This is an optimization exercise on Yosys and OpenROAD, whose aim is small area, not a production implementation. Function not checked in this run: the RTL went through the layout flow alone.

Figure 1. Routing congestion map.
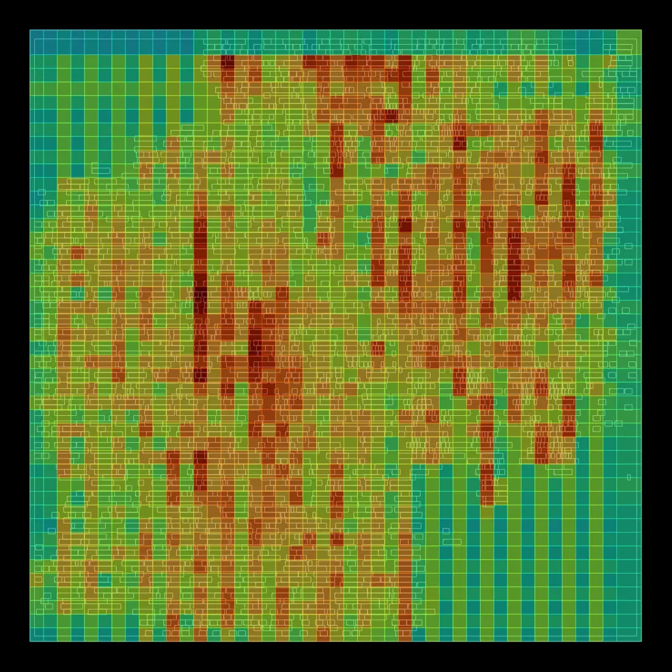
Figure 2. Metal 3.
Bar = 100 um.
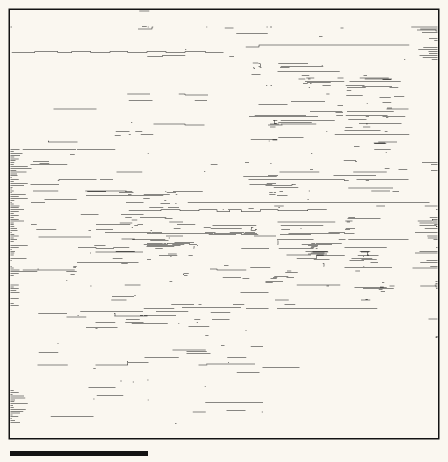
Figure 3. Sequential cells coloured by instance or generate block.
Other sequential cells in the stronger grey, the rest of the logic in the fainter grey.
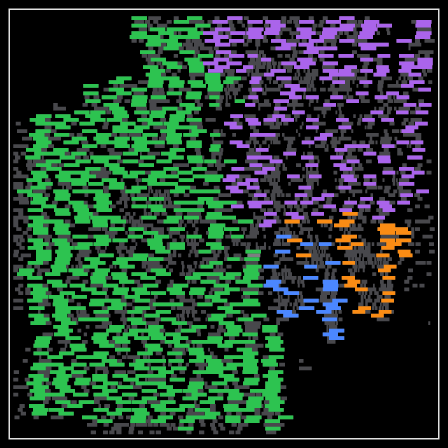
Figure 4. Met1 routing.
Bar = 100 um. Supply wires on this layer in grey.
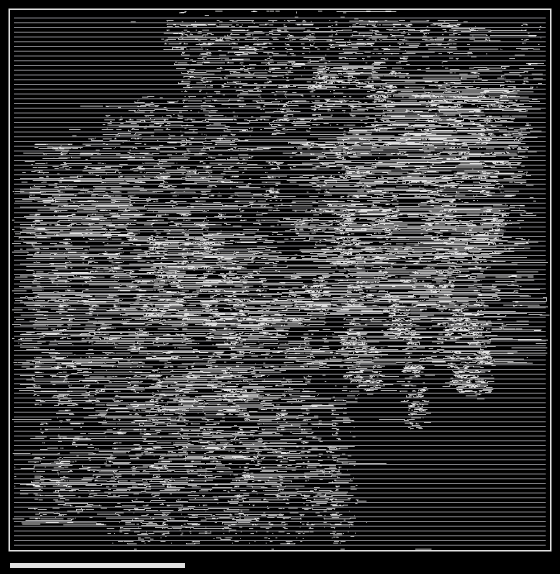
Figure 5. Placed cells, one colour a class.
Bar = 100 um.
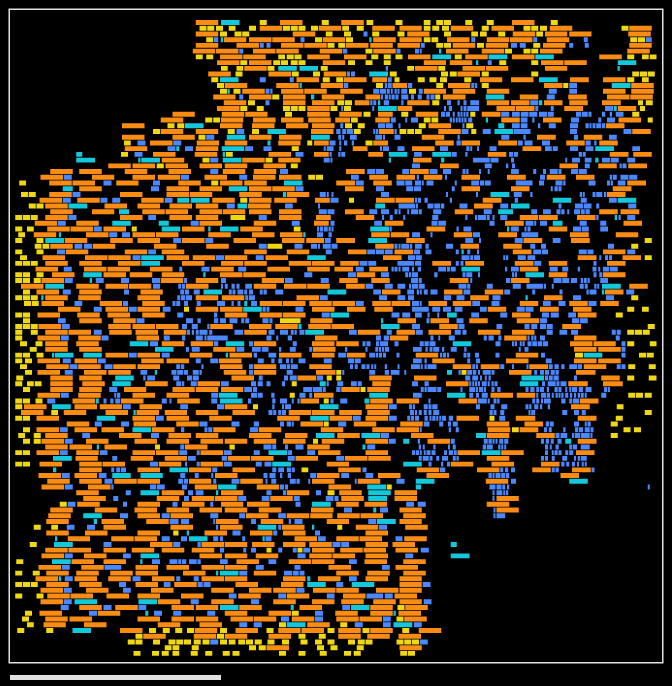
==> design/flow/design.v <==
module fifo
    #(
    parameter  DATA_WIDTH    = 8,
    parameter  FIFO_DEPTH    = 32,
    parameter  ADDR_WIDTH    = $clog2(FIFO_DEPTH)
    )
    (
    input                       clk,
    input   [DATA_WIDTH - 1:0]  data_i,
    output  [DATA_WIDTH - 1:0]  data_o,
    input                       wr_valid_i,
    input                       rd_valid_i,
    output                      empty_o,
    output                      full_o,
    output                      almost_empty_o,
    output                      almost_full_o,
    output  [ADDR_WIDTH:0]      counter,
    input                       rst_n
    );
    genvar addr;
    wire[ADDR_WIDTH:0]      wr_addr_inc;
    wire[ADDR_WIDTH - 1:0]  wr_addr_map;
    wire[ADDR_WIDTH:0]      rd_addr_inc;
    wire[ADDR_WIDTH - 1:0]  rd_addr_map;
    wire[DATA_WIDTH - 1:0]  buffer_nxt [0:FIFO_DEPTH - 1];
	reg [DATA_WIDTH - 1:0]  buffer     [0:FIFO_DEPTH - 1];
	reg [ADDR_WIDTH:0]      wr_addr;
    reg [ADDR_WIDTH:0]      rd_addr;
    assign data_o = buffer[rd_addr_map];
    assign wr_addr_inc = wr_addr + 1'b1;
    assign rd_addr_inc = rd_addr + 1'b1;
    assign wr_addr_map = wr_addr[ADDR_WIDTH - 1:0];
    assign rd_addr_map = rd_addr[ADDR_WIDTH - 1:0];
    assign empty_o = wr_addr == rd_addr;
    assign almost_empty_o = rd_addr_inc ==  wr_addr;
    assign full_o = (wr_addr_map == rd_addr_map) & (wr_addr[ADDR_WIDTH] ^ rd_addr[ADDR_WIDTH]);
    assign almost_full_o = wr_addr_map + 1'b1 == rd_addr_map;
    assign counter = wr_addr - rd_addr;
    generate
        for(addr = 0; addr < FIFO_DEPTH; addr = addr + 1) begin
            assign buffer_nxt[addr] = (wr_addr_map == addr) ? data_i : buffer[addr];
        end
    endgenerate
    generate
        for(addr = 0; addr < FIFO_DEPTH; addr = addr + 1) begin
            always @(posedge clk) begin
                if(!rst_n) begin 
                    buffer[addr] <= {DATA_WIDTH{1'b0}};
                end
                else if(wr_valid_i & !full_o) begin
                    buffer[addr] <= buffer_nxt[addr];
                end
            end
        end
    endgenerate
    always @(posedge clk) begin
        if(!rst_n) begin 
            wr_addr <= 0;        
        end
        else if(wr_valid_i & !full_o) begin
            wr_addr <= wr_addr_inc;
        end
    end
    always @(posedge clk) begin
        if(!rst_n) begin
            rd_addr <= 0;
        end
        else if(rd_valid_i & !empty_o) begin
            rd_addr <= rd_addr_inc;
        end
    end
endmodule
module sb_fifo
#(
    parameter DATA_WIDTH    = 8,
    parameter FIFO_DEPTH    = 2,
    parameter ADDR_WIDTH    = $clog2(FIFO_DEPTH)
)
(
    input                               clk,
    input           [DATA_WIDTH - 1:0]  data_i,
    output          [DATA_WIDTH-1:0]    data_o,
    input                               wr_valid_i,
    input                               rd_valid_i,
    output                              wr_ready_o,      
    output                              rd_ready_o,      
    input                               rst_n
);
    genvar addr;
    wire                    rd_handshake;
    wire                    wr_handshake;
    reg [DATA_WIDTH-1:0]    mem     [FIFO_DEPTH-1:0];
    reg [ADDR_WIDTH:0]      rd_ptr;
    reg [ADDR_WIDTH:0]      wr_ptr;
    assign data_o       = mem[rd_ptr[ADDR_WIDTH-1:0]];
    assign wr_ready_o   = (~((rd_ptr[ADDR_WIDTH]^wr_ptr[ADDR_WIDTH]) & (~|(rd_ptr[ADDR_WIDTH-1:0]^wr_ptr[ADDR_WIDTH-1:0]))));
    assign rd_ready_o   = |(rd_ptr^wr_ptr);
    assign rd_handshake = rd_valid_i & rd_ready_o;
    assign wr_handshake = wr_valid_i & wr_ready_o;
    always @(posedge clk) begin
        if(wr_handshake) begin
            mem[wr_ptr[ADDR_WIDTH-1:0]] <= data_i;
        end
    end
    always @(posedge clk) begin
        if(!rst_n) begin
            wr_ptr <= {(ADDR_WIDTH+1){1'b0}};
        end
        else if(wr_handshake) begin
            wr_ptr <= wr_ptr + 1'b1;
        end
    end
    always @(posedge clk) begin
        if(!rst_n) begin
            rd_ptr <= {(ADDR_WIDTH+1){1'b0}};
        end
        else if(rd_handshake) begin
            rd_ptr <= rd_ptr + 1'b1;
        end
    end
endmodule
module skid_buffer
#(
    parameter   SBUF_TYPE   = 5,
    parameter   DATA_WIDTH  = 8
)
(
    input                       clk,
    input                       rst_n,
    input   [DATA_WIDTH-1:0]    bwd_data_i,
    input                       bwd_valid_i,
    input                       fwd_ready_i,
    output  [DATA_WIDTH-1:0]    fwd_data_o,
    output                      bwd_ready_o,
    output                      fwd_valid_o
);
generate
    if(SBUF_TYPE == 0) begin : FULL_REGISTERED
        wire                        bwd_handshake;
        wire                        fwd_handshake;
        reg     [DATA_WIDTH-1:0]    bwd_data_d;
        reg     [DATA_WIDTH-1:0]    fwd_data_d;
        reg                         bwd_ready_d;
        reg                         fwd_valid_d;
        reg     [DATA_WIDTH-1:0]    bwd_data_q;
        reg     [DATA_WIDTH-1:0]    fwd_data_q;
        reg                         bwd_ready_q;
        reg                         fwd_valid_q;
        assign fwd_data_o       = fwd_data_q;
        assign fwd_valid_o      = fwd_valid_q;
        assign bwd_ready_o      = bwd_ready_q;
        assign bwd_handshake    = bwd_valid_i & bwd_ready_o;
        assign fwd_handshake    = fwd_valid_o & fwd_ready_i;
        always @* begin
            bwd_data_d  = bwd_data_q;
            fwd_data_d  = fwd_data_q;
            bwd_ready_d = bwd_ready_q;
            fwd_valid_d = fwd_valid_q;
            if(bwd_handshake & fwd_handshake) begin 
                fwd_data_d = bwd_data_i;
            end
            else if (bwd_handshake) begin
                if(fwd_valid_q) begin  
                    bwd_data_d  = bwd_data_i;
                    bwd_ready_d = 1'b0;
                end
                else begin   
                    fwd_data_d  = bwd_data_i;
                    fwd_valid_d = 1'b1;
                end
            end
            else if (fwd_handshake) begin
                if(bwd_ready_q) begin    
                    fwd_valid_d = 1'b0;
                end
                else begin  
                    fwd_data_d  = bwd_data_q;
                    bwd_ready_d = 1'b1;
                end
            end
        end
        always @(posedge clk) begin
            if(!rst_n) begin
                fwd_valid_q <= 1'b0;
            end
            else begin
                fwd_data_q  <= fwd_data_d;
                fwd_valid_q <= fwd_valid_d;
            end
        end
        always @(posedge clk) begin
            if(!rst_n) begin
                bwd_ready_q <= 1'b1;
            end
            else begin
                bwd_data_q  <= bwd_data_d;
                bwd_ready_q <= bwd_ready_d;
            end
        end
    end
    else if(SBUF_TYPE == 1) begin   : OPT_BWD_TIMING     
        wire                        bwd_ready_d;
        wire                        bwd_handshake;
        wire                        fwd_handshake;
        wire    [DATA_WIDTH-1:0]    inter_fifo_data_i;
        wire    [DATA_WIDTH-1:0]    inter_fifo_data_o;
        wire                        inter_fifo_empty;
        wire                        inter_fifo_full;
        wire                        inter_fifo_almost_full;
        wire    [2:0]               inter_fifo_counter;
        wire                        inter_fifo_wr_en;
        wire                        inter_fifo_rd_en;
        reg     [DATA_WIDTH-1:0]    bwd_data_q;
        reg                         bwd_valid_q;
        reg                         bwd_ready_q;
        reg                         bwd_ready_prev_q;
        fifo #(
            .DATA_WIDTH(DATA_WIDTH),
            .FIFO_DEPTH(4)
        ) fifo (
            .clk(clk),
            .data_i(inter_fifo_data_i),
            .data_o(inter_fifo_data_o),
            .rd_valid_i(inter_fifo_rd_en),
            .wr_valid_i(inter_fifo_wr_en),
            .empty_o(inter_fifo_empty),
            .full_o(inter_fifo_full),
            .almost_empty_o(),
            .almost_full_o(inter_fifo_almost_full),
            .counter(inter_fifo_counter),
            .rst_n(rst_n)
            );
        assign bwd_ready_o      = bwd_ready_q;
        assign bwd_ready_d      = ~(inter_fifo_counter == 2'd2) & ~inter_fifo_almost_full & ~inter_fifo_full;
        assign fwd_data_o       = (inter_fifo_empty) ? bwd_data_q : inter_fifo_data_o;
        assign fwd_valid_o      = bwd_handshake | (~inter_fifo_empty);
        assign inter_fifo_data_i= bwd_data_q;
        assign inter_fifo_wr_en = bwd_handshake & ((~inter_fifo_empty) | (~fwd_handshake));
        assign inter_fifo_rd_en = fwd_handshake;
        assign bwd_handshake    = bwd_ready_prev_q & bwd_valid_q;
        assign fwd_handshake    = fwd_ready_i & fwd_valid_o;
        always @(posedge clk) begin
            if(!rst_n) begin
            end
            else begin
                bwd_data_q <= bwd_data_i;
            end
        end
        always @(posedge clk) begin
            if(!rst_n) begin
                bwd_valid_q <= 1'b0;
            end
            else begin
                bwd_valid_q <= bwd_valid_i;
            end
        end
        always @(posedge clk) begin
            if(!rst_n) begin
                bwd_ready_q      <= 1'b1;
                bwd_ready_prev_q <= 1'b1;
            end
            else begin
                bwd_ready_q      <= bwd_ready_d;
                bwd_ready_prev_q <= bwd_ready_q;
            end
        end
    end
    else if(SBUF_TYPE == 2) begin   : LIGHT_WEIGHT
        wire                        bwd_handshake;
        wire                        fwd_handshake;
        reg                         bwd_ptr;
        reg                         fwd_ptr;
        reg     [DATA_WIDTH-1:0]    buffer;
        assign fwd_data_o       = buffer;
        assign bwd_ready_o      = ~fwd_valid_o;
        assign fwd_valid_o      = bwd_ptr ^ fwd_ptr;
        assign bwd_handshake    = bwd_valid_i & bwd_ready_o;
        assign fwd_handshake    = fwd_ready_i & fwd_valid_o;
        always @(posedge clk) begin
            if(!rst_n) begin
                bwd_ptr <= 1'b0;
            end
            else if(bwd_handshake) begin
                bwd_ptr <= ~bwd_ptr;
            end
        end
        always @(posedge clk) begin
            if(!rst_n) begin
                fwd_ptr <= 1'b0;
            end
            else if(fwd_handshake) begin
                fwd_ptr <= ~fwd_ptr;
            end
        end
        always @(posedge clk) begin
            if(!rst_n) begin
            end
            else if(bwd_handshake) begin
                buffer <= bwd_data_i;
            end
        end
    end
    else if(SBUF_TYPE == 3) begin   : OPT_FWD_TIMING     
        localparam ACTIVE_ST        = 1'd0;
        localparam PASSIVE_ST       = 1'd1;
        wire    [DATA_WIDTH-1:0]    fwd_data_d;          
        wire                        fwd_data_en;         
        wire                        fwd_data_ien;        
        wire                        fwd_valid_d;         
        wire                        fwd_valid_en;        
        wire                        fwd_valid_ien;       
        wire                        fwd_sel;             
        wire    [DATA_WIDTH-1:0]    fifo_rd_data;        
        wire                        fifo_rd_valid;       
        wire                        fifo_rd_ready;       
        reg                         sb_state_d;          
        reg     [DATA_WIDTH-1:0]    fwd_data_q;          
        reg     [DATA_WIDTH-1:0]    fwd_bckp_data_q;     
        reg                         fwd_bckp_valid_q;    
        reg                         fwd_valid_q;         
        reg                         fwd_ready_q;         
        reg                         sb_state_q;
        sb_fifo 
        #(
            .DATA_WIDTH(DATA_WIDTH),
            .FIFO_DEPTH(2)
        ) fifo (
            .clk        (clk),
            .data_i     (bwd_data_i),
            .data_o     (fifo_rd_data),
            .rd_valid_i (fifo_rd_valid),
            .wr_valid_i (bwd_valid_i),
            .wr_ready_o (bwd_ready_o),
            .rd_ready_o (fifo_rd_ready),
            .rst_n      (rst_n)
        );
        assign fwd_data_o       = fwd_data_q;
        assign fwd_valid_o      = fwd_valid_q;
        assign fwd_sel          = (sb_state_q == PASSIVE_ST) & (~fwd_ready_q);
        assign fwd_data_d       = (fwd_sel) ? fwd_bckp_data_q  : fifo_rd_data;
        assign fwd_valid_d      = (~(!fwd_valid_q & (sb_state_q == PASSIVE_ST))) & ((fwd_sel) ? fwd_bckp_valid_q : fifo_rd_ready);
        assign fwd_data_en      = fwd_data_ien | fwd_ready_i;
        assign fwd_valid_en     = fwd_valid_ien | fwd_ready_i;
        assign fwd_data_ien     = (sb_state_q == ACTIVE_ST) & fifo_rd_ready;
        assign fwd_valid_ien    = fwd_data_ien;
        assign fifo_rd_valid    = (sb_state_q == ACTIVE_ST) | ((sb_state_q == PASSIVE_ST) & fwd_ready_q & fwd_valid_q);
        always @(*) begin
            sb_state_d = sb_state_q;
            case(sb_state_q)
                ACTIVE_ST: begin
                    if(fifo_rd_ready) begin
                        sb_state_d = PASSIVE_ST;
                    end
                end
                PASSIVE_ST: begin
                    if(!fwd_valid_q) begin
                        sb_state_d = ACTIVE_ST;
                    end
                end
            endcase
        end
        always @(posedge clk) begin
            if(fwd_data_en) begin
                fwd_data_q <= fwd_data_d;
            end
        end
        always @(posedge clk) begin
            if(!rst_n) begin
                fwd_valid_q <= 1'b0;
            end
            else if(fwd_valid_en) begin
                fwd_valid_q <= fwd_valid_d;
            end
        end
        always @(posedge clk) begin
            fwd_ready_q <= fwd_ready_i;
        end
        always @(posedge clk) begin
            if(fwd_ready_q) begin
                fwd_bckp_data_q <= fifo_rd_data;
            end 
        end
        always @(posedge clk) begin
            if(!rst_n) begin
                fwd_bckp_valid_q <= 1'b0;
            end
            else if(fwd_ready_q) begin
                fwd_bckp_valid_q <= fifo_rd_ready & (~(!fwd_valid_q & (sb_state_q == PASSIVE_ST)));
            end
        end
        always @(posedge clk) begin
            if(~rst_n) begin
                sb_state_q <= 1'b0;
            end
            else begin
                sb_state_q <= sb_state_d;
            end
        end
    end
    else if(SBUF_TYPE == 4) begin   : BYPASS
        assign fwd_data_o   = bwd_data_i;
        assign fwd_valid_o  = bwd_valid_i;
        assign bwd_ready_o  = fwd_ready_i;
    end
    else if(SBUF_TYPE == 5) begin   : HALF_REGISTERED
        wire                    bwd_hsk;
        wire                    fwd_hsk;
        wire                    full;
        reg [DATA_WIDTH-1:0]    buffer;
        reg                     fwd_vld;
        reg                     wr_ptr;
        reg                     rd_ptr;
        assign fwd_data_o   = buffer;
        assign fwd_valid_o  = fwd_vld;
        assign bwd_ready_o  = fwd_hsk | (~full);
        assign bwd_hsk      = bwd_valid_i & bwd_ready_o; 
        assign fwd_hsk      = fwd_valid_o & fwd_ready_i; 
        assign full         = wr_ptr^rd_ptr;
        always @(posedge clk) begin
            if(bwd_hsk) begin
                buffer <= bwd_data_i;
            end
        end
        always @(posedge clk or negedge rst_n) begin
            if(~rst_n) begin
                fwd_vld <= 1'b0;
            end
            else if(fwd_hsk | bwd_hsk) begin
                fwd_vld <= bwd_hsk;
            end
        end
        always @(posedge clk or negedge rst_n) begin
            if(~rst_n) begin
                wr_ptr <= 1'b0;
            end
            else if(bwd_hsk) begin
                wr_ptr <= ~wr_ptr;
            end
        end
        always @(posedge clk or negedge rst_n) begin
            if(~rst_n) begin
                rd_ptr <= 1'b0;
            end
            else if(fwd_hsk) begin
                rd_ptr <= ~rd_ptr;
            end
        end
    end
endgenerate
endmodule
module sync_fifo
#(
    parameter FIFO_TYPE         = 4,
    parameter DATA_WIDTH        = 32,
    parameter FIFO_DEPTH        = 32,
    parameter IN_DATA_WIDTH     = DATA_WIDTH,
    parameter OUT_DATA_WIDTH    = DATA_WIDTH,
    parameter CONCAT_ORDER      = "LSB",
    parameter ADDR_WIDTH        = $clog2(FIFO_DEPTH)
)
(
    input                           clk,
    input   [IN_DATA_WIDTH-1:0]     data_i,
    output  [OUT_DATA_WIDTH-1:0]    data_o,
    input                           wr_valid_i,
    input                           rd_valid_i,
    output                          empty_o,
    output                          full_o,
    output                          wr_ready_o,      
    output                          rd_ready_o,      
    output                          almost_empty_o,  
    output                          almost_full_o,   
    output  [ADDR_WIDTH:0]          counter,         
    input                           rst_n
);
genvar addr;
generate
if(FIFO_TYPE == 1) begin : NORMAL_FIFO
    wire                    rd_handshake;
    wire                    wr_handshake;
    reg [DATA_WIDTH-1:0]    mem     [FIFO_DEPTH-1:0];
    reg [ADDR_WIDTH:0]      rd_ptr;
    reg [ADDR_WIDTH:0]      wr_ptr;
    assign data_o       = mem[rd_ptr[ADDR_WIDTH-1:0]];
    assign empty_o      = ~|(rd_ptr^wr_ptr);
    assign full_o       = (rd_ptr[ADDR_WIDTH]^wr_ptr[ADDR_WIDTH]) & (~|(rd_ptr[ADDR_WIDTH-1:0]^wr_ptr[ADDR_WIDTH-1:0]));
    assign wr_ready_o   = (~full_o);
    assign rd_ready_o   = (~empty_o);
    assign rd_handshake = rd_valid_i & rd_ready_o;
    assign wr_handshake = wr_valid_i & wr_ready_o;
    always @(posedge clk) begin
        if(wr_handshake) begin
            mem[wr_ptr[ADDR_WIDTH-1:0]] <= data_i;
        end
    end
    always @(posedge clk) begin
        if(!rst_n) begin
            wr_ptr <= {(ADDR_WIDTH+1){1'b0}};
        end
        else if(wr_handshake) begin
            wr_ptr <= wr_ptr + 1'b1;
        end
    end
    always @(posedge clk) begin
        if(!rst_n) begin
            rd_ptr <= {(ADDR_WIDTH+1){1'b0}};
        end
        else if(rd_handshake) begin
            rd_ptr <= rd_ptr + 1'b1;
        end
    end
end
else if(FIFO_TYPE == 2) begin : FWD_FLOP
    wire                    rd_handshake;
    wire                    wr_handshake;
    wire                    po_bwd_valid;
    wire                    po_bwd_ready;
    wire                    po_fwd_valid;
    reg [DATA_WIDTH-1:0]    mem     [FIFO_DEPTH-1:0];
    reg [ADDR_WIDTH:0]      rd_ptr;
    reg [ADDR_WIDTH:0]      wr_ptr;
    skid_buffer #(
        .SBUF_TYPE  (0),
        .DATA_WIDTH (DATA_WIDTH)
    ) pipe_out (
        .clk        (clk),        
        .rst_n      (rst_n),      
        .bwd_data_i (mem[rd_ptr[ADDR_WIDTH-1:0]]), 
        .bwd_valid_i(po_bwd_valid),
        .fwd_ready_i(rd_valid_i),
        .fwd_data_o (data_o), 
        .bwd_ready_o(po_bwd_ready),
        .fwd_valid_o(po_fwd_valid)
    );
    assign empty_o      = ~po_fwd_valid;
    assign full_o       = (rd_ptr[ADDR_WIDTH]^wr_ptr[ADDR_WIDTH]) & (~|(rd_ptr[ADDR_WIDTH-1:0]^wr_ptr[ADDR_WIDTH-1:0]));
    assign wr_ready_o   = (~full_o);
    assign rd_ready_o   = po_fwd_valid;
    assign po_bwd_valid = |(rd_ptr^wr_ptr);
    assign rd_handshake = po_bwd_valid & po_bwd_ready;
    assign wr_handshake = wr_valid_i & wr_ready_o;
    always @(posedge clk) begin
        if(wr_handshake) begin
            mem[wr_ptr[ADDR_WIDTH-1:0]] <= data_i;
        end
    end
    always @(posedge clk) begin
        if(!rst_n) begin
            wr_ptr <= {(ADDR_WIDTH+1){1'b0}};
        end
        else if(wr_handshake) begin
            wr_ptr <= wr_ptr + 1'b1;
        end
    end
    always @(posedge clk) begin
        if(!rst_n) begin
            rd_ptr <= {(ADDR_WIDTH+1){1'b0}};
        end
        else if(rd_handshake) begin
            rd_ptr <= rd_ptr + 1'b1;
        end
    end
end
else if(FIFO_TYPE == 0) begin : HALF_FLOP
    wire                    full_r_en;
    wire                    empty_r_en;
    wire                    full_nxt;
    wire                    empty_nxt;
    wire                    wr_handshake;
    wire[ADDR_WIDTH:0]      wr_addr_inc;
    wire[ADDR_WIDTH - 1:0]  wr_addr_map;
    wire                    rd_handshake;
    wire[ADDR_WIDTH:0]      rd_addr_inc;
    wire[ADDR_WIDTH - 1:0]  rd_addr_map;
	reg [DATA_WIDTH - 1:0]  mem        [0:FIFO_DEPTH - 1];
	reg [ADDR_WIDTH:0]      wr_addr;
    reg [ADDR_WIDTH:0]      rd_addr;
    reg                     empty_q;
    reg                     full_q;
    reg                     rd_ready;
    reg                     wr_ready;
    assign data_o           = mem[rd_addr_map];
    assign wr_addr_inc      = wr_addr + 1'b1;
    assign wr_addr_map      = wr_addr[ADDR_WIDTH - 1:0];
    assign wr_handshake     = wr_valid_i & !full_o;
    assign full_o           = full_q;
    assign wr_ready_o       = wr_ready;
    assign rd_addr_inc      = rd_addr + 1'b1;
    assign rd_addr_map      = rd_addr[ADDR_WIDTH - 1:0];
    assign rd_handshake     = rd_valid_i & !empty_o;
    assign empty_o          = empty_q;
    assign rd_ready_o       = rd_ready;
    assign empty_r_en       = wr_handshake | rd_handshake;
    assign full_r_en        = wr_handshake | rd_handshake;
    assign empty_nxt        = (rd_handshake & almost_empty_o) & (~wr_handshake);
    assign full_nxt         = (wr_handshake & almost_full_o) & (~rd_handshake);
    assign almost_empty_o   = rd_addr_inc ==  wr_addr;
    assign almost_full_o    = wr_addr_map + 1'b1 == rd_addr_map;
    assign counter          = wr_addr - rd_addr;
    always @(posedge clk) begin
        if(wr_handshake) begin
            mem[wr_addr_map] <= data_i;
        end
    end
    always @(posedge clk) begin
    end
    always @(posedge clk) begin
        if(!rst_n) begin 
            wr_addr <= 0;        
        end
        else if(wr_handshake) begin
            wr_addr <= wr_addr_inc;
        end
    end
    always @(posedge clk) begin
        if(!rst_n) begin
            rd_addr <= 0;
        end
        else if(rd_handshake) begin
            rd_addr <= rd_addr_inc;
        end
    end
    always @(posedge clk) begin
        if(!rst_n) begin
            full_q <= 1'b0;
        end
        else if(full_r_en) begin
            full_q <= full_nxt;
        end
    end
    always @(posedge clk) begin
        if(!rst_n) begin
            wr_ready <= 1'b1;
        end
        else if(full_r_en) begin
            wr_ready <= ~full_nxt;
        end
    end
    always @(posedge clk) begin
        if(!rst_n) begin
            empty_q <= 1'b1;
        end
        else if(empty_r_en) begin
            empty_q <= empty_nxt;
        end
    end
    always @(posedge clk) begin
        if(!rst_n) begin
            rd_ready <= 1'b0;
        end
        else if(empty_r_en) begin
            rd_ready <= ~empty_nxt;
        end
    end
end
else if(FIFO_TYPE == 3) begin : CONCAT_FIFO
    localparam CAT_NUM      = OUT_DATA_WIDTH/IN_DATA_WIDTH;
    localparam CAT_NUM_W    = $clog2(CAT_NUM);
    genvar sml_idx;
    wire                    wr_hsk;
    wire                    rd_hsk;
    wire                    sml_full;
    reg [IN_DATA_WIDTH-1:0] buffer  [0:CAT_NUM-1];
    reg [CAT_NUM_W-1:0]     sml_cnt;
    reg                     wr_ptr;
    reg                     rd_ptr;
    assign wr_ready_o   = (~(wr_ptr^rd_ptr)) | rd_valid_i;
    assign rd_ready_o   = (wr_ptr^rd_ptr);
    assign empty_o      = ~rd_ready_o;
    assign full_o       = ~wr_ready_o;
    assign wr_hsk       = wr_valid_i & wr_ready_o;
    assign rd_hsk       = rd_valid_i & rd_ready_o;
    assign sml_full     = ~|(sml_cnt ^ (CAT_NUM-1));
    for(sml_idx = 0; sml_idx < CAT_NUM; sml_idx = sml_idx + 1) begin
        if(CONCAT_ORDER == "LSB") begin
            assign data_o[IN_DATA_WIDTH*(sml_idx+1)-1-:IN_DATA_WIDTH] = buffer[sml_idx];
        end
        else if(CONCAT_ORDER == "MSB") begin
            assign data_o[IN_DATA_WIDTH*(sml_idx+1)-1-:IN_DATA_WIDTH] = buffer[CAT_NUM - 1 - sml_idx];
        end
    end
    always @(posedge clk) begin
        if(wr_hsk) begin
            buffer[sml_cnt] <= data_i;
        end
    end
    always @(posedge clk or negedge rst_n) begin
        if(!rst_n) begin
            wr_ptr <= 1'b0;
        end
        else if(wr_hsk & sml_full) begin
            wr_ptr <= ~wr_ptr;
        end
    end
    always @(posedge clk or negedge rst_n) begin
        if(!rst_n) begin
            rd_ptr <= 1'b0;
        end
        else if(rd_hsk) begin
            rd_ptr <= ~rd_ptr;
        end
    end
    always @(posedge clk or negedge rst_n) begin
        if(!rst_n) begin
            sml_cnt <= {CAT_NUM_W{1'b0}};
        end
        else begin
            sml_cnt <= sml_cnt + wr_hsk;
        end
    end
end
else if(FIFO_TYPE == 4) begin : DECONCAT_FIFO
    genvar sml_idx;
    localparam CAT_NUM      = IN_DATA_WIDTH/OUT_DATA_WIDTH;
    localparam CAT_NUM_W    = $clog2(CAT_NUM);
    wire                        wr_hsk;
    wire                        rd_hsk;
    wire [OUT_DATA_WIDTH-1:0]   data_map [0:CAT_NUM-1];    
    wire                        buf_ocp;
    reg  [IN_DATA_WIDTH-1:0]    buffer;
    reg  [CAT_NUM_W-1:0]        sml_cnt;
    reg                         rd_ptr;
    reg                         wr_ptr;
    assign data_o       = data_map[sml_cnt];
    assign wr_ready_o   = (((~|(sml_cnt^(CAT_NUM-1))) & rd_hsk) | ((~|sml_cnt) & (~buf_ocp)));
    assign rd_ready_o   = buf_ocp;
    assign full_o       = ~wr_ready_o;
    assign empty_o      = ~rd_ready_o;
    assign buf_ocp      = wr_ptr ^ rd_ptr;
    assign wr_hsk       = wr_valid_i & wr_ready_o;
    assign rd_hsk       = rd_valid_i & rd_ready_o;
    for(sml_idx = 0; sml_idx < CAT_NUM; sml_idx = sml_idx + 1) begin
        assign data_map[sml_idx] = buffer[OUT_DATA_WIDTH*(sml_idx+1)-1-:OUT_DATA_WIDTH];
    end
    always @(posedge clk) begin
        if(wr_hsk) begin
            buffer <= data_i;
        end
    end
    always @(posedge clk or negedge rst_n) begin
        if(~rst_n) begin
            sml_cnt <= {CAT_NUM_W{1'b0}};
        end
        else begin
            sml_cnt <= sml_cnt + rd_hsk;
        end
    end
    always @(posedge clk or negedge rst_n) begin
        if(~rst_n) begin
            wr_ptr <= 1'b0;
        end
        else begin
            wr_ptr <= wr_ptr + wr_hsk;
        end
    end
    always @(posedge clk or negedge rst_n) begin
        if(~rst_n) begin
            rd_ptr <= 1'b0;
        end
        else begin
            rd_ptr <= rd_ptr + (rd_hsk & (~|(sml_cnt^(CAT_NUM-1))));
        end
    end
end
endgenerate
endmodule
module axi4_config_reg
#(
    parameter BASE_ADDR         = 32'h3000_0000,     
    parameter CONF_OFFSET       = 32'h01,            
    parameter DATA_W            = 8,
    parameter ADDR_W            = 32,
    parameter MST_ID_W          = 5,
    parameter TRANS_DATA_LEN_W  = 8,
    parameter TRANS_DATA_SIZE_W = 3,
    parameter TRANS_RESP_W      = 2,
    parameter CONF_ADDR_W       = 4,
    parameter CONF_DATA_W       = CONF_OFFSET*8      
)
(   
    input                       clk,
    input                       rst_n,
    input   [MST_ID_W-1:0]      m_awid_i,
    input   [ADDR_W-1:0]        m_awaddr_i,
    input                       m_awvalid_i,
    input   [DATA_W-1:0]        m_wdata_i,
    input                       m_wvalid_i,
    input                       m_bready_i,
    input   [MST_ID_W-1:0]      m_arid_i,
    input   [ADDR_W-1:0]        m_araddr_i,
    input                       m_arvalid_i,
    input                       m_rready_i,
    output                      m_awready_o,
    output                      m_wready_o,
    output  [TRANS_RESP_W-1:0]  m_bresp_o,
    output                      m_bvalid_o,
    output                      m_arready_o,
    output  [DATA_W-1:0]        m_rdata_o,
    output  [TRANS_RESP_W-1:0]  m_rresp_o,
    output                      m_rvalid_o,
    output                      dbi_tx_start_o,
    output  [CONF_DATA_W-1:0]   addr_soft_rst_o,
    output  [CONF_DATA_W-1:0]   addr_disp_on_o,
    output  [CONF_DATA_W-1:0]   addr_col_o,
    output  [CONF_DATA_W-1:0]   addr_row_o,
    output  [CONF_DATA_W-1:0]   addr_mem_wr_o,
    output  [CONF_DATA_W-1:0]   cmd_s_col_h_o,
    output  [CONF_DATA_W-1:0]   cmd_s_col_l_o,
    output  [CONF_DATA_W-1:0]   cmd_e_col_h_o,
    output  [CONF_DATA_W-1:0]   cmd_e_col_l_o,
    output  [CONF_DATA_W-1:0]   cmd_s_row_h_o,
    output  [CONF_DATA_W-1:0]   cmd_s_row_l_o,
    output  [CONF_DATA_W-1:0]   cmd_e_row_h_o,
    output  [CONF_DATA_W-1:0]   cmd_e_row_l_o
);
    localparam CONF_ADDR_NUM    = 1<<CONF_ADDR_W;
    localparam CONF_OFFSET_W    = $clog2(CONF_OFFSET);
    localparam AW_INFO_W        = MST_ID_W + ADDR_W;
    localparam W_INFO_W         = DATA_W;
    localparam B_INFO_W         = TRANS_RESP_W;
    localparam AR_INFO_W        = MST_ID_W + ADDR_W;
    localparam R_INFO_W         = DATA_W + TRANS_RESP_W;
    genvar conf_idx;
    wire [AW_INFO_W-1:0]        bwd_aw_info;
    wire [R_INFO_W-1:0]         bwd_r_info;
    wire [DATA_W-1:0]           bwd_rdata;
    wire [TRANS_RESP_W-1:0]     bwd_rresp;
    wire                        bwd_r_rdy;
    wire [R_INFO_W-1:0]         fwd_r_info;
    wire [B_INFO_W-1:0]         bwd_b_info;
    wire                        bwd_b_vld;
    wire                        bwd_b_rdy;
    wire [AW_INFO_W-1:0]        bwd_ar_info;
    wire [AW_INFO_W-1:0]        fwd_ar_info;
    wire [MST_ID_W-1:0]         fwd_arid;
    wire [ADDR_W-1:0]           fwd_araddr;
    wire                        fwd_ar_vld;
    wire [AW_INFO_W-1:0]        fwd_aw_info;
    wire [MST_ID_W-1:0]         fwd_awid;
    wire [ADDR_W-1:0]           fwd_awaddr;
    wire                        fwd_aw_vld;
    wire                        fwd_aw_rdy;
    wire [W_INFO_W-1:0]         fwd_wdata;
    wire                        fwd_w_vld;
    wire                        fwd_w_rdy;
    wire [CONF_ADDR_NUM-1:0]    awaddr_map_vld;
    wire [CONF_ADDR_NUM-1:0]    araddr_map_vld;
    wire                        config_wr_en;
    reg  [DATA_W-1:0]           ip_config_reg       [0:CONF_ADDR_NUM-1];
    skid_buffer #(
        .SBUF_TYPE(2),           
        .DATA_WIDTH(AW_INFO_W)
    ) aw_chn_buf (
        .clk        (clk),
        .rst_n      (rst_n),
        .bwd_data_i (bwd_aw_info),
        .bwd_valid_i(m_awvalid_i), 
        .fwd_ready_i(fwd_aw_rdy), 
        .fwd_data_o (fwd_aw_info),
        .bwd_ready_o(m_awready_o), 
        .fwd_valid_o(fwd_aw_vld)
    );
    skid_buffer #(
        .SBUF_TYPE(2),           
        .DATA_WIDTH(W_INFO_W)
    ) w_chn_buf (
        .clk        (clk),
        .rst_n      (rst_n),
        .bwd_data_i (m_wdata_i),
        .bwd_valid_i(m_wvalid_i), 
        .fwd_ready_i(fwd_w_rdy), 
        .fwd_data_o (fwd_wdata),
        .bwd_ready_o(m_wready_o), 
        .fwd_valid_o(fwd_w_vld)
    );
    skid_buffer #(
        .SBUF_TYPE(2),           
        .DATA_WIDTH(B_INFO_W)
    ) b_chn_buf (
        .clk        (clk),
        .rst_n      (rst_n),
        .bwd_data_i (bwd_b_info),
        .bwd_valid_i(bwd_b_vld), 
        .fwd_ready_i(m_bready_i), 
        .fwd_data_o (m_bresp_o),
        .bwd_ready_o(bwd_b_rdy), 
        .fwd_valid_o(m_bvalid_o)
    );
    skid_buffer #(
        .SBUF_TYPE(2),           
        .DATA_WIDTH(AR_INFO_W)
    ) ar_chn_buf (
        .clk        (clk),
        .rst_n      (rst_n),
        .bwd_data_i (bwd_ar_info),
        .bwd_valid_i(m_arvalid_i), 
        .fwd_ready_i(bwd_r_rdy), 
        .fwd_data_o (fwd_ar_info),
        .bwd_ready_o(m_arready_o), 
        .fwd_valid_o(fwd_ar_vld)
    );
    skid_buffer #(
        .SBUF_TYPE(2),           
        .DATA_WIDTH(R_INFO_W)
    ) r_chn_buf (
        .clk        (clk),
        .rst_n      (rst_n),
        .bwd_data_i (bwd_r_info),
        .bwd_valid_i(fwd_ar_vld), 
        .fwd_ready_i(m_rready_i), 
        .fwd_data_o (fwd_r_info),
        .bwd_ready_o(bwd_r_rdy), 
        .fwd_valid_o(m_rvalid_o)
    );
    assign dbi_tx_start_o   = ip_config_reg[8'h00][0];
    assign addr_soft_rst_o  = ip_config_reg[8'h01];
    assign addr_disp_on_o   = ip_config_reg[8'h02];
    assign addr_col_o       = ip_config_reg[8'h03];
    assign addr_row_o       = ip_config_reg[8'h04];
    assign addr_mem_wr_o    = ip_config_reg[8'h05];
    assign cmd_s_col_h_o    = ip_config_reg[8'h06];
    assign cmd_s_col_l_o    = ip_config_reg[8'h07];
    assign cmd_e_col_h_o    = ip_config_reg[8'h08];
    assign cmd_e_col_l_o    = ip_config_reg[8'h09];
    assign cmd_s_row_h_o    = ip_config_reg[8'h0A];
    assign cmd_s_row_l_o    = ip_config_reg[8'h0B];
    assign cmd_e_row_h_o    = ip_config_reg[8'h0C];
    assign cmd_e_row_l_o    = ip_config_reg[8'h0D];
    assign {m_rresp_o, m_rdata_o} = fwd_r_info;
    generate 
    for(conf_idx = 0; conf_idx < CONF_ADDR_NUM; conf_idx = conf_idx + 1) begin
        assign awaddr_map_vld[conf_idx] = ~|(fwd_awaddr ^ (BASE_ADDR+conf_idx*CONF_OFFSET));
        assign araddr_map_vld[conf_idx] = ~|(fwd_araddr ^ (BASE_ADDR+conf_idx*CONF_OFFSET));
    end
    endgenerate
    assign config_wr_en = fwd_w_vld & fwd_aw_vld;
    assign bwd_b_vld    = config_wr_en;
    assign fwd_aw_rdy   = config_wr_en & bwd_b_rdy;
    assign fwd_w_rdy    = config_wr_en & bwd_b_rdy;
    assign bwd_aw_info  = {m_awid_i, m_awaddr_i};
    assign bwd_ar_info  = {m_arid_i, m_araddr_i};
    assign bwd_b_info   = (|awaddr_map_vld) ? 2'b00 : 2'b11;     
    assign bwd_r_info   = {bwd_rresp, bwd_rdata};
    assign bwd_rdata    = ip_config_reg[fwd_araddr[CONF_ADDR_W+CONF_OFFSET_W-1-:CONF_ADDR_W]];
    assign bwd_rresp    = (|araddr_map_vld) ? 2'b00 : 2'b11;
    assign {fwd_arid, fwd_araddr} = fwd_ar_info;
    assign {fwd_awid, fwd_awaddr} = fwd_aw_info;
    generate 
    for(conf_idx = 0; conf_idx < CONF_ADDR_NUM; conf_idx = conf_idx + 1) begin
    always @(posedge clk or negedge rst_n) begin
        if(~rst_n) begin
            ip_config_reg[conf_idx] <= {DATA_W{1'b0}};
        end
        else if(awaddr_map_vld[conf_idx] & config_wr_en) begin
            ip_config_reg[conf_idx] <= fwd_wdata;
        end
    end
    end
    endgenerate
endmodule
module axi4_fifo 
#(
    parameter DATA_W            = 256,
    parameter ADDR_W            = 32,
    parameter MST_ID_W          = 5,
    parameter TRANS_DATA_LEN_W  = 8,
    parameter TRANS_DATA_SIZE_W = 3,
    parameter TRANS_RESP_W      = 2,
    parameter BASE_ADDR         = 32'h2000_0000,
    parameter DBI_IF_D_W        = 8,
    parameter W_FIFO_CAPAC      = 2     
) 
(
    input                       clk,
    input                       rst_n,
    input   [MST_ID_W-1:0]      m_awid_i,
    input   [ADDR_W-1:0]        m_awaddr_i,
    input                       m_awvalid_i,
    input   [DATA_W-1:0]        m_wdata_i,
    input                       m_wlast_i,
    input                       m_wvalid_i,
    input                       m_bready_i,
    input                       dtp_d_rdy_i,
    output                      m_awready_o,
    output                      m_wready_o,
    output  [MST_ID_W-1:0]      m_bid_o,
    output  [TRANS_RESP_W-1:0]  m_bresp_o,
    output                      m_bvalid_o,
    output  [DBI_IF_D_W-1:0]    dtp_d_data_o,
    output                      dtp_d_vld_o
);
    localparam AW_INFO_W    = MST_ID_W + ADDR_W;
    localparam W_INFO_W     = DATA_W + 1;
    localparam B_INFO_W     = MST_ID_W + TRANS_RESP_W;
    wire [AW_INFO_W-1:0]    bwd_aw_info;
    wire [AW_INFO_W-1:0]    fwd_aw_info;
    wire [MST_ID_W-1:0]     fwd_aw_awid;
    wire [ADDR_W-1:0]       fwd_aw_awaddr;
    wire                    fwd_aw_vld;
    wire                    fwd_aw_rdy;
    wire [B_INFO_W-1:0]     bwd_b_info;
    wire [MST_ID_W-1:0]     bwd_b_bid;
    wire [TRANS_RESP_W-1:0] bwd_b_bresp;
    wire                    bwd_b_vld;
    wire                    bwd_b_rdy;
    wire [B_INFO_W-1:0]     fwd_b_info;
    wire [MST_ID_W-1:0]     fwd_b_bid;
    wire [TRANS_RESP_W-1:0] fwd_b_bresp;
    wire [W_INFO_W-1:0]     wb_wr_data;
    wire [W_INFO_W-1:0]     wb_rd_data;
    wire                    wb_rd_wlast;
    wire [DATA_W-1:0]       wb_rd_wdata;
    wire                    wb_wr_vld;
    wire                    wb_wr_rdy;
    wire                    wb_rd_vld;
    wire                    wb_rd_rdy;
    wire                    aw_map_vld;    
    wire                    bwd_w_hsk;     
    skid_buffer #(
        .SBUF_TYPE      (2),       
        .DATA_WIDTH     (AW_INFO_W)
    ) aw_buf (  
        .clk            (clk),
        .rst_n          (rst_n),
        .bwd_data_i     (bwd_aw_info),
        .bwd_valid_i    (m_awvalid_i),
        .fwd_ready_i    (fwd_aw_rdy),
        .fwd_data_o     (fwd_aw_info),
        .bwd_ready_o    (m_awready_o),
        .fwd_valid_o    (fwd_aw_vld)
    );
    sync_fifo #(
        .FIFO_TYPE      (1),              
        .DATA_WIDTH     (W_INFO_W),       
        .FIFO_DEPTH     (W_FIFO_CAPAC)
    ) w_buf (
        .clk            (clk),
        .data_i         (wb_wr_data),
        .data_o         (wb_rd_data),
        .wr_valid_i     (wb_wr_vld),
        .rd_valid_i     (wb_rd_vld),
        .empty_o        (),
        .full_o         (),
        .wr_ready_o     (wb_wr_rdy),
        .rd_ready_o     (wb_rd_rdy),
        .almost_empty_o (),
        .almost_full_o  (),
        .counter        (),
        .rst_n          (rst_n)
    );
    sync_fifo #(
        .FIFO_TYPE      (4),      
        .DATA_WIDTH     (),       
        .IN_DATA_WIDTH  (DATA_W),
        .OUT_DATA_WIDTH (DBI_IF_D_W),
        .FIFO_DEPTH     ()        
    ) dbi_d_buf (   
        .clk            (clk),
        .data_i         (wb_rd_wdata),
        .data_o         (dtp_d_data_o),
        .wr_valid_i     (wb_rd_rdy),
        .rd_valid_i     (dtp_d_rdy_i),
        .empty_o        (),
        .full_o         (),
        .wr_ready_o     (wb_rd_vld),
        .rd_ready_o     (dtp_d_vld_o),
        .almost_empty_o (),
        .almost_full_o  (),
        .counter        (),
        .rst_n          (rst_n)
    );
    skid_buffer #(
        .SBUF_TYPE      (2),       
        .DATA_WIDTH     (B_INFO_W)
    ) b_buf (   
        .clk            (clk),
        .rst_n          (rst_n),
        .bwd_data_i     (bwd_b_info),
        .bwd_valid_i    (bwd_b_vld),
        .fwd_ready_i    (m_bready_i),
        .fwd_data_o     (fwd_b_info),
        .bwd_ready_o    ( ),
        .fwd_valid_o    (m_bvalid_o)
    );
    assign m_wready_o   = fwd_aw_vld & (wb_wr_rdy | (~aw_map_vld));  
    assign m_bid_o      = fwd_b_bid;
    assign m_bresp_o    = fwd_b_bresp;
    assign bwd_aw_info  = {m_awid_i, m_awaddr_i};
    assign fwd_aw_rdy   = bwd_w_hsk & m_wlast_i;
    assign {fwd_aw_awid, fwd_aw_awaddr} = fwd_aw_info;
    assign wb_wr_vld    = fwd_aw_vld & aw_map_vld & m_wvalid_i;      
    assign wb_wr_data   = {m_wlast_i, m_wdata_i};
    assign bwd_w_hsk    = m_wvalid_i & m_wready_o;
    assign {wb_rd_wlast, wb_rd_wdata} = wb_rd_data;
    assign bwd_b_info   = {bwd_b_bid, bwd_b_bresp};
    assign bwd_b_bid    = fwd_aw_awid;
    assign bwd_b_bresp  = aw_map_vld ? 2'b00 : 2'b11;
    assign bwd_b_vld    = bwd_w_hsk & m_wlast_i;
    assign {fwd_b_bid, fwd_b_bresp} = fwd_b_info;
    assign aw_map_vld   = ~|(fwd_aw_awaddr^(BASE_ADDR));
endmodule
module gray_to_rgb 
#(
    parameter GRAY_PXL_W    = 8,
    parameter RGB_PXL_W     = 16,
    parameter RGB_SPLIT_W   = 8
)
(
    input                       clk,
    input                       rst_n,
    input   [GRAY_PXL_W-1:0]    gray_pxl_dat_i,
    input                       gray_pxl_vld_i,
    input                       rgb_pxl_rdy_i,
    output                      gray_pxl_rdy_o,
    output  [RGB_SPLIT_W-1:0]   rgb_pxl_dat_o,
    output                      rgb_pxl_vld_o
);
    wire    [4:0]               pxl_r_dat;
    wire    [5:0]               pxl_g_dat;
    wire    [4:0]               pxl_b_dat;
    wire    [RGB_PXL_W-1:0]     rgb_pxl_dat; 
    wire    [RGB_SPLIT_W-1:0]   rgb_pxl_dat_hi; 
    wire    [RGB_SPLIT_W-1:0]   rgb_pxl_dat_lo; 
    wire                        rgb_pxl_hsk;
    reg                         rgb_pxl_lo_flag;
    assign rgb_pxl_dat_o    = rgb_pxl_lo_flag ? rgb_pxl_dat_lo : rgb_pxl_dat_hi;
    assign rgb_pxl_vld_o    = gray_pxl_vld_i;
    assign gray_pxl_rdy_o   = rgb_pxl_lo_flag & rgb_pxl_rdy_i;
    assign rgb_pxl_hsk      = rgb_pxl_vld_o & rgb_pxl_rdy_i;
    assign rgb_pxl_dat_hi   = rgb_pxl_dat[RGB_PXL_W-1-:RGB_SPLIT_W];
    assign rgb_pxl_dat_lo   = rgb_pxl_dat[RGB_SPLIT_W-1-:RGB_SPLIT_W];
    assign rgb_pxl_dat      = {pxl_r_dat, pxl_g_dat, pxl_b_dat};
    assign pxl_r_dat        = gray_pxl_dat_i[4:0];
    assign pxl_g_dat        = gray_pxl_dat_i[5:0];
    assign pxl_b_dat        = gray_pxl_dat_i[4:0];
    always @(posedge clk or negedge rst_n) begin
        if(~rst_n) begin
            rgb_pxl_lo_flag = 1'b0;
        end
        else if (rgb_pxl_hsk) begin
            rgb_pxl_lo_flag = ~rgb_pxl_lo_flag;
        end
    end
endmodule
module dbi_tx_fsm 
#(
    parameter INTERNAL_CLK      = 125000000,
    parameter DBI_IF_D_W        = 8
) 
(
    input                       clk,
    input                       rst_n,
    input                       dbi_tx_start_i,
    input   [DBI_IF_D_W-1:0]    addr_soft_rst_i,
    input   [DBI_IF_D_W-1:0]    addr_disp_on_i,
    input   [DBI_IF_D_W-1:0]    addr_col_i,
    input   [DBI_IF_D_W-1:0]    addr_row_i,
    input   [DBI_IF_D_W-1:0]    addr_mem_wr_i,
    input   [DBI_IF_D_W-1:0]    cmd_s_col_h_i,
    input   [DBI_IF_D_W-1:0]    cmd_s_col_l_i,
    input   [DBI_IF_D_W-1:0]    cmd_e_col_h_i,
    input   [DBI_IF_D_W-1:0]    cmd_e_col_l_i,
    input   [DBI_IF_D_W-1:0]    cmd_s_row_h_i,
    input   [DBI_IF_D_W-1:0]    cmd_s_row_l_i,
    input   [DBI_IF_D_W-1:0]    cmd_e_row_h_i,
    input   [DBI_IF_D_W-1:0]    cmd_e_row_l_i,
    input   [DBI_IF_D_W-1:0]    pxl_d_i,
    input                       pxl_vld_i,
    input                       dtp_tx_rdy_i,
    output                      pxl_rdy_o,
    output                      dtp_dbi_hrst_o,
    output  [DBI_IF_D_W-1:0]    dtp_tx_cmd_typ_o,
    output  [DBI_IF_D_W-1:0]    dtp_tx_cmd_dat_o,
    output                      dtp_tx_last_o,
    output                      dtp_tx_no_dat_o,
    output                      dtp_tx_vld_o
);
    localparam IDLE_ST          = 3'd0;
    localparam DBI_RST_ST       = 3'd1;
    localparam DBI_RST_CNCL_ST  = 3'd6;
    localparam DBI_SET_COL_ST   = 3'd2;
    localparam DBI_SET_ROW_ST   = 3'd3;
    localparam DBI_DISP_ST      = 3'd4;
    localparam DBI_STM_ST       = 3'd5;
    localparam NOP_CMD          = 8'h00;
    localparam RST_STALL_US     = 20;    
    localparam RST_STALL_CYC    = RST_STALL_US*(INTERNAL_CLK/1000000);
    localparam RST_STALL_W      = $clog2(RST_STALL_CYC);
    localparam DBI_TX_PER_TXN   = 4096;
    localparam DBI_TX_CNT_W     = $clog2(DBI_TX_PER_TXN);
    reg     [2:0]               dbi_tx_st_d;
    reg     [RST_STALL_W-1:0]   rst_stall_cnt_d;
    reg                         dtp_dbi_hrst_d;
    reg     [DBI_IF_D_W-1:0]    dtp_tx_cmd_typ_d;
    reg     [DBI_IF_D_W-1:0]    dtp_tx_cmd_dat_d;
    reg                         dtp_tx_last_d;
    reg                         dtp_tx_vld_d;
    reg     [DBI_TX_CNT_W-1:0]  dbi_tx_cnt_d;
    reg                         dtp_tx_no_dat_d;
    wire    [DBI_TX_CNT_W-1:0]  set_col_list    [0:3];
    wire    [DBI_TX_CNT_W-1:0]  set_col_map;
    wire    [DBI_TX_CNT_W-1:0]  set_row_list    [0:3];
    wire    [DBI_TX_CNT_W-1:0]  set_row_map;
    reg                         rgb_pxl_rdy;
    reg     [2:0]               dbi_tx_st_q;
    reg     [RST_STALL_W-1:0]   rst_stall_cnt_q;
    reg     [DBI_TX_CNT_W-1:0]  dbi_tx_cnt_q;
    assign dtp_dbi_hrst_o   = dtp_dbi_hrst_d;
    assign dtp_tx_cmd_typ_o = dtp_tx_cmd_typ_d;
    assign dtp_tx_cmd_dat_o = dtp_tx_cmd_dat_d;
    assign dtp_tx_last_o    = dtp_tx_last_d;
    assign dtp_tx_no_dat_o  = dtp_tx_no_dat_d;
    assign dtp_tx_vld_o     = dtp_tx_vld_d;
    assign pxl_rdy_o        = rgb_pxl_rdy;
    assign set_col_list[0]  = cmd_s_col_h_i;
    assign set_col_list[1]  = cmd_s_col_l_i;
    assign set_col_list[2]  = cmd_e_col_h_i;
    assign set_col_list[3]  = cmd_e_col_l_i;
    assign set_row_list[0]  = cmd_s_row_h_i;
    assign set_row_list[1]  = cmd_s_row_l_i;
    assign set_row_list[2]  = cmd_e_row_h_i;
    assign set_row_list[3]  = cmd_e_row_l_i;
    assign set_col_map      = set_col_list[dbi_tx_cnt_q[1:0]];
    assign set_row_map      = set_row_list[dbi_tx_cnt_q[1:0]];
    always @(*) begin
        dbi_tx_st_d         = dbi_tx_st_q;
        rst_stall_cnt_d     = rst_stall_cnt_q;
        dbi_tx_cnt_d        = dbi_tx_cnt_q;
        dtp_tx_cmd_typ_d    = NOP_CMD;
        dtp_tx_cmd_dat_d    = NOP_CMD;
        rgb_pxl_rdy         = 1'b0;
        dtp_dbi_hrst_d      = 1'b0;
        dtp_tx_last_d       = 1'b0;
        dtp_tx_no_dat_d     = 1'b0;
        dtp_tx_vld_d        = 1'b0;
        case(dbi_tx_st_q) 
            IDLE_ST: begin
                if(dbi_tx_start_i) begin
                    dbi_tx_st_d     = DBI_RST_ST;
                end
            end
            DBI_RST_ST: begin
                dtp_tx_vld_d        = 1'b1;
                dtp_dbi_hrst_d      = 1'b1;
                if(dtp_tx_rdy_i) begin
                    dbi_tx_st_d     = DBI_RST_CNCL_ST;
                    rst_stall_cnt_d = (RST_STALL_CYC - 1);
                end
            end
            DBI_RST_CNCL_ST: begin
                rst_stall_cnt_d     = rst_stall_cnt_q - 1'b1;
                if(~|rst_stall_cnt_q) begin
                    dbi_tx_st_d     = DBI_SET_COL_ST;
                    dbi_tx_cnt_d    = {DBI_TX_CNT_W{1'b0}};
                end
            end
            DBI_SET_COL_ST: begin
                dtp_tx_cmd_typ_d    = addr_col_i;
                dtp_tx_cmd_dat_d    = set_col_map;
                dtp_tx_vld_d        = 1'b1;
                dtp_tx_last_d       = &dbi_tx_cnt_q[1:0];
                if(dtp_tx_rdy_i) begin    
                    dbi_tx_cnt_d    = dbi_tx_cnt_q + 1'b1;
                    if (dtp_tx_last_d) begin    
                        dbi_tx_st_d = DBI_SET_ROW_ST;
                        dbi_tx_cnt_d= {DBI_TX_CNT_W{1'b0}};
                    end
                end
            end
            DBI_SET_ROW_ST: begin
                dtp_tx_cmd_typ_d    = addr_row_i;
                dtp_tx_cmd_dat_d    = set_row_map;
                dtp_tx_vld_d        = 1'b1;
                dtp_tx_last_d       = &dbi_tx_cnt_q[1:0];
                if(dtp_tx_rdy_i) begin    
                    dbi_tx_cnt_d    = dbi_tx_cnt_q + 1'b1;
                    if (dtp_tx_last_d) begin    
                        dbi_tx_st_d = DBI_DISP_ST;
                        dbi_tx_cnt_d= {DBI_TX_CNT_W{1'b0}};
                    end
                end
            end
            DBI_DISP_ST: begin
                dtp_tx_cmd_typ_d    = addr_disp_on_i;
                dtp_tx_no_dat_d     = 1'b1;
                dtp_tx_vld_d        = 1'b1;
                dtp_tx_last_d       = 1'b1;
                if (dtp_tx_rdy_i) begin
                    dbi_tx_st_d     = DBI_STM_ST;
                end
            end
            DBI_STM_ST: begin
                dtp_tx_cmd_typ_d    = addr_mem_wr_i;
                dtp_tx_cmd_dat_d    = pxl_d_i;
                dtp_tx_vld_d        = pxl_vld_i;
                rgb_pxl_rdy         = dtp_tx_rdy_i;
                dtp_tx_last_d       = ~|(dbi_tx_cnt_q^(DBI_TX_PER_TXN-1));
                if(dtp_tx_rdy_i) begin
                    dbi_tx_cnt_d    = dbi_tx_cnt_q + (dtp_tx_rdy_i & dtp_tx_vld_o);
                    if(dtp_tx_last_d) begin
                        dbi_tx_cnt_d= {DBI_TX_CNT_W{1'b0}};
                        if(~dbi_tx_start_i) begin
                            dbi_tx_st_d = IDLE_ST;   
                        end
                    end
                end
            end
        endcase 
    end
    always @(posedge clk or negedge rst_n) begin
        if(~rst_n) begin
            dbi_tx_st_q <= IDLE_ST;
        end
        else begin
            dbi_tx_st_q <= dbi_tx_st_d;
        end
    end
    always @(posedge clk) begin
        rst_stall_cnt_q <= rst_stall_cnt_d;
    end
    always @(posedge clk) begin
        dbi_tx_cnt_q <= dbi_tx_cnt_d;
    end
endmodule
module dbi_tx_phy 
#(
    parameter INTERNAL_CLK      = 125000000,
    parameter DBI_IF_D_W        = 8
) (
    input                       clk,
    input                       rst_n,
    input                       dtf_dbi_hrst_i,
    input   [DBI_IF_D_W-1:0]    dtf_tx_cmd_typ_i,
    input   [DBI_IF_D_W-1:0]    dtf_tx_cmd_dat_i,
    input                       dtf_tx_no_dat_i,
    input                       dtf_tx_last_i,
    input                       dtf_tx_vld_i,
    output                      dtf_tx_rdy_o,
    output  [DBI_IF_D_W-1:0]    dbi_d_o,
    output                      dbi_csx_o,
    output                      dbi_dcx_o,
    output                      dbi_resx_o,
    output                      dbi_rdx_o,
    output                      dbi_wrx_o
);
    localparam IDLE_ST          = 3'd0;
    localparam HRST_ST          = 3'd1;
    localparam CMD_ST           = 3'd2;
    localparam D_ST             = 3'd3;
    localparam TXN_STALL_ST     = 3'd4;
    localparam T_WRL_NS         = 33;
    localparam T_WRH_NS         = 33;
    localparam T_HRST_NS        = 12000;
    localparam T_TXN_PAU_NS     = T_WRL_NS + T_WRL_NS;     
    localparam CLK_MHZ          = INTERNAL_CLK/1000000;
    localparam T_WRL_CYC        = (T_WRL_NS * CLK_MHZ) / 1000;
    localparam T_WRH_CYC        = (T_WRH_NS * CLK_MHZ) / 1000;
    localparam T_HRST_CYC       = (T_HRST_NS * CLK_MHZ) / 1000;
    localparam T_TXN_PAU_CYC    = (T_TXN_PAU_NS * CLK_MHZ) / 1000;
    localparam T_CYC_MAX        = T_HRST_CYC;
    localparam T_CYC_W          = $clog2(T_CYC_MAX);
    reg     [2:0]               dbi_phy_st_d;
    reg     [T_CYC_W-1:0]       tmr_cnt_d;
    reg                         dtf_tx_rdy;
    reg     [DBI_IF_D_W-1:0]    dbi_wr_d_d;
    reg                         dbi_dcx_d;
    reg                         dbi_csx_d;
    reg                         dbi_resx_d;
    reg                         dbi_rdx_d;
    reg                         dbi_wrx_d;
    reg                         dbi_d_ctrl_d;
    wire                        dtf_hsk;
    reg     [1:0]               tx_cnt_d;
    reg     [2:0]               dbi_phy_st_q;
    reg     [T_CYC_W-1:0]       tmr_cnt_q;
    reg     [DBI_IF_D_W-1:0]    dbi_wr_d_q;
    reg                         dbi_dcx_q;
    reg                         dbi_csx_q;
    reg                         dbi_resx_q;
    reg                         dbi_rdx_q;
    reg                         dbi_wrx_q;
    reg                         dbi_d_ctrl_q;
    reg     [1:0]               tx_cnt_q;
    reg     [DBI_IF_D_W-1:0]    dtf_cmd_dat_buf;
    reg     [DBI_IF_D_W-1:0]    dtf_no_dat_buf;
    reg     [DBI_IF_D_W-1:0]    dtf_last_buf;
    assign dbi_d_o      = dbi_d_ctrl_q ? dbi_wr_d_q : {DBI_IF_D_W{1'b0}};
    assign dbi_dcx_o    = dbi_dcx_q;
    assign dbi_csx_o    = dbi_csx_q;
    assign dbi_resx_o   = dbi_resx_q;
    assign dbi_rdx_o    = dbi_rdx_q;
    assign dbi_wrx_o    = dbi_wrx_q;
    assign dtf_tx_rdy_o = dtf_tx_rdy;
    assign dtf_hsk      = dtf_tx_vld_i & dtf_tx_rdy_o;
    always @(*) begin
        dbi_phy_st_d        = dbi_phy_st_q;
        tmr_cnt_d           = tmr_cnt_q;
        dtf_tx_rdy          = 1'b0;
        dbi_wr_d_d          = dbi_wr_d_q;
        dbi_dcx_d           = dbi_dcx_q;
        dbi_csx_d           = dbi_csx_q;
        dbi_resx_d          = dbi_resx_q;
        dbi_rdx_d           = dbi_rdx_q;
        dbi_wrx_d           = dbi_wrx_q;
        dbi_d_ctrl_d        = dbi_d_ctrl_q;
        tx_cnt_d            = tx_cnt_q;
        case(dbi_phy_st_q)
            IDLE_ST: begin
                dtf_tx_rdy  = 1'b1;
                if(dtf_tx_vld_i) begin
                    if(dtf_dbi_hrst_i) begin     
                        dbi_phy_st_d = HRST_ST;
                        dbi_resx_d   = 1'b0;
                        tmr_cnt_d    = (T_HRST_CYC-1);
                    end
                    else begin                   
                        dbi_phy_st_d = CMD_ST;
                        dbi_wr_d_d   = dtf_tx_cmd_typ_i;
                        dbi_d_ctrl_d = 1'b1;
                        dbi_csx_d    = 1'b0;
                        dbi_dcx_d    = 1'b0;
                        dbi_wrx_d    = 1'b0;
                        tmr_cnt_d    = (T_WRL_CYC-1);
                    end
                end
            end
            HRST_ST: begin
                tmr_cnt_d = tmr_cnt_q - 1'b1;
                if(~|tmr_cnt_q) begin
                    dbi_phy_st_d = TXN_STALL_ST;
                    dbi_resx_d   = 1'b1;
                    tmr_cnt_d    = (T_TXN_PAU_CYC-1);
                end
            end
            CMD_ST: begin
                tmr_cnt_d = tmr_cnt_q - 1'b1;
                if (~|tmr_cnt_q) begin
                    if (dbi_wrx_q) begin
                        if(dtf_no_dat_buf) begin     
                            dbi_phy_st_d = TXN_STALL_ST;
                            dbi_d_ctrl_d = 1'b0;
                            dbi_csx_d    = 1'b1;
                            tmr_cnt_d    = (T_TXN_PAU_CYC-1);
                        end
                        else begin                   
                            dbi_phy_st_d = D_ST;
                            dbi_wr_d_d   = dtf_cmd_dat_buf;
                            dbi_dcx_d    = 1'b1;
                            dbi_wrx_d    = 1'b0;
                            tmr_cnt_d    = (T_WRL_CYC-1);
                            tx_cnt_d     = 2'd0;
                        end
                    end
                    else begin
                        dbi_wrx_d = 1'b1;
                        tmr_cnt_d = (T_WRH_CYC-1);
                    end
                end
            end
            D_ST: begin
                tmr_cnt_d = tmr_cnt_q - 1'b1;
                if (~|tmr_cnt_q) begin
                    if (dbi_wrx_q) begin
                        if(dtf_last_buf) begin           
                            dbi_phy_st_d = TXN_STALL_ST;
                            dbi_d_ctrl_d = 1'b0;
                            dbi_csx_d    = 1'b1;
                            tmr_cnt_d    = (T_TXN_PAU_CYC-1);
                        end
                        else begin
                            dtf_tx_rdy = 1'b1;
                            if(dtf_tx_vld_i) begin       
                                dbi_wr_d_d   = dtf_tx_cmd_dat_i;
                                dbi_wrx_d    = 1'b0;
                                tmr_cnt_d    = (T_WRL_CYC-1);
                            end
                            else begin                   
                                tmr_cnt_d = tmr_cnt_q;
                            end
                        end
                    end
                    else begin
                        dbi_wrx_d = 1'b1;
                        tmr_cnt_d = (T_WRH_CYC-1);
                    end
                end
            end
            TXN_STALL_ST: begin
                tmr_cnt_d = tmr_cnt_q - 1'b1;
                if (~|tmr_cnt_q) begin
                    dbi_phy_st_d = IDLE_ST;
                end
            end
        endcase
    end
    always @(posedge clk or negedge rst_n) begin
        if (~rst_n) begin
            dbi_phy_st_q <= IDLE_ST;
        end
        else begin
            dbi_phy_st_q <= dbi_phy_st_d;
        end
    end
    always @(posedge clk or negedge rst_n) begin
        if (~rst_n) begin
            tmr_cnt_q <= {T_CYC_W{1'b0}};
        end
        else begin
            tmr_cnt_q <= tmr_cnt_d;
        end
    end
    always @(posedge clk) begin
        dbi_wr_d_q <= dbi_wr_d_d;
    end
    always @(posedge clk or negedge rst_n) begin
        if (~rst_n) begin
            dbi_csx_q <= 1'b1;
        end
        else begin
            dbi_csx_q <= dbi_csx_d;
        end
    end
    always @(posedge clk or negedge rst_n) begin
        if (~rst_n) begin
            dbi_dcx_q <= 1'b1;
        end
        else begin
            dbi_dcx_q <= dbi_dcx_d;
        end
    end
    always @(posedge clk or negedge rst_n) begin
        if (~rst_n) begin
            dbi_resx_q <= 1'b1;
        end
        else begin
            dbi_resx_q <= dbi_resx_d;
        end
    end
    always @(posedge clk or negedge rst_n) begin
        if (~rst_n) begin
            dbi_rdx_q <= 1'b1;
        end
        else begin
            dbi_rdx_q <= dbi_rdx_d;
        end
    end
    always @(posedge clk or negedge rst_n) begin
        if (~rst_n) begin
            dbi_wrx_q <= 1'b1;
        end
        else begin
            dbi_wrx_q <= dbi_wrx_d;
        end
    end
    always @(posedge clk or negedge rst_n) begin
        if (~rst_n) begin
            dbi_d_ctrl_q <= 1'b0;
        end
        else begin
            dbi_d_ctrl_q <= dbi_d_ctrl_d;
        end
    end
    always @(posedge clk) begin
        if (~rst_n) begin
            tx_cnt_q <= 2'd00;
        end
        else begin
            tx_cnt_q <= tx_cnt_d;
        end
    end
    always @(posedge clk) begin
        if(dtf_hsk) begin
            dtf_cmd_dat_buf <= dtf_tx_cmd_dat_i;
            dtf_no_dat_buf  <= dtf_tx_no_dat_i;
            dtf_last_buf    <= dtf_tx_last_i;
        end
    end
endmodule
module dbi_tx_controller 
#(
    parameter INTERNAL_CLK          = 125000000,
    parameter DMA_DATA_W            = 256,
    parameter ADDR_W                = 32,
    parameter MC_DATA_W             = 8,
    parameter MST_ID_W              = 5,
    parameter TRANS_DATA_LEN_W      = 8,
    parameter TRANS_DATA_SIZE_W     = 3,
    parameter TRANS_RESP_W          = 2,
    parameter IP_DATA_BASE_ADDR     = 32'h2000_0000,
    parameter IP_CONF_BASE_ADDR     = 32'h3000_0000,
    parameter IP_CONF_OFFSET_ADDR   = 32'h01,
    parameter DBI_IF_D_W            = 8
) (
    input                       clk,
    input                       rst_n,
    input   [MST_ID_W-1:0]      m_awid_i,
    input   [ADDR_W-1:0]        m_awaddr_i,
    input                       m_awvalid_i,
    input   [DMA_DATA_W-1:0]    m_wdata_i,
    input                       m_wlast_i,
    input                       m_wvalid_i,
    input                       m_bready_i,
    input   [MST_ID_W-1:0]      mc_awid_i,
    input   [ADDR_W-1:0]        mc_awaddr_i,
    input                       mc_awvalid_i,
    input   [MC_DATA_W-1:0]     mc_wdata_i,
    input                       mc_wvalid_i,
    input                       mc_bready_i,
    input   [MST_ID_W-1:0]      mc_arid_i,
    input   [ADDR_W-1:0]        mc_araddr_i,
    input                       mc_arvalid_i,
    input                       mc_rready_i,
    output                      m_awready_o,
    output                      m_wready_o,
    output  [MST_ID_W-1:0]      m_bid_o,
    output  [TRANS_RESP_W-1:0]  m_bresp_o,
    output                      m_bvalid_o,
    output                      mc_awready_o,
    output                      mc_wready_o,
    output  [TRANS_RESP_W-1:0]  mc_bresp_o,
    output                      mc_bvalid_o,
    output                      mc_arready_o,
    output  [MC_DATA_W-1:0]     mc_rdata_o,
    output  [TRANS_RESP_W-1:0]  mc_rresp_o,
    output                      mc_rvalid_o,
    output                      dbi_dcx_o,
    output                      dbi_csx_o,
    output                      dbi_resx_o,
    output                      dbi_rdx_o,
    output                      dbi_wrx_o,
    output  [DBI_IF_D_W-1:0]    dbi_d_o 
);
    wire                        dbi_tx_start;
    wire    [DBI_IF_D_W-1:0]    addr_soft_rst;
    wire    [DBI_IF_D_W-1:0]    addr_disp_on;
    wire    [DBI_IF_D_W-1:0]    addr_col;
    wire    [DBI_IF_D_W-1:0]    addr_row;
    wire    [DBI_IF_D_W-1:0]    addr_mem_wr;
    wire    [DBI_IF_D_W-1:0]    cmd_s_col_h;
    wire    [DBI_IF_D_W-1:0]    cmd_s_col_l;
    wire    [DBI_IF_D_W-1:0]    cmd_e_col_h;
    wire    [DBI_IF_D_W-1:0]    cmd_e_col_l;
    wire    [DBI_IF_D_W-1:0]    cmd_s_row_h;
    wire    [DBI_IF_D_W-1:0]    cmd_s_row_l;
    wire    [DBI_IF_D_W-1:0]    cmd_e_row_h;
    wire    [DBI_IF_D_W-1:0]    cmd_e_row_l;
    wire                        dtp_d_rdy;
    wire                        dtp_d_vld;
    wire    [DBI_IF_D_W-1:0]    dtp_d_data;
    wire    [DBI_IF_D_W-1:0]    rgb_pxl_dat;
    wire                        rgb_pxl_vld;
    wire                        rgb_pxl_rdy;
    wire                        dtp_dbi_hrst;
    wire    [DBI_IF_D_W-1:0]    dtp_tx_cmd_typ;
    wire    [DBI_IF_D_W-1:0]    dtp_tx_cmd_dat;
    wire                        dtp_tx_last;
    wire                        dtp_tx_no_dat;
    wire                        dtp_tx_vld;
    wire                        dtp_tx_rdy;
    axi4_config_reg #(
        .BASE_ADDR          (IP_CONF_BASE_ADDR),
        .CONF_OFFSET        (IP_CONF_OFFSET_ADDR)
    ) acr (
        .clk                (clk),
        .rst_n              (rst_n),
        .m_awid_i           (mc_awid_i),
        .m_awaddr_i         (mc_awaddr_i),
        .m_awvalid_i        (mc_awvalid_i),
        .m_wdata_i          (mc_wdata_i),
        .m_wvalid_i         (mc_wvalid_i),
        .m_bready_i         (mc_bready_i),
        .m_arid_i           (mc_arid_i),
        .m_araddr_i         (mc_araddr_i),
        .m_arvalid_i        (mc_arvalid_i),
        .m_rready_i         (mc_rready_i),
        .m_awready_o        (mc_awready_o),
        .m_wready_o         (mc_wready_o),
        .m_bresp_o          (mc_bresp_o),
        .m_bvalid_o         (mc_bvalid_o),
        .m_arready_o        (mc_arready_o),
        .m_rdata_o          (mc_rdata_o),
        .m_rresp_o          (mc_rresp_o),
        .m_rvalid_o         (mc_rvalid_o),
        .dbi_tx_start_o     (dbi_tx_start),
        .addr_soft_rst_o    (addr_soft_rst),
        .addr_disp_on_o     (addr_disp_on),
        .addr_col_o         (addr_col),
        .addr_row_o         (addr_row),
        .addr_mem_wr_o      (addr_mem_wr),
        .cmd_s_col_h_o      (cmd_s_col_h),
        .cmd_s_col_l_o      (cmd_s_col_l),
        .cmd_e_col_h_o      (cmd_e_col_h),
        .cmd_e_col_l_o      (cmd_e_col_l),
        .cmd_s_row_h_o      (cmd_s_row_h),
        .cmd_s_row_l_o      (cmd_s_row_l),
        .cmd_e_row_h_o      (cmd_e_row_h),
        .cmd_e_row_l_o      (cmd_e_row_l)
    );
    axi4_fifo #(
        .BASE_ADDR          (IP_DATA_BASE_ADDR)
    ) af (
        .clk                (clk),
        .rst_n              (rst_n),
        .m_awid_i           (m_awid_i),
        .m_awaddr_i         (m_awaddr_i),
        .m_awvalid_i        (m_awvalid_i),
        .m_wdata_i          (m_wdata_i),
        .m_wlast_i          (m_wlast_i),
        .m_wvalid_i         (m_wvalid_i),
        .m_bready_i         (m_bready_i),
        .dtp_d_rdy_i        (dtp_d_rdy),
        .m_awready_o        (m_awready_o),
        .m_wready_o         (m_wready_o),
        .m_bid_o            (m_bid_o),
        .m_bresp_o          (m_bresp_o),
        .m_bvalid_o         (m_bvalid_o),
        .dtp_d_data_o       (dtp_d_data),
        .dtp_d_vld_o        (dtp_d_vld)
    );
    gray_to_rgb #(
    ) g2r (
        .clk                (clk),
        .rst_n              (rst_n),
        .gray_pxl_dat_i     (dtp_d_data),
        .gray_pxl_vld_i     (dtp_d_vld),
        .rgb_pxl_rdy_i      (rgb_pxl_rdy),
        .gray_pxl_rdy_o     (dtp_d_rdy),
        .rgb_pxl_dat_o      (rgb_pxl_dat),
        .rgb_pxl_vld_o      (rgb_pxl_vld)
    );
    dbi_tx_fsm #(
        .INTERNAL_CLK       (INTERNAL_CLK)
    ) dtf (
        .clk                (clk),
        .rst_n              (rst_n),
        .dbi_tx_start_i     (dbi_tx_start),
        .addr_soft_rst_i    (addr_soft_rst),
        .addr_disp_on_i     (addr_disp_on),
        .addr_col_i         (addr_col),
        .addr_row_i         (addr_row),
        .addr_mem_wr_i      (addr_mem_wr),
        .cmd_s_col_h_i      (cmd_s_col_h),
        .cmd_s_col_l_i      (cmd_s_col_l),
        .cmd_e_col_h_i      (cmd_e_col_h),
        .cmd_e_col_l_i      (cmd_e_col_l),
        .cmd_s_row_h_i      (cmd_s_row_h),
        .cmd_s_row_l_i      (cmd_s_row_l),
        .cmd_e_row_h_i      (cmd_e_row_h),
        .cmd_e_row_l_i      (cmd_e_row_l),
        .pxl_d_i            (rgb_pxl_dat),
        .pxl_vld_i          (rgb_pxl_vld),
        .dtp_tx_rdy_i       (dtp_tx_rdy),
        .pxl_rdy_o          (rgb_pxl_rdy),
        .dtp_dbi_hrst_o     (dtp_dbi_hrst),
        .dtp_tx_cmd_typ_o   (dtp_tx_cmd_typ),
        .dtp_tx_cmd_dat_o   (dtp_tx_cmd_dat),
        .dtp_tx_last_o      (dtp_tx_last),
        .dtp_tx_no_dat_o    (dtp_tx_no_dat),
        .dtp_tx_vld_o       (dtp_tx_vld)
    );
    dbi_tx_phy #(
        .INTERNAL_CLK       (INTERNAL_CLK)
    ) dtp (
        .clk                (clk),
        .rst_n              (rst_n),
        .dtf_dbi_hrst_i     (dtp_dbi_hrst),
        .dtf_tx_cmd_typ_i   (dtp_tx_cmd_typ),
        .dtf_tx_cmd_dat_i   (dtp_tx_cmd_dat),
        .dtf_tx_no_dat_i    (dtp_tx_no_dat),
        .dtf_tx_last_i      (dtp_tx_last),
        .dtf_tx_vld_i       (dtp_tx_vld),
        .dtf_tx_rdy_o       (dtp_tx_rdy),
        .dbi_d_o            (dbi_d_o),
        .dbi_csx_o          (dbi_csx_o),
        .dbi_dcx_o          (dbi_dcx_o),
        .dbi_resx_o         (dbi_resx_o),
        .dbi_rdx_o          (dbi_rdx_o),
        .dbi_wrx_o          (dbi_wrx_o)
    );
endmodule
==> design/flow/run.sh <==
#!/bin/bash
# synth_recipe.tcl (not shown) runs the flow's synth.tcl, then flattens the netlist and writes it again
# the make line also repeats each setting of config.mk as NAME=value (left out here)
make -C /OpenROAD-flow-scripts/flow DESIGN_CONFIG=/design/flow/config.mk WORK_HOME=/design/flow/orfs CLKGATE_MAP_FILE= SYNTH_SCRIPT=/design/flow/synth_recipe.tcl finish
==> design/flow/config.mk <==
export PLATFORM = sky130hd
export DESIGN_NAME = dbi_tx_controller
export DESIGN_NICKNAME = dbi_tx_controller
export VERILOG_FILES = /design/flow/design.v
export SDC_FILE = /design/flow/constraint.sdc
export NUM_CORES = 4
export LEC_CHECK = 0
export CAP_MARGIN = 20
export CORE_MARGIN = 2
export CORE_UTILIZATION = 40
export SLEW_MARGIN = 20
==> design/flow/constraint.sdc <==
create_clock -name core_clock -period 8.0 [get_ports {clk}]
set_input_delay 1.6000 -clock core_clock [delete_from_list [all_inputs] [get_ports {clk}]]
set_output_delay 1.6000 -clock core_clock [all_outputs]
set_load 0.01 [all_outputs]
==> results.ini <==
[run_status]
status = timing/DRC/antenna clean

[worst_setup_path]
critical_path_class = flip-flop to flip-flop
path_cells = inv_1, ha_1, nor3b_1, and4b_1, a41oi_1, o21ai_0, o21ai_0, inv_8, buf_4
cp-end-kind = flip-flop
crit_path_top_delay_cell = inv_8
path_common_cell = o21ai_0
cp.depth = 9

[power]
power_density_nw_per_um2 = 234
total_power_mw = 10.6

[clock_network]
h-tree-depth = 3
cts_made_buffers = 98
cts_hold_buf = 0
cts.repair.resized = 0
cts_tree = built

[grt]
grt_pass1_vias = 22331
grt_max_degree = 123
overflow = 0

[logic_synthesis]
async_flop_share_pct = 17.2
synth.cell_area_um2 = 37300

[sta]
rsz0062_at_grt = false
drv_slew = 0
hold_viol = 0
setup_tns_ns = 0
relSlewSlack_pct = 20.1
period_share_pct = 58.9

[drt]
drt.antenna.violating_nets = 0
top_layer = met4

[final_layout]
multi_input_area_um2 = 9900

About Figure 1:
busiest layer in global routing: met2
global routing met3 resource utilization: 3.04%

About Figure 2:
The longest straight run is 174 um. The wires run mostly horizontal.
final WL: 100000 um
Vias: 22388

About Figure 3:
`acr`: marked purple, flops 220. `dtp`: marked orange, flops 37, where middle right. `dtf`: marked blue, flops 27. `af`: marked green, flops 634.
die area: 95600 um2
Final Util: 49.3%
non-filler cells, final: 4065

About Figure 4:
The wires run mostly horizontal. The layer carries 42.5 mm of wire.
met1 Usage GRT: 28.5%

About Figure 5:
all other logic: marked blue, cells 1333. clock drivers and dummy loads: marked cyan, cells 184. flip-flops: marked orange, cells 919. other buffers and delay cells: marked yellow, cells 385.
core area: 91900 um2
design area: 45300 um2
Seq area share: 58.8%
FP Rows: 111

[final cells by class]
class | instances | share of cell area (%)
Antenna cell | 1 | 0.00552
Clock buffer | 129 | 5.99
Clock inverter | 55 | 1.12
Inverter | 47 | 0.406
Multi-Input combinational cell | 1286 | 21.8
Sequential cell | 919 | 58.8
Tap cell | 1243 | 3.43
Timing Repair Buffer | 385 | 8.42
[cell usage in the layout (no fill, tap or decap), types with 18 or more instances in the layout]
cell	count
a31oi_1	18
o21ai_0	96
inv_1	45
nand3_1	65
nor3_1	19
a32oi_1	18
a22oi_1	24
nand2_1	118
clkbuf_16	101
mux2_2	323
nand4_1	24
dfrtp_1	152
mux2i_1	45
nor4_1	29
clkinv_1	19
a21oi_1	57
nor2_1	104
clkbuf_1	20
clkdlybuf4s50_1	349
buf_4	31
and3_1	23
clkinv_2	18
edfxtp_1	743
[through the flow]
step / util (%) / area (um2)
2_1_floorplan: - / 37300
3_3_place_gp: 45.7 / 42100
3_5_place_dp: 45.7 / 42100
4_1_cts: 49.3 / 45300
5_1_grt: 49.3 / 45300
6_report: 49.3 / 45300
[power by group]
part | switching [mW] | internal, mW
Clock | 1.89 | 2.60
Sequential | 0.0866 | 5.29
Combinational | 0.449 | 0.302

[what the ideal ports hide]
How much do the figures lean on ideal ports? The routed layout below was timed once more, with nothing changed but the port constraints.
Step 1 (the two cells are an assumption about what drives the block):
set clk [get_ports {clk}]
set_driving_cell -lib_cell sky130_fd_sc_hd__clkbuf_16 $clk
set_driving_cell -lib_cell sky130_fd_sc_hd__buf_2 [delete_from_list [all_inputs] $clk]
Step 2, shift: input delay + t, output delay - t, t = (earliest + latest rising clock arrival at the registers) / 2. This alone moves slack from input paths to output paths.
Three values: no drivers, after step 1, after step 2; two values: the first two.
shift t [ns]: 0.726
slack for setup (ns): 3.292 / 3.292 / 3.292
worst hold slack (ns): 0.420 / 0.420 / 0.420
cell pins on the clock port's net: 1
After both steps setup and hold are still met in this run. The setup slack of this run moves by 0.000 ns with the drivers and by 0.000 ns with both steps.
